Context: an optimization exercise on an open-source flow, tuned for a short achievable clock period and few clock cycles. The choices shown serve that exercise and are no tape-out recipe.
Only simulation tests tie the RTL to the original design; equivalence was not proved.
Power and IR drop assume default switching activity.

--- flow/run.sh ---
#!/bin/bash
# synth_recipe.tcl (not shown) runs the flow's synth.tcl, then flattens the netlist and writes it again
# the make line also repeats each setting of config.mk as NAME=value (left out here)
make -C /OpenROAD-flow-scripts/flow DESIGN_CONFIG=/design/flow/config.mk WORK_HOME=/design/flow/orfs CLKGATE_MAP_FILE= SYNTH_SCRIPT=/design/flow/synth_recipe.tcl finish
--- flow/config.mk ---
export PLATFORM = sky130hd
export DESIGN_NAME = myCPU
export DESIGN_NICKNAME = myCPU
export VERILOG_FILES = /design/flow/design.v
export SDC_FILE = /design/flow/constraint.sdc
export NUM_CORES = 4
export LEC_CHECK = 0
export CAP_MARGIN = 20
export CORE_MARGIN = 2
export CORE_UTILIZATION = 40
export SLEW_MARGIN = 20
--- flow/constraint.sdc ---
create_clock -name core_clock -period 11.0 [get_ports {clk}]
set_input_delay 2.2000 -clock core_clock [delete_from_list [all_inputs] [get_ports {clk}]]
set_output_delay 2.2000 -clock core_clock [all_outputs]
set_load 0.01 [all_outputs]
--- flow/design.v ---
module csr_regfile(
input clk,
input rst_b,
input        csr_wen_exe,
input [11:0] csr_waddr_exe,
input [31:0] csr_wdata_exe,
input             csr_ren_exe,
input      [11:0] csr_raddr_exe,
output reg [31:0] csr_rdata_csr,
output reg [31:0] mstatus_csr,
output reg [31:0] mie_csr,
output reg [31:0] mtvec_csr,
output reg [31:0] mepc_csr,
input        csr_wen_intp,
input [11:0] csr_waddr_intp,
input [31:0] csr_wdata_intp
);
parameter CSR_CYCLE    = 12'hc00;
parameter CSR_CYCLEH   = 12'hc80;
parameter CSR_MTVEC    = 12'h305;
parameter CSR_MCAUSE   = 12'h342;
parameter CSR_MEPC     = 12'h341;
parameter CSR_MIE      = 12'h304;
parameter CSR_MSTATUS  = 12'h300;
parameter CSR_MSCRATCH = 12'h340;
parameter CSR_MISA     = 12'h301;
parameter CSR_MTVAL    = 12'h343;
reg [63:0] cycle_cnt;
reg [31:0] mcause_csr;
reg [31:0] mscratch_csr;
reg [31:0] mtval_csr;
always @(posedge clk or negedge rst_b) begin
  if(~rst_b)
    cycle_cnt <= 64'd0;
  else
    cycle_cnt <= cycle_cnt + 64'd1;
end
always @(posedge clk or negedge rst_b) begin
  if(~rst_b)
    mtvec_csr <= 32'd0;
  else if(csr_wen_intp & (csr_waddr_intp == CSR_MTVEC))
    mtvec_csr <= csr_wdata_intp;
  else if(csr_wen_exe & (csr_waddr_exe == CSR_MTVEC))
    mtvec_csr <= csr_wdata_exe;
end
always @(posedge clk or negedge rst_b) begin
  if(~rst_b)
    mcause_csr <= 32'd0;
  else if(csr_wen_intp & (csr_waddr_intp == CSR_MCAUSE))
    mcause_csr <= csr_wdata_intp;
  else if(csr_wen_exe & (csr_waddr_exe == CSR_MCAUSE))
    mcause_csr <= csr_wdata_exe;
end
always @(posedge clk or negedge rst_b) begin
  if(~rst_b)
    mepc_csr <= 32'd0;
  else if(csr_wen_intp & (csr_waddr_intp == CSR_MEPC))
    mepc_csr <= csr_wdata_intp;
  else if(csr_wen_exe & (csr_waddr_exe == CSR_MEPC))
    mepc_csr <= csr_wdata_exe;
end
always @(posedge clk or negedge rst_b) begin
  if(~rst_b)
    mie_csr <= 32'd0;
  else if(csr_wen_intp & (csr_waddr_intp == CSR_MIE))
    mie_csr <= csr_wdata_intp;
  else if(csr_wen_exe & (csr_waddr_exe == CSR_MIE))
    mie_csr <= csr_wdata_exe;
end
always @(posedge clk or negedge rst_b) begin
  if(~rst_b)
    mstatus_csr <= 32'd0;
  else if(csr_wen_intp & (csr_waddr_intp == CSR_MSTATUS))
    mstatus_csr <= csr_wdata_intp;
  else if(csr_wen_exe & (csr_waddr_exe == CSR_MSTATUS))
    mstatus_csr <= csr_wdata_exe;
end
always @(posedge clk or negedge rst_b) begin
  if(~rst_b)
    mscratch_csr <= 32'd0;
  else if(csr_wen_intp & (csr_waddr_intp == CSR_MSCRATCH))
    mscratch_csr <= csr_wdata_intp;
  else if(csr_wen_exe & (csr_waddr_exe == CSR_MSCRATCH))
    mscratch_csr <= csr_wdata_exe;
end
always @(posedge clk or negedge rst_b) begin
  if(~rst_b)
    mtval_csr <= 32'd0;
  else if(csr_wen_intp & (csr_waddr_intp == CSR_MTVAL))
    mtval_csr <= csr_wdata_intp;
  else if(csr_wen_exe & (csr_waddr_exe == CSR_MTVAL))
    mtval_csr <= csr_wdata_exe;
end
wire [31:0] misa_csr = {2'b1,4'b0,17'b0,1'b1,8'h00};
always @(*) begin
  if(csr_ren_exe) begin
    case(csr_raddr_exe)
      CSR_CYCLE   : csr_rdata_csr = cycle_cnt[31:0];
      CSR_CYCLEH  : csr_rdata_csr = cycle_cnt[63:32];
      CSR_MTVEC   : csr_rdata_csr = mtvec_csr;
      CSR_MCAUSE  : csr_rdata_csr = mcause_csr;
      CSR_MEPC    : csr_rdata_csr = mepc_csr;
      CSR_MIE     : csr_rdata_csr = mie_csr;
      CSR_MSTATUS : csr_rdata_csr = mstatus_csr;
      CSR_MSCRATCH: csr_rdata_csr = mscratch_csr;
      CSR_MISA    : csr_rdata_csr = misa_csr;
      CSR_MTVAL   : csr_rdata_csr = mtval_csr;
      default     : csr_rdata_csr = 32'd0;
    endcase
  end 
  else
    csr_rdata_csr = 32'd0;
end
endmodule
module decoder(
  input clk,
  input rst_b,
  input [31:0] pc_if,
  input [31:0] inst_if,
  input clear_ctl,
  input hold_ctl,
  output reg [31:0] pc_dec, 
  output reg [31:0] imm_dec, 
  output reg        imm_en_dec,   
  output reg sll_dec,  
  output reg srl_dec,  
  output reg sra_dec,  
  output reg add_dec,  
  output reg sub_dec,  
  output reg lui_dec,   
  output reg auipc_dec,   
  output reg xor_dec,  
  output reg and_dec,  
  output reg or_dec,  
  output reg slt_dec,   
  output reg sltu_dec,   
  output reg lb_dec,    
  output reg lh_dec,  
  output reg lbu_dec,  
  output reg lhu_dec,  
  output reg lw_dec,  
  output reg sb_dec,  
  output reg sh_dec,  
  output reg sw_dec,  
  output reg ebreak_dec,   
  output reg ecall_dec,   
  output reg mret_dec,   
  output reg jal_dec,  
  output reg jalr_dec,  
  output reg beq_dec,  
  output reg bne_dec,  
  output reg blt_dec,  
  output reg bge_dec,  
  output reg bltu_dec,  
  output reg bgeu_dec,  
  output reg fence_dec,
  output reg fence_i_dec,
  output reg csrrw_dec,
  output reg csrrs_dec,
  output reg csrrc_dec,
  output reg [4:0] reg_raddr1_dec,    
  output reg [4:0] reg_raddr2_dec,   
  output reg [4:0] reg_waddr_dec,   
  output wire illegal_inst_dec, 
  output reg [31:0] inst_dec, 
  output reg reg_ren1_dec,  
  output reg reg_ren2_dec  
);
reg [31:0] imm_dec_pre ;
reg        imm_en_dec_pre;  
reg        sll_dec_pre;  
reg        srl_dec_pre;  
reg        sra_dec_pre;  
reg        add_dec_pre;  
reg        sub_dec_pre;  
reg        lui_dec_pre;  
reg        auipc_dec_pre;  
reg        xor_dec_pre;  
reg        and_dec_pre;  
reg        or_dec_pre;  
reg        slt_dec_pre;  
reg        sltu_dec_pre;  
reg        lb_dec_pre;  
reg        lh_dec_pre;  
reg        lbu_dec_pre;  
reg        lhu_dec_pre;  
reg        lw_dec_pre;  
reg        sb_dec_pre;  
reg        sh_dec_pre;  
reg        sw_dec_pre;  
reg        ebreak_dec_pre;  
reg        ecall_dec_pre;  
reg        mret_dec_pre;  
reg        jal_dec_pre;  
reg        jalr_dec_pre;  
reg        beq_dec_pre;  
reg        bne_dec_pre;  
reg        blt_dec_pre;  
reg        bge_dec_pre;  
reg        bltu_dec_pre;  
reg        bgeu_dec_pre;  
reg        fence_dec_pre;
reg        fence_i_dec_pre;
reg csrrw_dec_pre ;
reg csrrs_dec_pre ;
reg csrrc_dec_pre ;
reg [4:0] reg_raddr1_dec_pre;  
reg [4:0] reg_raddr2_dec_pre;  
reg [4:0] reg_waddr_dec_pre;
reg reg_ren1_dec_pre;
reg reg_ren2_dec_pre;
wire [6:0] opcode = inst_if[6:0]; 
wire [2:0] funct3 = inst_if[14:12]; 
wire [6:0] funct7 = inst_if[31:25]; 
always @(*) begin
imm_dec_pre = 32'd0;
imm_en_dec_pre= 32'd0;  
sll_dec_pre    = 1'b0;  
srl_dec_pre    = 1'b0;  
sra_dec_pre    = 1'b0;  
add_dec_pre    = 1'b0;  
sub_dec_pre    = 1'b0;
lui_dec_pre    = 1'b0;  
auipc_dec_pre  = 1'b0;  
xor_dec_pre    = 1'b0;  
and_dec_pre    = 1'b0;  
or_dec_pre     = 1'b0;  
slt_dec_pre    = 1'b0;  
sltu_dec_pre   = 1'b0;  
lb_dec_pre     = 1'b0;  
lh_dec_pre     = 1'b0;  
lbu_dec_pre    = 1'b0;  
lhu_dec_pre    = 1'b0;  
lw_dec_pre     = 1'b0;  
sb_dec_pre     = 1'b0;  
sh_dec_pre     = 1'b0;  
sw_dec_pre     = 1'b0;  
ebreak_dec_pre  = 1'b0;  
ecall_dec_pre  = 1'b0;  
mret_dec_pre  = 1'b0;  
jal_dec_pre    = 1'b0;  
jalr_dec_pre   = 1'b0;  
beq_dec_pre    = 1'b0;  
bne_dec_pre    = 1'b0;  
blt_dec_pre    = 1'b0;  
bge_dec_pre    = 1'b0;  
bltu_dec_pre   = 1'b0;  
bgeu_dec_pre   = 1'b0;  
fence_dec_pre    = 1'b0;
fence_i_dec_pre  = 1'b0;
csrrw_dec_pre  = 1'b0;
csrrs_dec_pre  = 1'b0;
csrrc_dec_pre  = 1'b0;
reg_raddr1_dec_pre        = inst_if[19:15];
reg_raddr2_dec_pre        = inst_if[24:20];
reg_waddr_dec_pre         = inst_if[11:7];
reg_ren1_dec_pre     = 1'b0;
reg_ren2_dec_pre     = 1'b0;
case (opcode)
  8'b0110111: 
    begin  
      imm_dec_pre[31:12] = inst_if[31:12];
      imm_en_dec_pre     = 1'b1;
      lui_dec_pre        = 1'b1;
    end
  8'b0010111:
    begin  
      imm_dec_pre[31:12] = inst_if[31:12];
      imm_en_dec_pre     = 1'b1;
      auipc_dec_pre      = 1'b1;
    end
  8'b1101111:
    begin   
      imm_dec_pre[19:12] = inst_if[19:12];
      imm_dec_pre[11]    = inst_if[20];
      imm_dec_pre[10:1]  = inst_if[30:21];
      imm_dec_pre[20]    = inst_if[31];
      imm_en_dec_pre     = 1'b1;
      jal_dec_pre        = 1'b1;
    end
  8'b1100111:
    begin  
      case(funct3)
        3'b000:
	  begin  
            imm_dec_pre[11:0]  = inst_if[31:20];
            imm_en_dec_pre     = 1'b1;
            jalr_dec_pre       = 1'b1;
            reg_ren1_dec_pre     = 1'b1;
          end
      endcase
    end
  8'b1100011:
    begin  
      imm_dec_pre[11]    = inst_if[7];
      imm_dec_pre[4:1]   = inst_if[11:8];
      imm_dec_pre[10:5]  = inst_if[30:25];
      imm_dec_pre[12]    = inst_if[31];
      imm_en_dec_pre     = 1'b1;
      reg_ren1_dec_pre     = 1'b1;
      reg_ren2_dec_pre     = 1'b1;
      case(funct3)
        3'b000: beq_dec_pre  = 1'b1;
        3'b001: bne_dec_pre  = 1'b1;
        3'b100: blt_dec_pre  = 1'b1;
        3'b101: bge_dec_pre  = 1'b1;
        3'b110: bltu_dec_pre = 1'b1;
        3'b111: bgeu_dec_pre = 1'b1;
      endcase
    end	      
  8'b0000011:
    begin  
      imm_dec_pre[11:0]  = inst_if[31:20];
      imm_en_dec_pre     = 1'b1;
      reg_ren1_dec_pre         = 1'b1;
      case (funct3)
        3'b000: lb_dec_pre     = 1'b1; 
        3'b001: lh_dec_pre     = 1'b1; 
        3'b010: lw_dec_pre     = 1'b1; 
        3'b100: lbu_dec_pre    = 1'b1; 
        3'b101: lhu_dec_pre    = 1'b1; 
      endcase
    end
  8'b0100011:
    begin
     imm_dec_pre[4:0]  = inst_if[11:7];
     imm_dec_pre[11:5] = inst_if[31:25];
     imm_en_dec_pre= 1'b1;
     reg_ren1_dec_pre    = 1'b1;
     reg_ren2_dec_pre    = 1'b1;
     case(funct3)
       3'b000: sb_dec_pre = 1'b1;
       3'b001: sh_dec_pre = 1'b1;
       3'b010: sw_dec_pre = 1'b1;
     endcase
   end	      
  8'b0010011:
    begin  
      reg_ren1_dec_pre     = 1'b1;	
      imm_en_dec_pre     = 1'b1;
      case (funct3)
        3'b000:
          begin 
            imm_dec_pre[11:0]  = inst_if[31:20];
      	    add_dec_pre        = 1'b1;
          end
        3'b010:
          begin 
            imm_dec_pre[11:0]  = inst_if[31:20];
      	    slt_dec_pre        = 1'b1;
          end
        3'b011:
          begin 
            imm_dec_pre[11:0]  = inst_if[31:20];
      	    sltu_dec_pre       = 1'b1;
          end
        3'b100:
          begin 
            imm_dec_pre[11:0]  = inst_if[31:20];
      	    xor_dec_pre        = 1'b1;
          end
        3'b110:
          begin 
            imm_dec_pre[11:0]  = inst_if[31:20];
      	    or_dec_pre         = 1'b1;
          end
        3'b111:
          begin 
            imm_dec_pre[11:0]  = inst_if[31:20];
      	    and_dec_pre         = 1'b1;
          end
        3'b001:
          begin 
            if(funct7 == 7'b0000000) begin
              imm_dec_pre[4:0]  = inst_if[24:20];
              imm_en_dec_pre    = 1'b1;
      	      sll_dec_pre       = 1'b1;
      	    end
          end
        3'b101:
          begin
            if(funct7 == 7'b0000000) begin 
              imm_dec_pre[4:0]  = inst_if[24:20];
      	      srl_dec_pre       = 1'b1;
      	    end
      	    else if(funct7 == 7'b0100000) begin 
              imm_dec_pre[4:0]  = inst_if[24:20];
      	      sra_dec_pre       = 1'b1;
            end
         end
      endcase
    end
  8'b0110011:
    begin  
      reg_ren1_dec_pre = 1'b1; 
      reg_ren2_dec_pre = 1'b1; 
      case(funct3)
        3'b000:
          if(funct7 == 7'b0000000)
            add_dec_pre = 1'b1; 
      	  else if(funct7 == 7'b0100000)
            sub_dec_pre = 1'b1;
        3'b001: if(funct7 == 7'b0000000) sll_dec_pre  = 1'b1;
        3'b010: if(funct7 == 7'b0000000) slt_dec_pre  = 1'b1;
        3'b011: if(funct7 == 7'b0000000) sltu_dec_pre = 1'b1;
        3'b100: if(funct7 == 7'b0000000) xor_dec_pre  = 1'b1;
        3'b101:
          if(funct7 == 7'b0000000) 
            srl_dec_pre = 1'b1;
      	  else if(funct7 == 7'b0100000)
            sra_dec_pre = 1'b1;
        3'b110: if(funct7 == 7'b0000000) or_dec_pre   = 1'b1; 
        3'b111: if(funct7 == 7'b0000000) and_dec_pre  = 1'b1; 
      endcase
    end
  8'b0001111:
    begin 
      case(funct3)
        3'b000:
          begin
            fence_dec_pre      = 1'b1;
      	    imm_dec_pre[27:25] = inst_if[27:25];
      	    imm_dec_pre[24:22] = inst_if[24:22];
          end
        3'b001: fence_i_dec_pre = 1'b1;
      endcase
    end	      
  8'b1110011:
    begin  
      imm_dec_pre[31:20] = inst_if[31:20];
      case(funct3)
        3'b000:
          begin
            if(inst_if[31:20] == 12'b0000_0000_0000)
              ecall_dec_pre = 1'b1;
            else if(inst_if[31:20] == 12'b0000_0000_0001)
              ebreak_dec_pre = 1'b1;
            else if(inst_if[31:20] == 12'b0011_0000_0010)
              mret_dec_pre = 1'b1;
          end
        3'b001:
          begin
            reg_ren1_dec_pre    = 1'b1;
      	    csrrw_dec_pre     = 1'b1;
          end
        3'b010:
          begin
            reg_ren1_dec_pre    = 1'b1;
      	    csrrs_dec_pre     = 1'b1;
          end
        3'b011:
          begin
            reg_ren1_dec_pre    = 1'b1;
      	    csrrc_dec_pre     = 1'b1;
          end
        3'b101:
          begin
            imm_dec_pre[19:15] = inst_if[19:15];
            imm_en_dec_pre   = 1'b1;
      	    csrrw_dec_pre    = 1'b1;
          end
        3'b110:
          begin
            imm_dec_pre[19:15] = inst_if[19:15];
            imm_en_dec_pre   = 1'b1;
      	    csrrs_dec_pre    = 1'b1;
          end
        3'b111:
          begin
            imm_dec_pre[19:15] = inst_if[19:15];
            imm_en_dec_pre   = 1'b1;
      	    csrrc_dec_pre    = 1'b1;
          end
      endcase
    end
endcase 
end 
always @(posedge clk or negedge rst_b) begin
  if(~rst_b) begin 
    pc_dec          <= 32'd0;
    imm_dec         <= 32'd0;
    imm_en_dec      <= 32'd0;
    sll_dec         <= 1'b0;  
    srl_dec         <= 1'b0;  
    sra_dec         <= 1'b0;  
    add_dec         <= 1'b0;  
    sub_dec         <= 1'b0;  
    lui_dec         <= 1'b0;  
    auipc_dec       <= 1'b0;  
    xor_dec         <= 1'b0;  
    and_dec         <= 1'b0;  
    or_dec          <= 1'b0;  
    slt_dec         <= 1'b0;  
    sltu_dec        <= 1'b0;  
    lb_dec          <= 1'b0;  
    lh_dec          <= 1'b0;  
    lbu_dec         <= 1'b0;  
    lhu_dec         <= 1'b0;  
    lw_dec          <= 1'b0;  
    sb_dec          <= 1'b0;  
    sh_dec          <= 1'b0;  
    sw_dec          <= 1'b0;  
    ebreak_dec      <= 1'b0;  
    ecall_dec       <= 1'b0;  
    mret_dec        <= 1'b0;  
    jal_dec         <= 1'b0;  
    jalr_dec        <= 1'b0;  
    beq_dec         <= 1'b0;  
    bne_dec         <= 1'b0;  
    blt_dec         <= 1'b0;  
    bge_dec         <= 1'b0;  
    bltu_dec        <= 1'b0;  
    bgeu_dec        <= 1'b0;  
    fence_dec       <= 1'b0;
    fence_i_dec     <= 1'b0;
    csrrw_dec       <= 1'b0;
    csrrs_dec       <= 1'b0;
    csrrc_dec       <= 1'b0;
    reg_raddr1_dec         <= 5'b0;  
    reg_raddr2_dec         <= 5'b0;  
    reg_waddr_dec          <= 5'b0;  
    reg_ren1_dec      <= 1'b0;
    reg_ren2_dec      <= 1'b0;
    inst_dec          <= 32'd0;
  end
  else if(hold_ctl) begin 
    pc_dec          <= pc_dec       ;
    imm_dec         <= imm_dec      ;
    imm_en_dec      <= imm_en_dec   ;
    sll_dec         <= sll_dec      ;  
    srl_dec         <= srl_dec      ;  
    sra_dec         <= sra_dec      ;  
    add_dec         <= add_dec      ;  
    sub_dec         <= sub_dec      ;  
    lui_dec         <= lui_dec      ;  
    auipc_dec       <= auipc_dec    ;  
    xor_dec         <= xor_dec      ;  
    and_dec         <= and_dec      ;  
    or_dec          <= or_dec       ;  
    slt_dec         <= slt_dec      ;  
    sltu_dec        <= sltu_dec     ;  
    lb_dec          <= lb_dec       ;  
    lh_dec          <= lh_dec       ;  
    lbu_dec         <= lbu_dec      ;  
    lhu_dec         <= lhu_dec      ;  
    lw_dec          <= lw_dec       ;  
    sb_dec          <= sb_dec       ;  
    sh_dec          <= sh_dec       ;  
    sw_dec          <= sw_dec       ;  
    ebreak_dec      <= ebreak_dec   ;  
    ecall_dec       <= ecall_dec    ;  
    mret_dec        <= mret_dec     ;  
    jal_dec         <= jal_dec      ;  
    jalr_dec        <= jalr_dec     ;  
    beq_dec         <= beq_dec      ;  
    bne_dec         <= bne_dec      ;  
    blt_dec         <= blt_dec      ;  
    bge_dec         <= bge_dec      ;  
    bltu_dec        <= bltu_dec     ;  
    bgeu_dec        <= bgeu_dec     ;  
    fence_dec       <= fence_dec    ;
    fence_i_dec     <= fence_i_dec  ;
    csrrw_dec       <= csrrw_dec    ;
    csrrs_dec       <= csrrs_dec    ;
    csrrc_dec       <= csrrc_dec    ;
    reg_raddr1_dec         <= reg_raddr1_dec      ;  
    reg_raddr2_dec         <= reg_raddr2_dec      ;  
    reg_waddr_dec          <= reg_waddr_dec       ;  
    reg_ren1_dec      <= reg_ren1_dec   ;
    reg_ren2_dec      <= reg_ren2_dec   ;
    inst_dec          <= inst_dec;
  end
  else if(clear_ctl) begin 
    pc_dec          <= 32'd0;
    imm_dec         <= 32'd0;
    imm_en_dec      <= 32'd0;
    sll_dec         <= 1'b0;  
    srl_dec         <= 1'b0;  
    sra_dec         <= 1'b0;  
    add_dec         <= 1'b0;  
    sub_dec         <= 1'b0;  
    lui_dec         <= 1'b0;  
    auipc_dec       <= 1'b0;  
    xor_dec         <= 1'b0;  
    and_dec         <= 1'b0;  
    or_dec          <= 1'b0;  
    slt_dec         <= 1'b0;  
    sltu_dec        <= 1'b0;  
    lb_dec          <= 1'b0;  
    lh_dec          <= 1'b0;  
    lbu_dec         <= 1'b0;  
    lhu_dec         <= 1'b0;  
    lw_dec          <= 1'b0;  
    sb_dec          <= 1'b0;  
    sh_dec          <= 1'b0;  
    sw_dec          <= 1'b0;  
    ebreak_dec      <= 1'b0;  
    ecall_dec       <= 1'b0;  
    mret_dec        <= 1'b0;  
    jal_dec         <= 1'b0;  
    jalr_dec        <= 1'b0;  
    beq_dec         <= 1'b0;  
    bne_dec         <= 1'b0;  
    blt_dec         <= 1'b0;  
    bge_dec         <= 1'b0;  
    bltu_dec        <= 1'b0;  
    bgeu_dec        <= 1'b0;  
    fence_dec       <= 1'b0;
    fence_i_dec     <= 1'b0;
    csrrw_dec       <= 1'b0;
    csrrs_dec       <= 1'b0;
    csrrc_dec       <= 1'b0;
    reg_raddr1_dec         <= 5'b0;  
    reg_raddr2_dec         <= 5'b0;  
    reg_waddr_dec          <= 5'b0;  
    reg_ren1_dec      <= 1'b0;
    reg_ren2_dec      <= 1'b0;
    inst_dec          <= 32'd0;
  end
  else begin   
    pc_dec          <= pc_if              ;
    imm_dec         <= imm_dec_pre        ;
    imm_en_dec      <= imm_en_dec_pre     ;
    sll_dec         <= sll_dec_pre        ;  
    srl_dec         <= srl_dec_pre        ;  
    sra_dec         <= sra_dec_pre        ;  
    add_dec         <= add_dec_pre        ;  
    sub_dec         <= sub_dec_pre        ;  
    lui_dec         <= lui_dec_pre        ;  
    auipc_dec       <= auipc_dec_pre      ;  
    xor_dec         <= xor_dec_pre        ;  
    and_dec         <= and_dec_pre        ;  
    or_dec          <= or_dec_pre         ;  
    slt_dec         <= slt_dec_pre        ;  
    sltu_dec        <= sltu_dec_pre       ;  
    lb_dec          <= lb_dec_pre         ;  
    lh_dec          <= lh_dec_pre         ;  
    lbu_dec         <= lbu_dec_pre        ;  
    lhu_dec         <= lhu_dec_pre        ;  
    lw_dec          <= lw_dec_pre         ;  
    sb_dec          <= sb_dec_pre         ;  
    sh_dec          <= sh_dec_pre         ;  
    sw_dec          <= sw_dec_pre         ;  
    ebreak_dec      <= ebreak_dec_pre     ;  
    ecall_dec       <= ecall_dec_pre      ;  
    mret_dec        <= mret_dec_pre      ;  
    jal_dec         <= jal_dec_pre        ;  
    jalr_dec        <= jalr_dec_pre       ;  
    beq_dec         <= beq_dec_pre        ;  
    bne_dec         <= bne_dec_pre        ;  
    blt_dec         <= blt_dec_pre        ;  
    bge_dec         <= bge_dec_pre        ;  
    bltu_dec        <= bltu_dec_pre       ;  
    bgeu_dec        <= bgeu_dec_pre       ;  
    fence_dec       <= fence_dec_pre      ;
    fence_i_dec     <= fence_i_dec_pre    ;
    csrrw_dec       <= csrrw_dec_pre      ;
    csrrs_dec       <= csrrs_dec_pre      ;
    csrrc_dec       <= csrrc_dec_pre      ;
    reg_raddr1_dec         <= reg_raddr1_dec_pre        ;  
    reg_raddr2_dec         <= reg_raddr2_dec_pre        ;  
    reg_waddr_dec          <= reg_waddr_dec_pre         ;  
    reg_ren1_dec      <= reg_ren1_dec_pre     ;
    reg_ren2_dec      <= reg_ren2_dec_pre     ;
    inst_dec          <= inst_if;
  end
end
assign illegal_inst_dec = ~(
  sll_dec|  
  srl_dec|  
  sra_dec|  
  add_dec|  
  sub_dec|  
  lui_dec|  
  auipc_dec|  
  xor_dec|  
  and_dec|  
  or_dec|  
  slt_dec|  
  sltu_dec|  
  lb_dec|  
  lh_dec|  
  lbu_dec|  
  lhu_dec|  
  lw_dec|  
  sb_dec|  
  sh_dec|  
  sw_dec|  
  ebreak_dec|  
  ecall_dec|  
  mret_dec|  
  jal_dec|  
  jalr_dec|  
  beq_dec|  
  bne_dec|  
  blt_dec|  
  bge_dec|  
  bltu_dec|  
  bgeu_dec|  
  fence_dec|
  fence_i_dec|
  csrrw_dec|
  csrrs_dec|
  csrrc_dec
  ) & |inst_dec; 
endmodule
module execute(
input clk,
input rst_b,
input clear_ctl,
input hold_ctl,
input [31:0] pc_dec,
input [31:0] imm_dec,
input        imm_en_dec,  
input sll_dec,  
input srl_dec,  
input sra_dec,  
input add_dec,  
input sub_dec,  
input lui_dec,  
input auipc_dec,  
input xor_dec,  
input and_dec,  
input or_dec,  
input slt_dec,  
input sltu_dec,  
input lb_dec,  
input lh_dec,  
input lbu_dec,  
input lhu_dec,  
input lw_dec,  
input sb_dec,  
input sh_dec,  
input sw_dec,  
input jal_dec,  
input jalr_dec,  
input beq_dec,  
input bne_dec,  
input blt_dec,  
input bge_dec,  
input bltu_dec,  
input bgeu_dec,  
input fence_dec, 
input fence_i_dec,
input csrrw_dec, 
input csrrs_dec,
input csrrc_dec,
input [4:0] reg_waddr_dec,
input [31:0] reg_rdata1_ctl,
input [31:0] reg_rdata2_ctl,
output reg lb_exe,
output reg lh_exe,
output reg lbu_exe,
output reg lhu_exe,
output reg lw_exe,
output reg sb_exe,
output reg sh_exe,
output reg sw_exe,
output reg jump_en_exe,
output reg [31:0] jump_addr_exe,
output reg reg_wen_exe,
output reg [4:0] reg_waddr_exe,
output reg [31:0] reg_wdata_exe,
output reg [31:0] mem_addr_exe,
output reg [31:0] reg_rdata2_exe,
output reg load_addr_mis_exe_pre,
output reg store_addr_mis_exe_pre,
output reg [31:0] mem_addr_exe_pre,
output reg csr_wen_exe, 
output reg [11:0] csr_waddr_exe, 
output reg [31:0] csr_wdata_exe, 
output reg csr_ren_exe, 
output reg [11:0] csr_raddr_exe, 
input      [31:0] csr_rdata_csr 
);
reg jump_en_exe_pre;
reg [31:0] jump_addr_exe_pre;
reg reg_wen_exe_pre;
reg [4:0] reg_waddr_exe_pre;
reg [31:0] reg_wdata_exe_pre;
always @(*) begin
jump_en_exe_pre = 1'b0;
jump_addr_exe_pre = 32'd0;
reg_wen_exe_pre = 1'b0;
reg_waddr_exe_pre = 5'd0;
reg_wdata_exe_pre = 32'd0;
mem_addr_exe_pre = 32'd0;
csr_wen_exe = 1'b0; 
csr_waddr_exe = 12'd0;
csr_wdata_exe = 32'd0;
csr_ren_exe = 1'b0; 
csr_raddr_exe = 12'd0;
if(lui_dec) begin
  reg_wen_exe_pre = 1'b1;
  reg_waddr_exe_pre = reg_waddr_dec;
  reg_wdata_exe_pre = {imm_dec[31:12],12'd0};
end
if(auipc_dec) begin
  reg_wen_exe_pre = 1'b1;
  reg_waddr_exe_pre = reg_waddr_dec;
  reg_wdata_exe_pre = {imm_dec[31:12],12'd0} + pc_dec; 
end
if(jal_dec) begin
  reg_wen_exe_pre = 1'b1;
  reg_waddr_exe_pre = reg_waddr_dec;
  reg_wdata_exe_pre = pc_dec+32'd4; 
  jump_en_exe_pre = 1'b1;
  jump_addr_exe_pre = pc_dec + {{11{imm_dec[20]}},imm_dec[20:1],1'b0};
end
if(jalr_dec) begin
  reg_wen_exe_pre = 1'b1;
  reg_waddr_exe_pre = reg_waddr_dec;
  reg_wdata_exe_pre = pc_dec+32'd4;
  jump_en_exe_pre = 1'b1;
  jump_addr_exe_pre = reg_rdata1_ctl + {{20{imm_dec[11]}},imm_dec[11:0]};
end
if(beq_dec) begin
  if(reg_rdata1_ctl == reg_rdata2_ctl) begin
    jump_en_exe_pre = 1'b1;
    jump_addr_exe_pre = pc_dec + {{19{imm_dec[12]}},imm_dec[12:1],1'b0};
  end
end
if(bne_dec) begin
  if(reg_rdata1_ctl != reg_rdata2_ctl) begin
    jump_en_exe_pre = 1'b1;
    jump_addr_exe_pre = pc_dec + {{19{imm_dec[12]}},imm_dec[12:1],1'b0};
  end
end
if(blt_dec) begin
  if($signed(reg_rdata1_ctl) < $signed(reg_rdata2_ctl)) begin
    jump_en_exe_pre = 1'b1;
    jump_addr_exe_pre = pc_dec + {{19{imm_dec[12]}},imm_dec[12:1],1'b0};
  end
end
if(bltu_dec) begin
  if(reg_rdata1_ctl < reg_rdata2_ctl) begin
    jump_en_exe_pre = 1'b1;
    jump_addr_exe_pre = pc_dec + {{19{imm_dec[12]}},imm_dec[12:1],1'b0};
  end
end
if(bge_dec) begin
  if($signed(reg_rdata1_ctl) >= $signed(reg_rdata2_ctl)) begin
    jump_en_exe_pre = 1'b1;
    jump_addr_exe_pre = pc_dec + {{19{imm_dec[12]}},imm_dec[12:1],1'b0};
  end
end
if(bgeu_dec) begin
  if(reg_rdata1_ctl >= reg_rdata2_ctl) begin
    jump_en_exe_pre = 1'b1;
    jump_addr_exe_pre = pc_dec + {{19{imm_dec[12]}},imm_dec[12:1],1'b0};
  end
end
if(lb_dec|lh_dec|lw_dec|lbu_dec|lhu_dec) begin
  mem_addr_exe_pre = reg_rdata1_ctl + {{20{imm_dec[11]}},imm_dec[11:0]}; 
  reg_wen_exe_pre = 1'b1; 
  reg_waddr_exe_pre = reg_waddr_dec;
end
if(sb_dec|sh_dec|sw_dec) begin
  mem_addr_exe_pre = reg_rdata1_ctl + {{20{imm_dec[11]}},imm_dec[11:0]};
end
if(add_dec) begin
  reg_wen_exe_pre = 1'b1;
  reg_waddr_exe_pre = reg_waddr_dec;
  if(imm_en_dec)
    reg_wdata_exe_pre = {{20{imm_dec[11]}},imm_dec[11:0]} + reg_rdata1_ctl;
  else
    reg_wdata_exe_pre = reg_rdata2_ctl + reg_rdata1_ctl;
end
if(sub_dec) begin
  reg_wen_exe_pre = 1'b1;
  reg_waddr_exe_pre = reg_waddr_dec;
  reg_wdata_exe_pre = reg_rdata1_ctl - reg_rdata2_ctl;
end
if(slt_dec) begin
  reg_wen_exe_pre = 1'b1;
  reg_waddr_exe_pre = reg_waddr_dec;
  if(imm_en_dec & ($signed(reg_rdata1_ctl) < $signed({{20{imm_dec[11]}},imm_dec[11:0]})))
    reg_wdata_exe_pre = 32'd1;
  else if(~imm_en_dec & ($signed(reg_rdata1_ctl) < $signed(reg_rdata2_ctl)))
    reg_wdata_exe_pre = 32'd1;
end
if(sltu_dec) begin
  reg_wen_exe_pre = 1'b1;
  reg_waddr_exe_pre = reg_waddr_dec;
  if(imm_en_dec & (reg_rdata1_ctl < {{20{imm_dec[11]}},imm_dec[11:0]}))
    reg_wdata_exe_pre = 32'd1;
  else if(~imm_en_dec & (reg_rdata1_ctl < reg_rdata2_ctl))
    reg_wdata_exe_pre = 32'd1;
end
if(xor_dec) begin
  reg_wen_exe_pre = 1'b1;
  reg_waddr_exe_pre = reg_waddr_dec;
  if(imm_en_dec)
    reg_wdata_exe_pre = {{20{imm_dec[11]}},imm_dec[11:0]} ^ reg_rdata1_ctl; 
  else
    reg_wdata_exe_pre = reg_rdata2_ctl ^ reg_rdata1_ctl;
end
if(or_dec) begin
  reg_wen_exe_pre = 1'b1;
  reg_waddr_exe_pre = reg_waddr_dec;
  if(imm_en_dec)
    reg_wdata_exe_pre = {{20{imm_dec[11]}},imm_dec[11:0]} | reg_rdata1_ctl; 
  else
    reg_wdata_exe_pre = reg_rdata2_ctl | reg_rdata1_ctl;
end
if(and_dec) begin
  reg_wen_exe_pre = 1'b1;
  reg_waddr_exe_pre = reg_waddr_dec;
  if(imm_en_dec)
    reg_wdata_exe_pre = {{20{imm_dec[11]}},imm_dec[11:0]} & reg_rdata1_ctl; 
  else
    reg_wdata_exe_pre = reg_rdata2_ctl & reg_rdata1_ctl;
end
if(sll_dec) begin
  reg_wen_exe_pre = 1'b1;
  reg_waddr_exe_pre = reg_waddr_dec;
  if(imm_en_dec)
    reg_wdata_exe_pre = reg_rdata1_ctl << imm_dec[4:0]; 
  else
    reg_wdata_exe_pre = reg_rdata1_ctl << reg_rdata2_ctl[4:0];
end
if(srl_dec) begin
  reg_wen_exe_pre = 1'b1;
  reg_waddr_exe_pre = reg_waddr_dec;
  if(imm_en_dec)
    reg_wdata_exe_pre = reg_rdata1_ctl >> imm_dec[4:0]; 
  else
    reg_wdata_exe_pre = reg_rdata1_ctl >> reg_rdata2_ctl[4:0];
end
if(sra_dec) begin
  reg_wen_exe_pre = 1'b1;
  reg_waddr_exe_pre = reg_waddr_dec;
  if(imm_en_dec)
    reg_wdata_exe_pre = $signed(reg_rdata1_ctl) >>> imm_dec[4:0]; 
  else
    reg_wdata_exe_pre = $signed(reg_rdata1_ctl) >>> reg_rdata2_ctl[4:0];
end
if(fence_dec | fence_i_dec) begin
  jump_en_exe_pre = 1'b1;
  jump_addr_exe_pre = pc_dec + 32'd4;
end
if(csrrw_dec) begin 
  if(~imm_en_dec) begin
    csr_wen_exe = 1'b1;
    csr_waddr_exe = imm_dec[31:20];
    csr_wdata_exe = reg_rdata1_ctl;
    csr_ren_exe = 1'b1;
    csr_raddr_exe = imm_dec[31:20];
    reg_wen_exe_pre = 1'b1;
    reg_waddr_exe_pre = reg_waddr_dec;
    reg_wdata_exe_pre = csr_rdata_csr;
  end
  else begin
    csr_wen_exe = 1'b1;
    csr_waddr_exe = imm_dec[31:20];
    csr_wdata_exe = {27'd0,imm_dec[19:15]};
    csr_ren_exe = 1'b1;
    csr_raddr_exe = imm_dec[31:20];
    reg_wen_exe_pre = 1'b1;
    reg_waddr_exe_pre = reg_waddr_dec;
    reg_wdata_exe_pre = csr_rdata_csr;
  end
end
if(csrrs_dec) begin
  if(~imm_en_dec) begin
    csr_wen_exe = 1'b1;
    csr_waddr_exe = imm_dec[31:20];
    csr_wdata_exe = reg_rdata1_ctl | csr_rdata_csr;
    csr_ren_exe = 1'b1;
    csr_raddr_exe = imm_dec[31:20];
    reg_wen_exe_pre = 1'b1;
    reg_waddr_exe_pre = reg_waddr_dec;
    reg_wdata_exe_pre = csr_rdata_csr;
  end
  else begin
    csr_wen_exe = 1'b1;
    csr_waddr_exe = imm_dec[31:20];
    csr_wdata_exe = {27'd0,imm_dec[19:15]} | csr_rdata_csr;
    csr_ren_exe = 1'b1;
    csr_raddr_exe = imm_dec[31:20];
    reg_wen_exe_pre = 1'b1;
    reg_waddr_exe_pre = reg_waddr_dec;
    reg_wdata_exe_pre = csr_rdata_csr;
  end
end
if(csrrc_dec) begin
  if(~imm_en_dec) begin
    csr_wen_exe = 1'b1;
    csr_waddr_exe = imm_dec[31:20];
    csr_wdata_exe = ~reg_rdata1_ctl & csr_rdata_csr;
    csr_ren_exe = 1'b1;
    csr_raddr_exe = imm_dec[31:20];
    reg_wen_exe_pre = 1'b1;
    reg_waddr_exe_pre = reg_waddr_dec;
    reg_wdata_exe_pre = csr_rdata_csr;
  end
  else begin
    csr_wen_exe = 1'b1;
    csr_waddr_exe = imm_dec[31:20];
    csr_wdata_exe = ~{27'd0,imm_dec[19:15]} & csr_rdata_csr;
    csr_ren_exe = 1'b1;
    csr_raddr_exe = imm_dec[31:20];
    reg_wen_exe_pre = 1'b1;
    reg_waddr_exe_pre = reg_waddr_dec;
    reg_wdata_exe_pre = csr_rdata_csr;
  end
end
end 
always @(posedge clk or negedge rst_b) begin
  if(~rst_b) begin
    jump_en_exe          <= 1'd0;
    jump_addr_exe        <= 32'd0;
    reg_wen_exe            <= 1'd0;
    reg_waddr_exe            <= 5'd0;
    reg_wdata_exe            <= 32'd0;
    mem_addr_exe        <= 32'd0;
    reg_rdata2_exe         <= 32'd0;
    lb_exe               <= 1'b0;
    lh_exe               <= 1'b0;
    lbu_exe              <= 1'b0;
    lhu_exe              <= 1'b0;
    lw_exe               <= 1'b0;
    sb_exe               <= 1'b0;
    sh_exe               <= 1'b0;
    sw_exe               <= 1'b0;
  end
  else if(hold_ctl) begin
    jump_en_exe         <= jump_en_exe  ;
    jump_addr_exe       <= jump_addr_exe;
    reg_wen_exe           <= reg_wen_exe    ;
    reg_waddr_exe           <= reg_waddr_exe    ;
    reg_wdata_exe           <= reg_wdata_exe    ;
    mem_addr_exe       <= mem_addr_exe;
    reg_rdata2_exe        <= reg_rdata2_exe ;
    lb_exe              <= lb_exe  ;
    lh_exe              <= lh_exe  ;
    lbu_exe             <= lbu_exe ;
    lhu_exe             <= lhu_exe ;
    lw_exe              <= lw_exe  ;
    sb_exe              <= sb_exe  ;
    sh_exe              <= sh_exe  ;
    sw_exe              <= sw_exe  ;
  end
  else if(clear_ctl) begin
    jump_en_exe          <= 1'd0;
    jump_addr_exe        <= 32'd0;
    reg_wen_exe            <= 1'd0;
    reg_waddr_exe            <= 5'd0;
    reg_wdata_exe            <= 32'd0;
    mem_addr_exe        <= 32'd0;
    reg_rdata2_exe         <= 32'd0;
    lb_exe               <= 1'b0;
    lh_exe               <= 1'b0;
    lbu_exe              <= 1'b0;
    lhu_exe              <= 1'b0;
    lw_exe               <= 1'b0;
    sb_exe               <= 1'b0;
    sh_exe               <= 1'b0;
    sw_exe               <= 1'b0;
  end
  else begin
    jump_en_exe         <= jump_en_exe_pre  ;
    jump_addr_exe       <= jump_addr_exe_pre;
    reg_wen_exe           <= reg_wen_exe_pre    ;
    reg_waddr_exe           <= reg_waddr_exe_pre    ;
    reg_wdata_exe           <= reg_wdata_exe_pre    ;
    mem_addr_exe       <= mem_addr_exe_pre;
    reg_rdata2_exe        <= reg_rdata2_ctl       ;
    lb_exe              <= lb_dec  ;
    lh_exe              <= lh_dec  ;
    lbu_exe             <= lbu_dec ;
    lhu_exe             <= lhu_dec ;
    lw_exe              <= lw_dec  ;
    sb_exe              <= sb_dec  ;
    sh_exe              <= sh_dec  ;
    sw_exe              <= sw_dec  ;
  end
end
always @(*) begin
load_addr_mis_exe_pre = 1'b0;
store_addr_mis_exe_pre = 1'b0;
if((lh_dec|lhu_dec) & mem_addr_exe_pre[0]) load_addr_mis_exe_pre = 1'b1;
if(lw_dec & (|mem_addr_exe_pre[1:0])) load_addr_mis_exe_pre = 1'b1;
if(sh_dec & mem_addr_exe_pre[0]) store_addr_mis_exe_pre = 1'b1;
if(sw_dec & (|mem_addr_exe_pre[1:0])) store_addr_mis_exe_pre = 1'b1;
end
endmodule
module fetch(
    input clk,
    input rst_b,
    input [31:0] jump_addr_ctl, 
    input jump_ctl, 
    input hold_ctl, 
    input clear_ctl, 
    input [31:0] inst_if_ctl, 
    output reg [31:0] pc_if_pre, 
    output wire pc_req_if_pre, 
    output reg [31:0] pc_if, 
    output  [31:0] inst_if  
);
assign pc_req_if_pre = 1'b1;
always @(posedge clk or negedge rst_b) begin
  if(~rst_b)
    pc_if_pre <= 32'd0;
  else if(jump_ctl)
    pc_if_pre <= jump_addr_ctl;
  else if(hold_ctl)
    pc_if_pre <= pc_if_pre;
  else if(clear_ctl)
    pc_if_pre <= 32'd0;
  else
    pc_if_pre <= pc_if_pre + 32'd4;
end
always @(posedge clk or negedge rst_b) begin
  if(~rst_b) begin
    pc_if   <= 32'd0;
  end
  else if(hold_ctl) begin
    pc_if   <= pc_if;
  end
  else if(clear_ctl) begin
    pc_if   <= 32'd0;
  end
  else begin
    pc_if   <= pc_if_pre;
  end
end
reg clear_ctl_d,hold_ctl_d; 
always @(posedge clk or negedge rst_b) begin
  if(~rst_b) begin
    clear_ctl_d <= 1'b0;
    hold_ctl_d  <= 1'b0;
  end
  else begin
    clear_ctl_d <= clear_ctl;
    hold_ctl_d  <= hold_ctl;
  end
end
wire hold_ctl_on_str = hold_ctl & ~hold_ctl_d; 
reg [31:0] inst_if_ctl_hold; 
always @(posedge clk or negedge rst_b) begin
  if(~rst_b)
    inst_if_ctl_hold <= 32'd0;
  else if(hold_ctl_on_str)
    inst_if_ctl_hold <= inst_if_ctl; 
end
assign inst_if = hold_ctl_d ? inst_if_ctl_hold : (clear_ctl_d ? 32'd0 : inst_if_ctl);
endmodule
module interrupt(
input clk,
input rst_b,
input ecall_dec,
input ebreak_dec,
input mret_dec,
input jump_en_exe,
input ld_use_hold_ctl,
input [31:0] pc_dec,
input [31:0] inst_dec,
input illegal_inst_dec,
input load_addr_mis_exe_pre,
input store_addr_mis_exe_pre,
input [31:0] mem_addr_exe_pre,
input [7:0] ext_ini_flag_top,
input [31:0] mstatus_csr,
input [31:0] mie_csr,
input [31:0] mtvec_csr,
input [31:0] mepc_csr,
output reg        csr_wen_intp,
output reg [11:0] csr_waddr_intp,
output reg [31:0] csr_wdata_intp,
output reg        ini_clear_intp,
output reg        ini_jump_intp,
output reg [31:0] ini_jump_addr_intp
);
parameter IDLE             = 3'd0;
parameter MEPC             = 3'd1;
parameter MSTATUS          = 3'd2;
parameter MCAUSE           = 3'd3;
parameter MTVAL            = 3'd4;
parameter JUMP             = 3'd5;
wire external_irq = ext_ini_flag_top[1] & mstatus_csr[3] & mie_csr[11];
wire timer_irq = ext_ini_flag_top[0] & mstatus_csr[3] & mie_csr[7];
wire illegal_inst_ecp = illegal_inst_dec;
wire inst_addr_mis_ecp = |pc_dec[1:0];
wire ecall_ecp = ecall_dec;
wire ebreak_ecp = ebreak_dec;
wire load_addr_mis_ecp = load_addr_mis_exe_pre & ~ld_use_hold_ctl;
wire store_addr_mis_ecp = store_addr_mis_exe_pre & ~ld_use_hold_ctl;
wire [7:0] irq_ecp_en = {external_irq,timer_irq,illegal_inst_ecp,inst_addr_mis_ecp,ecall_ecp,ebreak_ecp,load_addr_mis_ecp,store_addr_mis_ecp} & {8{~jump_en_exe}};
wire mret_dec_ok = mret_dec & ~jump_en_exe;
reg [7:0] irq_ecp_en_active;
reg mret_dec_active;
reg [2:0] intp_status;
reg [2:0] intp_status_next;
reg [31:0] inst_dec_active;
reg [31:0] pc_dec_active;
reg [31:0] mem_addr_exe_pre_active;
always @(posedge clk or negedge rst_b) begin
  if(~rst_b)
    intp_status <= IDLE;
  else
    intp_status <= intp_status_next;
end
always @(*) begin
  case(intp_status)
    IDLE:
      if(|irq_ecp_en)
        intp_status_next = MEPC;
      else if(mret_dec_ok)
        intp_status_next = MSTATUS;
      else
        intp_status_next = intp_status;
    MEPC:
      if(|irq_ecp_en_active)
        intp_status_next = MSTATUS;
      else
        intp_status_next = intp_status;
    MSTATUS:
      if(|irq_ecp_en_active)
        intp_status_next = MCAUSE;
      else if(mret_dec_active)
        intp_status_next = JUMP;
      else
        intp_status_next = intp_status;
    MCAUSE:
      if(|irq_ecp_en_active)
        intp_status_next = MTVAL;
      else
        intp_status_next = intp_status;
    MTVAL:
      if(|irq_ecp_en_active)
        intp_status_next = JUMP;
      else
        intp_status_next = intp_status;
    JUMP:  intp_status_next = IDLE;
    default:  intp_status_next = IDLE;         
  endcase
end 
genvar i;
generate
  for(i=0;i<8;i=i+1) begin: gen_irq_ecp_active
    always @(posedge clk or negedge rst_b) begin
      if(~rst_b)
        irq_ecp_en_active[i]         <= 1'b0;
      else if(irq_ecp_en[i] & (intp_status_next == MEPC))
        irq_ecp_en_active[i]         <= 1'b1;
      else if(irq_ecp_en_active[i] & (intp_status_next == JUMP))
        irq_ecp_en_active[i]         <= 1'b0;
    end 
  end 
endgenerate
always @(posedge clk or negedge rst_b) begin
  if(~rst_b)
    mret_dec_active <= 1'b0;
  else if(mret_dec_ok & (intp_status_next == MSTATUS))
    mret_dec_active <= 1'b1;
  else if(mret_dec_active & (intp_status_next == JUMP))
    mret_dec_active <= 1'b0;
end
always @(posedge clk or negedge rst_b) begin
  if(~rst_b)
    inst_dec_active <= 32'd0;
  else if(irq_ecp_en[5] & (intp_status_next == MEPC))
    inst_dec_active <= inst_dec;
  else if(irq_ecp_en_active[5] & (intp_status_next == JUMP))
    inst_dec_active <= 32'd0;
end
always @(posedge clk or negedge rst_b) begin
  if(~rst_b)
    pc_dec_active <= 32'd0;
  else if((irq_ecp_en[4] | irq_ecp_en[2]) & (intp_status_next == MEPC))
    pc_dec_active <= pc_dec;
  else if((irq_ecp_en_active[4] | irq_ecp_en_active[2]) & (intp_status_next == JUMP))
    pc_dec_active <= 32'd0;
end
always @(posedge clk or negedge rst_b) begin
  if(~rst_b)
    mem_addr_exe_pre_active <= 32'd0;
  else if((|irq_ecp_en[1:0]) & (intp_status_next == MEPC))
    mem_addr_exe_pre_active <= mem_addr_exe_pre;
  else if((|irq_ecp_en_active[1:0]) & (intp_status_next == JUMP))
    mem_addr_exe_pre_active <= 32'd0;
end
always @(*) begin
  csr_wen_intp = 1'b0;
  csr_waddr_intp = 12'd0;
  csr_wdata_intp = 32'd0;
  ini_clear_intp = 1'b0;
  ini_jump_intp = 1'b0;
  ini_jump_addr_intp = 32'd0;
  case(intp_status_next)
    IDLE:
      begin
        csr_wen_intp = 1'b0;
        csr_waddr_intp = 12'd0;
        csr_wdata_intp = 32'd0;
        ini_clear_intp = 1'b0;
        ini_jump_intp = 1'b0;
        ini_jump_addr_intp = 32'd0;
      end
    MEPC:
      if(|irq_ecp_en) begin
        csr_wen_intp = 1'b1;
        csr_waddr_intp = 12'h341;
        csr_wdata_intp = pc_dec;
        ini_clear_intp = 1'b1;
      end
    MSTATUS:
      if(|irq_ecp_en_active) begin 
        csr_wen_intp = 1'b1;
        csr_waddr_intp = 12'h300;
        csr_wdata_intp = {mstatus_csr[31:4],1'b0,mstatus_csr[2:0]};
        ini_clear_intp = 1'b1;
      end
      else if(mret_dec) begin 
        csr_wen_intp = 1'b1;
        csr_waddr_intp = 12'h300;
        csr_wdata_intp = {mstatus_csr[31:4],mstatus_csr[7],mstatus_csr[2:0]};
        ini_clear_intp = 1'b1;
      end
    MCAUSE:
      if(irq_ecp_en_active[7]) begin
        csr_wen_intp = 1'b1;
        csr_waddr_intp = 12'h342;
        csr_wdata_intp = 32'h8000_000b;
        ini_clear_intp = 1'b1;
      end 
      else if(irq_ecp_en_active[6]) begin
        csr_wen_intp = 1'b1;
        csr_waddr_intp = 12'h342;
        csr_wdata_intp = 32'h8000_0007;
        ini_clear_intp = 1'b1;
      end 
      else if(irq_ecp_en_active[5]) begin
        csr_wen_intp = 1'b1;
        csr_waddr_intp = 12'h342;
        csr_wdata_intp = 32'h2;
        ini_clear_intp = 1'b1;
      end 
      else if(irq_ecp_en_active[4]) begin
        csr_wen_intp = 1'b1;
        csr_waddr_intp = 12'h342;
        csr_wdata_intp = 32'h0;
        ini_clear_intp = 1'b1;
      end 
      else if(irq_ecp_en_active[3]) begin
        csr_wen_intp = 1'b1;
        csr_waddr_intp = 12'h342;
        csr_wdata_intp = 32'd11;
        ini_clear_intp = 1'b1;
      end 
      else if(irq_ecp_en_active[2]) begin
        csr_wen_intp = 1'b1;
        csr_waddr_intp = 12'h342;
        csr_wdata_intp = 32'd3;
        ini_clear_intp = 1'b1;
      end 
      else if(irq_ecp_en_active[1]) begin
        csr_wen_intp = 1'b1;
        csr_waddr_intp = 12'h342;
        csr_wdata_intp = 32'd4;
        ini_clear_intp = 1'b1;
      end 
      else if(irq_ecp_en_active[0]) begin
        csr_wen_intp = 1'b1;
        csr_waddr_intp = 12'h342;
        csr_wdata_intp = 32'd6;
        ini_clear_intp = 1'b1;
      end 
    MTVAL:
      if(irq_ecp_en_active[7]) begin
        csr_wen_intp = 1'b1;
        csr_waddr_intp = 12'h343;
        csr_wdata_intp = 32'h0;
        ini_clear_intp = 1'b1;
      end 
      else if(irq_ecp_en_active[6]) begin
        csr_wen_intp = 1'b1;
        csr_waddr_intp = 12'h343;
        csr_wdata_intp = 32'h0;
        ini_clear_intp = 1'b1;
      end 
      else if(irq_ecp_en_active[5]) begin
        csr_wen_intp = 1'b1;
        csr_waddr_intp = 12'h343;
        csr_wdata_intp = inst_dec_active;
        ini_clear_intp = 1'b1;
      end 
      else if(irq_ecp_en_active[4]) begin
        csr_wen_intp = 1'b1;
        csr_waddr_intp = 12'h343;
        csr_wdata_intp = pc_dec_active;
        ini_clear_intp = 1'b1;
      end 
      else if(irq_ecp_en_active[3]) begin
        csr_wen_intp = 1'b1;
        csr_waddr_intp = 12'h343;
        csr_wdata_intp = 32'd0;
        ini_clear_intp = 1'b1;
      end 
      else if(irq_ecp_en_active[2]) begin
        csr_wen_intp = 1'b1;
        csr_waddr_intp = 12'h343;
        csr_wdata_intp = pc_dec_active;
        ini_clear_intp = 1'b1;
      end 
      else if(irq_ecp_en_active[1]) begin
        csr_wen_intp = 1'b1;
        csr_waddr_intp = 12'h343;
        csr_wdata_intp = mem_addr_exe_pre_active;
        ini_clear_intp = 1'b1;
      end 
      else if(irq_ecp_en_active[0]) begin
        csr_wen_intp = 1'b1;
        csr_waddr_intp = 12'h343;
        csr_wdata_intp = mem_addr_exe_pre_active;
        ini_clear_intp = 1'b1;
      end 
    JUMP:
      if(|irq_ecp_en_active) begin
        ini_jump_intp = 1'b1;
        ini_jump_addr_intp = mtvec_csr;
      end
      else if(mret_dec_active) begin
        ini_jump_intp = 1'b1;
        ini_jump_addr_intp = mepc_csr;
      end
  endcase
end 
endmodule
module mem_access (
input clk,
input rst_b,
input clear_ctl,
input hold_ctl,
input reg_wen_exe,
input [4:0] reg_waddr_exe,
input [31:0] reg_wdata_exe,
input [31:0] reg_rdata2_exe,
input [31:0] mem_addr_exe,
input lb_exe,
input lh_exe,
input lbu_exe,
input lhu_exe,
input lw_exe,
input sb_exe,
input sh_exe,
input sw_exe,
output reg [31:0] reg_rdata2_mem,
output reg lb_mem,
output reg lh_mem,
output reg lbu_mem,
output reg lhu_mem,
output reg lw_mem,
output reg sb_mem,
output reg sh_mem,
output reg sw_mem,
output reg reg_wen_mem,
output reg [4:0] reg_waddr_mem,
output reg [31:0] reg_wdata_mem,
output reg mem_cs_en_mem_pre,
output reg mem_wen_mem_pre,
output reg [31:0] mem_addr_mem_pre,
input  [31:0] mem_rdata_mem_ctl,
output  [31:0] mem_rdata_mem_ctl_mem,
output reg [31:0] mem_addr_mem
);
always @(*) begin
  mem_cs_en_mem_pre = 1'b0;
  mem_wen_mem_pre   = 1'b0;
  mem_addr_mem_pre  = 32'd0;
  if(lb_exe | lh_exe | lbu_exe | lhu_exe | lw_exe | sb_exe | sh_exe | sw_exe) begin
    mem_cs_en_mem_pre = 1'b1;
    mem_wen_mem_pre   = 1'b0;
    mem_addr_mem_pre  = mem_addr_exe;
  end
end
always @(posedge clk or negedge rst_b) begin
  if(~rst_b) begin
    lb_mem            <= 1'b0;
    lh_mem            <= 1'b0;
    lbu_mem           <= 1'b0;
    lhu_mem           <= 1'b0;
    lw_mem            <= 1'b0;
    sb_mem            <= 1'b0;
    sh_mem            <= 1'b0;
    sw_mem            <= 1'b0;
    reg_wen_mem         <= 1'b0;
    reg_waddr_mem         <= 5'b0;
    reg_wdata_mem         <= 32'b0;
    mem_addr_mem          <= 32'd0;
    reg_rdata2_mem        <= 32'd0;
  end
  else if(hold_ctl) begin
    lb_mem            <= lb_mem           ;
    lh_mem            <= lh_mem           ;
    lbu_mem           <= lbu_mem          ;
    lhu_mem           <= lhu_mem          ;
    lw_mem            <= lw_mem           ;
    sb_mem            <= sb_mem;
    sh_mem            <= sh_mem;
    sw_mem            <= sw_mem;
    reg_wen_mem         <= reg_wen_mem        ;
    reg_waddr_mem         <= reg_waddr_mem        ;
    reg_wdata_mem         <= reg_wdata_mem        ;
    mem_addr_mem          <= mem_addr_mem;
    reg_rdata2_mem        <= reg_rdata2_mem;
  end
  else if(clear_ctl) begin
    lb_mem            <= 1'b0;
    lh_mem            <= 1'b0;
    lbu_mem           <= 1'b0;
    lhu_mem           <= 1'b0;
    lw_mem            <= 1'b0;
    sb_mem            <= 1'b0;
    sh_mem            <= 1'b0;
    sw_mem            <= 1'b0;
    reg_wen_mem         <= 1'b0;
    reg_waddr_mem         <= 5'b0;
    reg_wdata_mem         <= 32'b0;
    mem_addr_mem          <= 32'd0;
    reg_rdata2_mem        <= 32'd0;
  end
  else begin
    lb_mem            <= lb_exe        ;
    lh_mem            <= lh_exe        ;
    lbu_mem           <= lbu_exe       ;
    lhu_mem           <= lhu_exe       ;
    lw_mem            <= lw_exe        ;
    sb_mem            <= sb_exe;
    sh_mem            <= sh_exe;
    sw_mem            <= sw_exe;
    reg_wen_mem         <= reg_wen_exe     ;
    reg_waddr_mem         <= reg_waddr_exe     ;
    reg_wdata_mem         <= reg_wdata_exe     ;
    mem_addr_mem          <= mem_addr_exe;
    reg_rdata2_mem        <= reg_rdata2_exe;
  end
end
reg clear_ctl_d,hold_ctl_d;
always @(posedge clk or negedge rst_b) begin
  if(~rst_b) begin
    clear_ctl_d <= 1'b0;
    hold_ctl_d  <= 1'b0;
  end
  else begin
    clear_ctl_d <= clear_ctl;
    hold_ctl_d  <= hold_ctl;
  end
end
wire hold_ctl_on_str = hold_ctl & ~hold_ctl_d;
reg [31:0] mem_rdata_mem_ctl_hold;
always @(posedge clk or negedge rst_b) begin
  if(~rst_b)
    mem_rdata_mem_ctl_hold <= 32'd0;
  else if(hold_ctl_on_str)
    mem_rdata_mem_ctl_hold <= mem_rdata_mem_ctl;
end
assign mem_rdata_mem_ctl_mem = hold_ctl_d ? mem_rdata_mem_ctl_hold : (clear_ctl_d ? 32'd0 : mem_rdata_mem_ctl);
endmodule
module regfile(
input clk,
input rst_b,
input reg_ren1_dec,
input reg_ren2_dec,
input [4:0] reg_raddr1_dec,
input [4:0] reg_raddr2_dec,
input reg_wen_wb,
input [4:0] reg_waddr_wb,
input [31:0] reg_wdata_wb,
output reg [31:0] reg_rdata1_reg,
output reg [31:0] reg_rdata2_reg
);
wire [31:0] rf[31:0];
assign rf[0] = 32'd0;
genvar g;
generate
  for(g=1;g<32;g=g+1) begin: gen_reg
    reg [31:0] r;
    always @(posedge clk or negedge rst_b) begin
      if(~rst_b)
        r <= 32'd0;
      else if(reg_wen_wb & (reg_waddr_wb == g))
        r <= reg_wdata_wb;
    end
    assign rf[g] = r;
  end
endgenerate
always @(*) begin
  if(reg_ren1_dec)
    reg_rdata1_reg = rf[reg_raddr1_dec];
  else
    reg_rdata1_reg = 32'd0;
end 
always @(*) begin
  if(reg_ren2_dec)
    reg_rdata2_reg = rf[reg_raddr2_dec];
  else
    reg_rdata2_reg = 32'd0;
end 
endmodule
module top_ctrl(
  input clk,                 
  input rst_b,               
  input         jump_en_exe,         
  input  [31:0] jump_addr_exe,       
  input         ini_jump_intp,       
  input  [31:0] ini_jump_addr_intp,  
  input         ini_clear_intp,      
  input ext_hold_top,        
  input load_exe,            
  input load_mem,            
  input [31:0] reg_rdata1_reg,  
  input [31:0] reg_rdata2_reg,  
  input [31:0] reg_wdata_exe,   
  input [31:0] reg_wdata_mem,   
  input [31:0] reg_wdata_wb_pre, 
  input [31:0] reg_wdata_wb,    
  input reg_ren1_dec,        
  input reg_ren2_dec,        
  input [4:0] reg_raddr1_dec,  
  input [4:0] reg_raddr2_dec,  
  input reg_wen_exe,         
  input reg_wen_mem,         
  input reg_wen_wb,          
  input [4:0] reg_waddr_exe,  
  input [4:0] reg_waddr_mem,  
  input [4:0] reg_waddr_wb,   
  output reg [31:0] reg_rdata1_ctl,  
  output reg [31:0] reg_rdata2_ctl,  
  input [31:0]  pc_if_pre,       
  input         pc_req_if_pre,   
  output [31:0] inst_if_ctl,     
  input [31:0]  mem_addr_mem_pre,  
  input         mem_cs_en_mem_pre,  
  input         mem_wen_mem_pre,  
  output [31:0] mem_rdata_mem_ctl,  
  input [31:0]  mem_addr_wb_pre,   
  input [31:0]  mem_wdata_wb_pre,   
  input         mem_cs_en_wb_pre,   
  input         mem_wen_wb_pre,     
  output [31:0] mem_addr_ctl,      
  output [31:0] mem_wdata_ctl,     
  output        mem_cs_en_ctl,      
  output        mem_wen_ctl,       
  input  [31:0] mem_rdata_top,     
  output reg hold_if_ctl,     
  output reg hold_dec_ctl,    
  output reg hold_exe_ctl,    
  output reg hold_mem_ctl,    
  output reg hold_wb_ctl,     
  output reg clear_if_ctl,    
  output reg clear_dec_ctl,   
  output reg clear_exe_ctl,   
  output reg clear_mem_ctl,   
  output reg clear_wb_ctl,    
  output reg jump_if_ctl,     
  output reg [31:0] jump_addr_if_ctl,  
  output ld_use_hold_ctl               
);
wire reg_rdata1_from_exe_flg = (reg_raddr1_dec == reg_waddr_exe) & (reg_raddr1_dec != 5'd0) & reg_ren1_dec & reg_wen_exe & ~load_exe;  
wire reg_rdata2_from_exe_flg = (reg_raddr2_dec == reg_waddr_exe) & (reg_raddr2_dec != 5'd0) & reg_ren2_dec & reg_wen_exe & ~load_exe;  
wire reg_rdata1_from_mem_flg = (reg_raddr1_dec == reg_waddr_mem) & (reg_raddr1_dec != 5'd0) & reg_ren1_dec & reg_wen_mem & ~load_mem;  
wire reg_rdata2_from_mem_flg = (reg_raddr2_dec == reg_waddr_mem) & (reg_raddr2_dec != 5'd0) & reg_ren2_dec & reg_wen_mem & ~load_mem;  
wire reg_rdata1_from_wb_pre_flg = (reg_raddr1_dec == reg_waddr_mem) & (reg_raddr1_dec != 5'd0) & reg_ren1_dec & reg_wen_mem & load_mem;  
wire reg_rdata2_from_wb_pre_flg = (reg_raddr2_dec == reg_waddr_mem) & (reg_raddr2_dec != 5'd0) & reg_ren2_dec & reg_wen_mem & load_mem;
wire reg_rdata1_from_wb_flg = (reg_raddr1_dec == reg_waddr_wb) & (reg_raddr1_dec != 5'd0) & reg_ren1_dec & reg_wen_wb;  
wire reg_rdata2_from_wb_flg = (reg_raddr2_dec == reg_waddr_wb) & (reg_raddr2_dec != 5'd0) & reg_ren2_dec & reg_wen_wb;  
always @(*) begin
  if(reg_rdata1_from_exe_flg)
    reg_rdata1_ctl = reg_wdata_exe;
  else if(reg_rdata1_from_mem_flg)
    reg_rdata1_ctl = reg_wdata_mem;
  else if(reg_rdata1_from_wb_pre_flg)
    reg_rdata1_ctl = reg_wdata_wb_pre;
  else if(reg_rdata1_from_wb_flg)
    reg_rdata1_ctl = reg_wdata_wb;
  else
    reg_rdata1_ctl = reg_rdata1_reg;
end
always @(*) begin
  if(reg_rdata2_from_exe_flg)
    reg_rdata2_ctl = reg_wdata_exe;
  else if(reg_rdata2_from_mem_flg)
    reg_rdata2_ctl = reg_wdata_mem;
  else if(reg_rdata2_from_wb_pre_flg)
    reg_rdata2_ctl = reg_wdata_wb_pre;
  else if(reg_rdata2_from_wb_flg)
    reg_rdata2_ctl = reg_wdata_wb;
  else
    reg_rdata2_ctl = reg_rdata2_reg;
end
wire if_access_bus_en  = ~mem_cs_en_wb_pre & ~mem_cs_en_mem_pre & pc_req_if_pre;
wire mem_access_bus_en = ~mem_cs_en_wb_pre & mem_cs_en_mem_pre;
wire wb_access_bus_en  = mem_cs_en_wb_pre;
reg if_access_bus_en_d,mem_access_bus_en_d;
always @(posedge clk or negedge rst_b) begin
  if(~rst_b) begin
    if_access_bus_en_d  <= 1'b0;
    mem_access_bus_en_d <= 1'b0;
  end
  else begin
    if_access_bus_en_d  <= if_access_bus_en;
    mem_access_bus_en_d <= mem_access_bus_en;
  end
end
assign mem_addr_ctl = mem_cs_en_wb_pre ? mem_addr_wb_pre : (mem_cs_en_mem_pre ? mem_addr_mem_pre : pc_if_pre);
assign mem_wdata_ctl = mem_cs_en_wb_pre ? mem_wdata_wb_pre : 32'd0;
assign mem_cs_en_ctl = mem_cs_en_wb_pre | mem_cs_en_mem_pre | pc_req_if_pre;
assign mem_wen_ctl = mem_cs_en_wb_pre ? mem_wen_wb_pre : (mem_cs_en_mem_pre ? mem_wen_mem_pre : 1'b0);
assign inst_if_ctl = mem_rdata_top & {32{if_access_bus_en_d}};
assign mem_rdata_mem_ctl = mem_rdata_top & {32{mem_access_bus_en_d}};
wire bus_mem_en_wb_en = mem_cs_en_wb_pre & mem_cs_en_mem_pre;
wire bus_if_en_mem_or_wb_en = pc_req_if_pre & (mem_cs_en_wb_pre | mem_cs_en_mem_pre);
wire exe_rs_mem_ld_rd_en = ((reg_raddr1_dec == reg_waddr_exe) & (reg_raddr1_dec != 5'd0) & reg_ren1_dec & reg_wen_exe & load_exe) |
                           ((reg_raddr2_dec == reg_waddr_exe) & (reg_raddr2_dec != 5'd0) & reg_ren2_dec & reg_wen_exe & load_exe) ; 
assign ld_use_hold_ctl = exe_rs_mem_ld_rd_en;
always @(*) begin
hold_if_ctl      = 1'd0;
hold_dec_ctl     = 1'd0;
hold_exe_ctl     = 1'd0;
hold_mem_ctl     = 1'd0;
hold_wb_ctl      = 1'd0;
clear_if_ctl     = 1'd0;
clear_dec_ctl    = 1'd0;
clear_exe_ctl    = 1'd0;
clear_mem_ctl    = 1'd0;
clear_wb_ctl     = 1'd0;
jump_if_ctl      = 1'd0;
jump_addr_if_ctl = 32'd0;  
if(ext_hold_top) begin
  hold_if_ctl        = 1'd1;
  hold_dec_ctl       = 1'd1;
  hold_exe_ctl       = 1'd1;
  hold_mem_ctl       = 1'd1;
  hold_wb_ctl       = 1'd1;
end
if(ini_jump_intp) begin
  jump_if_ctl      = 1'd1;
  jump_addr_if_ctl = ini_jump_addr_intp;
  clear_if_ctl    = 1'd1;
  clear_dec_ctl    = 1'd1;
  clear_exe_ctl    = 1'd1;
end
else if(ini_clear_intp & bus_mem_en_wb_en) begin
  clear_if_ctl      = 1'd1;
  clear_dec_ctl    = 1'd1;
  hold_exe_ctl    = 1'd1;
  clear_mem_ctl    = 1'd1;
end
else if(ini_clear_intp) begin
  clear_if_ctl      = 1'd1;
  clear_dec_ctl    = 1'd1;
  clear_exe_ctl    = 1'd1;
end
else if(bus_mem_en_wb_en) begin
  hold_if_ctl    = 1'd1;
  hold_dec_ctl    = 1'd1;
  hold_exe_ctl    = 1'd1;
  clear_mem_ctl    = 1'd1;
end
else if(jump_en_exe) begin
  jump_if_ctl      = 1'd1;
  jump_addr_if_ctl = jump_addr_exe;
  clear_if_ctl    = 1'd1;
  clear_dec_ctl    = 1'd1;
  clear_exe_ctl    = 1'd1;
end
else if(exe_rs_mem_ld_rd_en) begin
  hold_if_ctl      = 1'd1;
  hold_dec_ctl     = 1'd1;
  clear_exe_ctl    = 1'd1;
end
else if(bus_if_en_mem_or_wb_en) begin
  hold_if_ctl      = 1'd1;
  clear_dec_ctl     = 1'd1;
end
end 
endmodule
module write_back(
input clk,
input rst_b,
input clear_ctl,
input hold_ctl,
input lb_mem,
input lh_mem,
input lbu_mem,
input lhu_mem,
input lw_mem,
input sb_mem,
input sh_mem,
input sw_mem,
input reg_wen_mem,
input [4:0] reg_waddr_mem,
input [31:0] reg_wdata_mem,
input [31:0] mem_rdata_mem_ctl_mem,
input [31:0] reg_rdata2_mem,
input [31:0] mem_addr_mem,
output reg [31:0] mem_addr_wb_pre,
output reg [31:0] mem_wdata_wb_pre,
output reg        mem_wen_wb_pre,
output reg        mem_cs_en_wb_pre,
output reg [31:0] reg_wdata_wb_pre,
output reg reg_wen_wb,
output reg [4:0] reg_waddr_wb,
output reg [31:0] reg_wdata_wb
);
always @(*) begin
  mem_wdata_wb_pre = 32'd0;
  mem_addr_wb_pre  = 32'd0;
  mem_wen_wb_pre   = 1'b0;
  mem_cs_en_wb_pre = 1'b0;
  reg_wdata_wb_pre = reg_wdata_mem;
  if(lb_mem) begin
    case(mem_addr_mem[1:0])
      2'b00: reg_wdata_wb_pre = {{24{mem_rdata_mem_ctl_mem[7]}},mem_rdata_mem_ctl_mem[7:0]};
      2'b01: reg_wdata_wb_pre = {{24{mem_rdata_mem_ctl_mem[15]}},mem_rdata_mem_ctl_mem[15:8]};
      2'b10: reg_wdata_wb_pre = {{24{mem_rdata_mem_ctl_mem[23]}},mem_rdata_mem_ctl_mem[23:16]};
      2'b11: reg_wdata_wb_pre = {{24{mem_rdata_mem_ctl_mem[31]}},mem_rdata_mem_ctl_mem[31:24]};
    endcase
  end
  if(lh_mem) begin
    case(mem_addr_mem[1:0])
      2'b00: reg_wdata_wb_pre = {{16{mem_rdata_mem_ctl_mem[15]}},mem_rdata_mem_ctl_mem[15:0]};
      2'b10: reg_wdata_wb_pre = {{16{mem_rdata_mem_ctl_mem[31]}},mem_rdata_mem_ctl_mem[31:16]};
    endcase
  end
  if(lbu_mem) begin
    case(mem_addr_mem[1:0])
      2'b00: reg_wdata_wb_pre = {{24{1'b0}},mem_rdata_mem_ctl_mem[7:0]};
      2'b01: reg_wdata_wb_pre = {{24{1'b0}},mem_rdata_mem_ctl_mem[15:8]};
      2'b10: reg_wdata_wb_pre = {{24{1'b0}},mem_rdata_mem_ctl_mem[23:16]};
      2'b11: reg_wdata_wb_pre = {{24{1'b0}},mem_rdata_mem_ctl_mem[31:24]};
    endcase
  end
  if(lhu_mem) begin
    case(mem_addr_mem[1:0])
      2'b00: reg_wdata_wb_pre = {{16{1'b0}},mem_rdata_mem_ctl_mem[15:0]};
      2'b10: reg_wdata_wb_pre = {{16{1'b0}},mem_rdata_mem_ctl_mem[31:16]};
    endcase
  end
  if(lw_mem) reg_wdata_wb_pre = mem_rdata_mem_ctl_mem;
  if(sb_mem) begin
    mem_addr_wb_pre  = mem_addr_mem;
    mem_wen_wb_pre   = 1'b1;
    mem_cs_en_wb_pre = 1'b1;
    case(mem_addr_mem[1:0])
      2'b00: mem_wdata_wb_pre = {mem_rdata_mem_ctl_mem[31:8],reg_rdata2_mem[7:0]}; 
      2'b01: mem_wdata_wb_pre = {mem_rdata_mem_ctl_mem[31:16],reg_rdata2_mem[7:0],mem_rdata_mem_ctl_mem[7:0]};
      2'b10: mem_wdata_wb_pre = {mem_rdata_mem_ctl_mem[31:24],reg_rdata2_mem[7:0],mem_rdata_mem_ctl_mem[15:0]};
      2'b11: mem_wdata_wb_pre = {reg_rdata2_mem[7:0],mem_rdata_mem_ctl_mem[23:0]};
    endcase
  end
  if(sh_mem) begin
    mem_addr_wb_pre  = mem_addr_mem;
    mem_wen_wb_pre   = 1'b1;
    mem_cs_en_wb_pre = 1'b1;
    case(mem_addr_mem[1:0])
      2'b00: mem_wdata_wb_pre = {mem_rdata_mem_ctl_mem[31:16],reg_rdata2_mem[15:0]}; 
      2'b10: mem_wdata_wb_pre = {reg_rdata2_mem[15:0],mem_rdata_mem_ctl_mem[15:0]};
    endcase
  end
  if(sw_mem) begin
    mem_wdata_wb_pre = reg_rdata2_mem;
    mem_addr_wb_pre  = mem_addr_mem;
    mem_wen_wb_pre   = 1'b1;
    mem_cs_en_wb_pre = 1'b1;
  end
end
always @(posedge clk or negedge rst_b) begin
  if(~rst_b) begin
    reg_wen_wb       <= 1'b0;
    reg_waddr_wb       <= 5'b0;
    reg_wdata_wb       <= 32'b0;
  end
  else if(hold_ctl) begin
    reg_wen_wb       <= reg_wen_wb;
    reg_waddr_wb       <= reg_waddr_wb;
    reg_wdata_wb       <= reg_wdata_wb;
  end
  else if(clear_ctl) begin
    reg_wen_wb       <= 1'b0;
    reg_waddr_wb       <= 5'b0;
    reg_wdata_wb       <= 32'b0;
  end
  else begin
    reg_wen_wb       <= reg_wen_mem;
    reg_waddr_wb       <= reg_waddr_mem;
    reg_wdata_wb       <= reg_wdata_wb_pre;
  end
end
endmodule
module myCPU(
  input clk,
  input rst_b,
  input  [31:0] mem_rdata_top,
  output [31:0] mem_addr_ctl,
  output [31:0] mem_wdata_ctl,
  output        mem_wen_ctl,
  output        mem_cs_en_ctl,
  input       ext_hold_top,
  input [7:0] ext_ini_flag_top
);
wire        jump_if_ctl;
wire [31:0] jump_addr_if_ctl;
wire hold_if_ctl;
wire hold_dec_ctl;
wire hold_exe_ctl;
wire hold_mem_ctl;
wire hold_wb_ctl;
wire clear_if_ctl;
wire clear_dec_ctl;
wire clear_exe_ctl;
wire clear_mem_ctl;
wire clear_wb_ctl;
wire [31:0] inst_if;
wire [31:0] pc_if_pre;
wire [31:0] inst_if_ctl;
wire        pc_req_if_pre;
wire [31:0] pc_if;       
wire [31:0] pc_dec;
wire [31:0] imm_dec;
wire        imm_en_dec;  
wire sll_dec;  
wire srl_dec;  
wire sra_dec;  
wire add_dec;  
wire sub_dec;  
wire lui_dec;  
wire auipc_dec;  
wire xor_dec;  
wire and_dec;  
wire or_dec;  
wire slt_dec;  
wire sltu_dec;  
wire lb_dec;  
wire lh_dec;  
wire lbu_dec;  
wire lhu_dec;  
wire lw_dec;  
wire sb_dec;  
wire sh_dec;  
wire sw_dec;  
wire ebreak_dec;  
wire ecall_dec;  
wire mret_dec;  
wire jal_dec;  
wire jalr_dec;  
wire beq_dec;  
wire bne_dec;  
wire blt_dec;  
wire bge_dec;  
wire bltu_dec;  
wire bgeu_dec;  
wire fence_dec;
wire fence_i_dec;
wire csrrw_dec;
wire csrrs_dec;
wire csrrc_dec;
wire [4:0] reg_raddr1_dec;  
wire [4:0] reg_raddr2_dec;  
wire [4:0] reg_waddr_dec;  
wire reg_ren1_dec;  
wire reg_ren2_dec;
wire [31:0] reg_rdata1_reg;
wire [31:0] reg_rdata2_reg;
wire [31:0] reg_rdata1_ctl;
wire [31:0] reg_rdata2_ctl;
wire jump_en_exe;
wire [31:0] jump_addr_exe;
wire reg_wen_exe;
wire [4:0] reg_waddr_exe;
wire [31:0] reg_wdata_exe;
wire [31:0] reg_wdata_wb_pre;
wire [31:0] mem_addr_exe;
wire [31:0] reg_rdata2_exe;
wire csr_wen_exe;
wire [11:0] csr_waddr_exe;
wire [31:0] csr_wdata_exe;
wire csr_ren_exe;
wire [11:0] csr_raddr_exe;
wire [31:0] csr_rdata_csr;
wire lb_exe;
wire lh_exe;
wire lbu_exe;
wire lhu_exe;
wire lw_exe;
wire sb_exe;
wire sh_exe;
wire sw_exe;
wire lb_mem;
wire lh_mem;
wire lbu_mem;
wire lhu_mem;
wire lw_mem;
wire sb_mem;
wire sh_mem;
wire sw_mem;
wire [31:0] reg_rdata2_mem;
wire [31:0] mem_rdata_mem_ctl;
wire [31:0] mem_rdata_mem_ctl_mem;
wire [31:0] mem_addr_mem_pre;
wire        mem_cs_en_mem_pre;
wire        mem_wen_mem_pre;
wire [31:0]       mem_addr_mem;
wire reg_wen_mem;
wire [4:0] reg_waddr_mem;
wire [31:0] reg_wdata_mem;
wire reg_wen_wb;
wire [4:0] reg_waddr_wb;
wire [31:0] reg_wdata_wb;
wire [31:0] mem_addr_wb_pre;
wire [31:0] mem_wdata_wb_pre;
wire        mem_wen_wb_pre;
wire        mem_cs_en_wb_pre;
wire [31:0] mstatus_csr;
wire [31:0] mie_csr;
wire [31:0] mtvec_csr;
wire [31:0] mepc_csr;
wire        csr_wen_intp;
wire [11:0] csr_waddr_intp;
wire [31:0] csr_wdata_intp;
wire        ini_clear_intp;
wire        ini_jump_intp;
wire [31:0] ini_jump_addr_intp;
wire        illegal_inst_dec;
wire        ld_use_hold_ctl;
wire        load_addr_mis_exe_pre;
wire        store_addr_mis_exe_pre;
wire [31:0] inst_dec;
wire [31:0] mem_addr_exe_pre;
fetch u_fetch(
    .clk           (clk),
    .rst_b         (rst_b),
    .jump_addr_ctl (jump_addr_if_ctl),
    .jump_ctl      (jump_if_ctl),
    .hold_ctl      (hold_if_ctl),
    .clear_ctl     (clear_if_ctl),
    .inst_if_ctl   (inst_if_ctl),
    .pc_if_pre     (pc_if_pre),
    .pc_req_if_pre (pc_req_if_pre),
    .pc_if         (pc_if), 
    .inst_if       (inst_if) 
);
decoder u_decoder(
    .clk       (clk),
    .rst_b     (rst_b),
    .pc_if     (pc_if),
    .inst_if   (inst_if),
    .clear_ctl (clear_dec_ctl),
    .hold_ctl  (hold_dec_ctl),
    .pc_dec        (pc_dec       ),
    .imm_dec       (imm_dec      ),
    .imm_en_dec    (imm_en_dec   ),  
    .sll_dec       (sll_dec      ),  
    .srl_dec       (srl_dec      ),  
    .sra_dec       (sra_dec      ),  
    .add_dec       (add_dec      ),  
    .sub_dec       (sub_dec      ),  
    .lui_dec       (lui_dec      ),  
    .auipc_dec     (auipc_dec    ),  
    .xor_dec       (xor_dec      ),  
    .and_dec       (and_dec      ),  
    .or_dec        (or_dec       ),  
    .slt_dec       (slt_dec      ),  
    .sltu_dec      (sltu_dec     ),  
    .lb_dec        (lb_dec       ),  
    .lh_dec        (lh_dec       ),  
    .lbu_dec       (lbu_dec      ),  
    .lhu_dec       (lhu_dec      ),  
    .lw_dec        (lw_dec       ),  
    .sb_dec        (sb_dec       ),  
    .sh_dec        (sh_dec       ),  
    .sw_dec        (sw_dec       ),  
    .ebreak_dec    (ebreak_dec   ),  
    .ecall_dec     (ecall_dec    ),  
    .mret_dec      (mret_dec     ),  
    .jal_dec       (jal_dec      ),  
    .jalr_dec      (jalr_dec     ),  
    .beq_dec       (beq_dec      ),  
    .bne_dec       (bne_dec      ),  
    .blt_dec       (blt_dec      ),  
    .bge_dec       (bge_dec      ),  
    .bltu_dec      (bltu_dec     ),  
    .bgeu_dec      (bgeu_dec     ),  
    .fence_dec     (fence_dec    ),
    .fence_i_dec   (fence_i_dec  ),
    .csrrw_dec     (csrrw_dec    ),
    .csrrs_dec     (csrrs_dec    ),
    .csrrc_dec     (csrrc_dec    ),
    .illegal_inst_dec (illegal_inst_dec),
    .inst_dec         (inst_dec),
    .reg_raddr1_dec       (reg_raddr1_dec      ),  
    .reg_raddr2_dec       (reg_raddr2_dec      ),  
    .reg_waddr_dec        (reg_waddr_dec       ),  
    .reg_ren1_dec    (reg_ren1_dec   ),  
    .reg_ren2_dec    (reg_ren2_dec   )  
);
execute u_execute(
.clk          (clk         ),
.rst_b        (rst_b       ),
.clear_ctl    (clear_exe_ctl ),
.hold_ctl     (hold_exe_ctl  ),
.pc_dec       (pc_dec      ),
.imm_dec      (imm_dec     ),
.imm_en_dec   (imm_en_dec  ),  
.sll_dec      (sll_dec     ),  
.srl_dec      (srl_dec     ),  
.sra_dec      (sra_dec     ),  
.add_dec      (add_dec     ),  
.sub_dec      (sub_dec     ),  
.lui_dec      (lui_dec     ),  
.auipc_dec    (auipc_dec   ),  
.xor_dec      (xor_dec     ),  
.and_dec      (and_dec     ),  
.or_dec       (or_dec      ),  
.slt_dec      (slt_dec     ),  
.sltu_dec     (sltu_dec    ),  
.lb_dec       (lb_dec      ),  
.lh_dec       (lh_dec      ),  
.lbu_dec      (lbu_dec     ),  
.lhu_dec      (lhu_dec     ),  
.lw_dec       (lw_dec      ),  
.sb_dec       (sb_dec      ),  
.sh_dec       (sh_dec      ),  
.sw_dec       (sw_dec      ),  
.jal_dec      (jal_dec     ),  
.jalr_dec     (jalr_dec    ),  
.beq_dec      (beq_dec     ),  
.bne_dec      (bne_dec     ),  
.blt_dec      (blt_dec     ),  
.bge_dec      (bge_dec     ),  
.bltu_dec     (bltu_dec    ),  
.bgeu_dec     (bgeu_dec    ),  
.fence_dec    (fence_dec   ),
.fence_i_dec  (fence_i_dec ),
.csrrw_dec    (csrrw_dec   ),
.csrrs_dec    (csrrs_dec   ),
.csrrc_dec    (csrrc_dec   ),
.load_addr_mis_exe_pre (load_addr_mis_exe_pre),
.store_addr_mis_exe_pre (store_addr_mis_exe_pre),
.mem_addr_exe_pre    (mem_addr_exe_pre),
.reg_waddr_dec       (reg_waddr_dec      ),
.reg_rdata1_ctl   (reg_rdata1_ctl  ),
.reg_rdata2_ctl   (reg_rdata2_ctl  ),
.lb_exe           (lb_exe          ),
.lh_exe           (lh_exe          ),
.lbu_exe          (lbu_exe         ),
.lhu_exe          (lhu_exe         ),
.lw_exe           (lw_exe          ), 
.sb_exe           (sb_exe          ),
.sh_exe           (sh_exe          ),
.sw_exe           (sw_exe          ),
.jump_en_exe    (jump_en_exe  ),
.jump_addr_exe  (jump_addr_exe),
.reg_wen_exe      (reg_wen_exe    ),
.reg_waddr_exe      (reg_waddr_exe    ),
.reg_wdata_exe      (reg_wdata_exe    ),
.mem_addr_exe  (mem_addr_exe),
.reg_rdata2_exe   (reg_rdata2_exe ),
.csr_wen_exe  (csr_wen_exe),
.csr_waddr_exe  (csr_waddr_exe),
.csr_wdata_exe  (csr_wdata_exe),
.csr_ren_exe  (csr_ren_exe),
.csr_raddr_exe  (csr_raddr_exe),
.csr_rdata_csr  (csr_rdata_csr)
);
mem_access u_mem_access(
.clk              (clk             ),
.rst_b            (rst_b           ),
.clear_ctl        (clear_mem_ctl   ),
.hold_ctl         (hold_mem_ctl    ),
.reg_wen_exe        (reg_wen_exe       ),
.reg_waddr_exe        (reg_waddr_exe       ),
.reg_wdata_exe        (reg_wdata_exe       ),
.mem_addr_exe    (mem_addr_exe   ),
.reg_rdata2_exe     (reg_rdata2_exe    ),
.lb_exe           (lb_exe          ),
.lh_exe           (lh_exe          ),
.lbu_exe          (lbu_exe         ),
.lhu_exe          (lhu_exe         ),
.lw_exe           (lw_exe          ), 
.sb_exe           (sb_exe          ),
.sh_exe           (sh_exe          ),
.sw_exe           (sw_exe          ),
.reg_rdata2_mem     (reg_rdata2_mem    ),
.lb_mem (lb_mem ),
.lh_mem (lh_mem ),
.lbu_mem(lbu_mem),
.lhu_mem(lhu_mem),
.lw_mem(lw_mem),
.sb_mem(sb_mem),
.sh_mem(sh_mem),
.sw_mem(sw_mem),
.mem_rdata_mem_ctl    (mem_rdata_mem_ctl),
.mem_cs_en_mem_pre    (mem_cs_en_mem_pre),
.mem_wen_mem_pre    (mem_wen_mem_pre),
.mem_addr_mem_pre    (mem_addr_mem_pre),
.mem_addr_mem        (mem_addr_mem),
.mem_rdata_mem_ctl_mem    (mem_rdata_mem_ctl_mem),
.reg_wen_mem(reg_wen_mem),
.reg_waddr_mem(reg_waddr_mem),
.reg_wdata_mem(reg_wdata_mem)
);
write_back u_write_back(
.clk              (clk              ),
.rst_b            (rst_b            ),
.clear_ctl        (clear_wb_ctl        ),
.hold_ctl         (hold_wb_ctl         ),
.lb_mem           (lb_mem           ),
.lh_mem           (lh_mem           ),
.lbu_mem          (lbu_mem          ),
.lhu_mem          (lhu_mem          ),
.lw_mem           (lw_mem           ),
.sb_mem(sb_mem),
.sh_mem(sh_mem),
.sw_mem(sw_mem),
.reg_wen_mem        (reg_wen_mem        ),
.reg_waddr_mem        (reg_waddr_mem        ),
.reg_wdata_mem        (reg_wdata_mem        ),
.mem_rdata_mem_ctl_mem  (mem_rdata_mem_ctl_mem  ),
.reg_rdata2_mem  (reg_rdata2_mem  ),
.mem_addr_mem (mem_addr_mem),
.mem_addr_wb_pre  (mem_addr_wb_pre ),
.mem_wdata_wb_pre (mem_wdata_wb_pre),
.mem_wen_wb_pre   (mem_wen_wb_pre  ),
.mem_cs_en_wb_pre (mem_cs_en_wb_pre),
.reg_wdata_wb_pre(reg_wdata_wb_pre),
.reg_wen_wb(reg_wen_wb),
.reg_waddr_wb(reg_waddr_wb),
.reg_wdata_wb(reg_wdata_wb)
);
interrupt u_interrupt(
.clk                (clk               ),
.rst_b              (rst_b             ),
.ecall_dec          (ecall_dec         ),
.ebreak_dec         (ebreak_dec        ),
.mret_dec           (mret_dec          ),
.jump_en_exe        (jump_en_exe       ),
.ld_use_hold_ctl    (ld_use_hold_ctl   ),
.pc_dec             (pc_dec            ),
.ext_ini_flag_top (ext_ini_flag_top),
.mstatus_csr        (mstatus_csr       ),
.mie_csr            (mie_csr           ),
.mtvec_csr          (mtvec_csr         ),
.mepc_csr           (mepc_csr          ),
.csr_wen_intp     (csr_wen_intp     ),
.illegal_inst_dec   (illegal_inst_dec),
.load_addr_mis_exe_pre (load_addr_mis_exe_pre),
.store_addr_mis_exe_pre (store_addr_mis_exe_pre),
.mem_addr_exe_pre   (mem_addr_exe_pre   ),
.inst_dec           (inst_dec           ),
.csr_waddr_intp     (csr_waddr_intp     ),
.csr_wdata_intp     (csr_wdata_intp     ),
.ini_clear_intp     (ini_clear_intp     ),
.ini_jump_intp      (ini_jump_intp      ),
.ini_jump_addr_intp (ini_jump_addr_intp )
);
top_ctrl u_top_ctrl(
.clk(clk),
.rst_b(rst_b),
.jump_en_exe       (jump_en_exe       ),
.jump_addr_exe     (jump_addr_exe     ),
.ini_jump_intp     (ini_jump_intp     ),
.ini_jump_addr_intp(ini_jump_addr_intp),
.ini_clear_intp    (ini_clear_intp    ),
.ext_hold_top    (ext_hold_top    ),
.load_exe       ({lb_exe|lh_exe|lbu_exe|lhu_exe|lw_exe}      ),
.load_mem       ({lb_mem|lh_mem|lbu_mem|lhu_mem|lw_mem}      ),
.reg_rdata1_reg (reg_rdata1_reg),
.reg_rdata2_reg (reg_rdata2_reg),
.reg_wdata_exe  (reg_wdata_exe ),
.reg_wdata_mem  (reg_wdata_mem ),
.reg_wdata_wb_pre(reg_wdata_wb_pre),
.reg_wdata_wb   (reg_wdata_wb  ),
.reg_ren1_dec   (reg_ren1_dec  ),
.reg_ren2_dec   (reg_ren2_dec  ),
.reg_raddr1_dec (reg_raddr1_dec),
.reg_raddr2_dec (reg_raddr2_dec),
.reg_wen_exe    (reg_wen_exe   ),
.reg_wen_mem    (reg_wen_mem   ),
.reg_wen_wb     (reg_wen_wb    ),
.reg_waddr_exe  (reg_waddr_exe ),
.reg_waddr_mem  (reg_waddr_mem ),
.reg_waddr_wb   (reg_waddr_wb  ),
.reg_rdata1_ctl (reg_rdata1_ctl),
.reg_rdata2_ctl (reg_rdata2_ctl),
.pc_if_pre     (pc_if_pre),
.pc_req_if_pre (pc_req_if_pre),
.inst_if_ctl   (inst_if_ctl),
.mem_rdata_mem_ctl    (mem_rdata_mem_ctl),
.mem_cs_en_mem_pre    (mem_cs_en_mem_pre),
.mem_wen_mem_pre    (mem_wen_mem_pre),
.mem_addr_mem_pre    (mem_addr_mem_pre),
.mem_addr_wb_pre  (mem_addr_wb_pre ),
.mem_wdata_wb_pre (mem_wdata_wb_pre),
.mem_wen_wb_pre   (mem_wen_wb_pre  ),
.mem_cs_en_wb_pre (mem_cs_en_wb_pre),
.mem_addr_ctl  (mem_addr_ctl ),
.mem_wdata_ctl (mem_wdata_ctl),
.mem_cs_en_ctl (mem_cs_en_ctl),
.mem_wen_ctl   (mem_wen_ctl  ),
.mem_rdata_top (mem_rdata_top),
.hold_if_ctl     (hold_if_ctl     ),
.hold_dec_ctl    (hold_dec_ctl    ),
.hold_exe_ctl    (hold_exe_ctl    ),
.hold_mem_ctl    (hold_mem_ctl    ),
.hold_wb_ctl     (hold_wb_ctl     ),
.clear_if_ctl   (clear_if_ctl   ),
.clear_dec_ctl   (clear_dec_ctl   ),
.clear_exe_ctl   (clear_exe_ctl   ),
.clear_mem_ctl   (clear_mem_ctl   ),
.clear_wb_ctl    (clear_wb_ctl    ),
.jump_if_ctl     (jump_if_ctl     ),
.jump_addr_if_ctl(jump_addr_if_ctl),
.ld_use_hold_ctl (ld_use_hold_ctl)
);
regfile u_regfile(
.clk        (clk       ),
.rst_b      (rst_b     ),
.reg_ren1_dec (reg_ren1_dec),
.reg_ren2_dec (reg_ren2_dec),
.reg_raddr1_dec (reg_raddr1_dec),
.reg_raddr2_dec (reg_raddr2_dec),
.reg_wen_wb   (reg_wen_wb  ),
.reg_waddr_wb (reg_waddr_wb),
.reg_wdata_wb   (reg_wdata_wb  ),
.reg_rdata1_reg (reg_rdata1_reg),
.reg_rdata2_reg (reg_rdata2_reg)
);
csr_regfile u_csr_regfile(
.clk           (clk           ),
.rst_b         (rst_b         ),
.csr_wen_exe (csr_wen_exe & ~hold_exe_ctl & ~clear_exe_ctl),
.csr_waddr_exe (csr_waddr_exe ),
.csr_wdata_exe (csr_wdata_exe ),
.csr_ren_exe (csr_ren_exe ),
.csr_raddr_exe (csr_raddr_exe ),
.csr_rdata_csr (csr_rdata_csr ),
.mstatus_csr   (mstatus_csr   ),
.mie_csr       (mie_csr       ),
.mtvec_csr     (mtvec_csr     ),
.mepc_csr      (mepc_csr      ),
.csr_wen_intp(csr_wen_intp),
.csr_waddr_intp(csr_waddr_intp),
.csr_wdata_intp(csr_wdata_intp)
);
endmodule
==> results.txt <==
outcome finished clean; Fin Setup TNS 0 ns; Power Total about 0.020 W; CTS H-tree lvls 4; slew margin rel. 11.22%; row count just under 200; TritonRoute pass-1 iters 10; mapped cell area 115,800 um^2; Area Growth Syn to Fin 13.20%; CP max stage delay between 1 and 1.5 ns; Max Cap Viol 0; register area share after synthesis a little over two fifths; GRT busiest layer met2; 1st-iter DRT viols 17,630; Max Freq roughly 100 MHz; CTS buffer count roughly 220; Leak Pwr slightly below 60 nW; GPL Wtd Cong ~1.1; biggest regs u_regfile.gen.r x992, u_csr_regfile.cycle_cnt x64; clock transition at the registers of the reported paths around 0.07 ns; met2 WL post-DR between 200,000 and 300,000 um; CTS tree built; synthesized net count around 13,000; worst hold slack 0.4595 ns; largest net degree at the start of global routing 189; pre-CTS setup slack between 0.8 and 0.9 ns; Critical Path RT 11.80 ns; yosys warns 9; area of the multi-input gates ~63,000 um^2; top_reg_cell synth dfrtp_1; VDD IR max a little over 0.3 mV; Yosys cell types between 100 and 150; Die Span X roughly 540 um; Setup crit start kind flip-flop; clk buf depth 4; most frequent cells in the layout 1,925 x dfrtp_1, 1,296 x nand2_1, 1,044 x mux2_2, 943 x o21ai_0, 643 x a21oi_1; GR met1 Demand/Resource 49.66%; RSZ-0062 raised after global routing no; Resize count post-CTS 0; Most common cell on crit path buf_4; total grt overflow 0; share of layout cells above drive strength 1 18.71%; Slowest-stage cell, CP dfrtp_1; fillcell total about 28,000; Final Hold Viols 0; critical path class flip-flop to flip-flop; IO buf count about 100; commonest non-fill, non-tap cell in the layout dfrtp_1; Layout Utilization roughly 46%; antenna viol nets, final 0; vias per cell 7.067; WL met1 approximately 220,000 um; met3 GRT Util 12.68%; crit-path max FO 29; part of the cycle the worst path needs between 90% and 100%; postcts setup bufs 0; Largest Register u_regfile.gen.r; max layer used met5; Starting Density roughly two fifths; syn_area_per_cell about 9.3 um^2; hold crit path type flip-flop to flip-flop; flops & latches, synth 1,948; M2 GR Usage between 60 and 70%; die area between 200,000 and 300,000 um^2; Post-route DRC 0; share of synthesized registers carrying an async set or reset 100.0%; max FFs per register ~1,000; number of synthesized flops with an enable pin 0
Testbench counts, summed over its fixed seeds: cycles 69,274.
-- stage by stage --
step                std cells  cell area, um^2
finish                  16260           131100
CTS                     16210           130800
floorplan               12410           115800
global route            16220           131000
detailed placement      15800           123000
global placement        15800           122900
-- cell usage after synthesis (215+ instances only) --
cell	n	area share, %
a21oi_1	649	2.8
a22o_1	268	2.0
a22oi_1	533	3.5
and3_1	277	1.5
clkbuf_1	804	2.6
dfrtp_1	1948	42
ha_1	252	2.7
inv_1	215	0.70
mux2_2	1044	10
nand2_1	1312	4.3
nand3_1	568	2.5
nor2_1	694	2.2
nor3_1	224	0.97
o21ai_0	947	4.1
-- area by class of cell --
class	count	area share, %
clock buffers	314	4.926
flip-flops and latches	1948	37.22
repair buffers	692	4.510
diodes	45	0.08592
inverters	229	0.6568
multi-input cells	9159	47.95
well taps	3781	3.610
clock inverters	93	1.042
-- worst max-delay path, delay by kind of cell (launching register included) --
family                   cells  cell delay (ns)
buffers and inverters        7             2.60
AO/OA/AOI/OAI                8             3.32
adder cells (fa/ha/maj)      1             0.41
flip-flops                   1             1.01
XOR/XNOR                     1             0.15
AND/OR/NAND/NOR              8             2.36
-- power by group --
group          leakage [nW]  total [W]  switching (W)  internal (W)
Clock                  3.84    0.00811        0.00332       0.00479
Combinational          27.5    0.00433        0.00338      0.000947
Sequential             27.0    0.00783       0.000407       0.00742
Total                  58.3     0.0203        0.00711        0.0132
-- final timing paths --
| check | start | to | slack, ns | cells past startpoint |
|---|---|---|---|---|
| max in group asynchronous | rst_b | u_fetch.pc_if_pre[29] | 7.19 | 3 |
| hold reg to reg | u_execute.reg_rdata2_exe[15] | u_mem_access.reg_rdata2_mem[15] | 0.46 | 2 |
| setup reg to reg | u_decoder.reg_raddr1_dec[0] | u_execute.reg_wdata_exe[4] | 0.99 | 25 |
| setup / recovery | u_decoder.reg_raddr1_dec[0] | u_execute.reg_wdata_exe[4] | 0.99 | 25 |
| hold / removal | u_execute.reg_rdata2_exe[15] | u_mem_access.reg_rdata2_mem[15] | 0.46 | 2 |
| min in group asynchronous | rst_b | u_regfile.gen_reg[7].r[29] | 1.22 | 1 |
-- cells by family after synthesis --
family / share of synthesized area, %
AOI/OAI and AO/OA: 21.22
xor gates and xnor gates: 1.982
adders and majority gates: 2.810
buffers and inverters: 4.504
DFF: 42.10
muxes: 11.72
other: 0.003239
and+or+nand+nor: 15.65
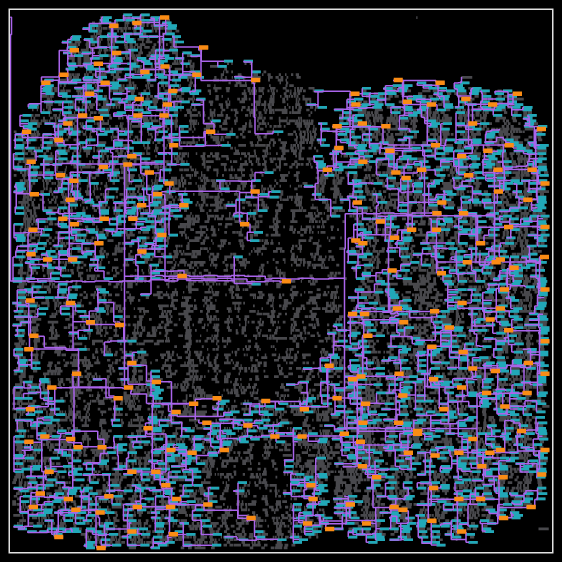
(clock wires, drivers and flops)
Drawn at 1 px/um.
Key: cyan = flip-flops [count 1,948]; purple = clock wires [length 27.6 mm]; orange = clock-net drivers [count 223]
There are 224 routed clock nets.
P_clk: 0.00811 W
Clk pwr share: 40.0%
Clk Latency, worst-skew pair: 0.98 ns
clock skew: 0.09993 ns

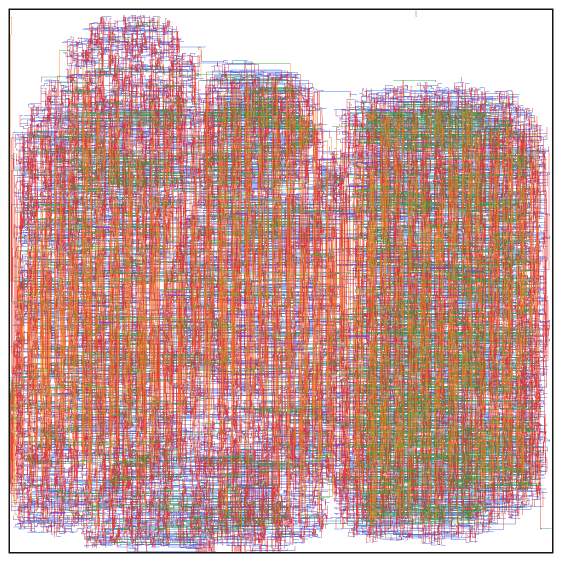
(routed metal, one colour a layer)
Drawn at 1 px/um.
Key: red = M2 [wire length 269 mm]; purple = M5 [wire length 272 um]; orange = M4 [wire length 76.9 mm]; blue = M1 [wire length 225 mm]; green = M3 [wire length 74.4 mm]
routed vias: 114,900
Post-Route WL: 645,100 um
DR WL/cell: 39.67 um

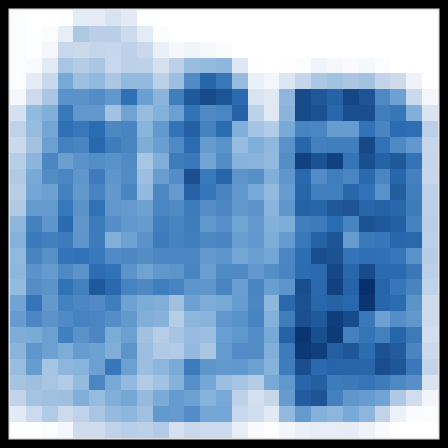
(wire density map)
27 x 27 tiles, from white (low) to dark blue (high), scaled to the fullest tile. Values are wire area over tile area, all layers added.
The mean over all tiles is 0.40. 10% of the tiles are nearly empty. 56% of the tiles are over half the peak.
overall global routing resource usage: 42.59%

-- re-timing with driven ports --
In the flow no input, the clock included, has a driving cell. The finished layout below was timed again as built, in two steps. Step 1 (the two cells are an assumption about what drives the block):
set clk [get_ports {clk}]
set_driving_cell -lib_cell sky130_fd_sc_hd__clkbuf_16 $clk
set_driving_cell -lib_cell sky130_fd_sc_hd__buf_2 [delete_from_list [all_inputs] $clk]
Step 2 moves the port delays by t, midway between the first and last clock arrival at a register: inputs arrive t later, outputs are due t later. That takes back most of the time a late clock gives input paths. a / b / c = ideal / step 1 / step 2; a / b = the first two.
t (ns): 1.046
setup slack, ns: 0.988 / 0.988 / 0.523
worst setup path at the end: input to register
worst data-port slew with drivers (ns): 0.08
After both steps this run still meets setup and hold. The setup slack of this run moves by 0.000 ns with the drivers and by -0.465 ns with both steps.
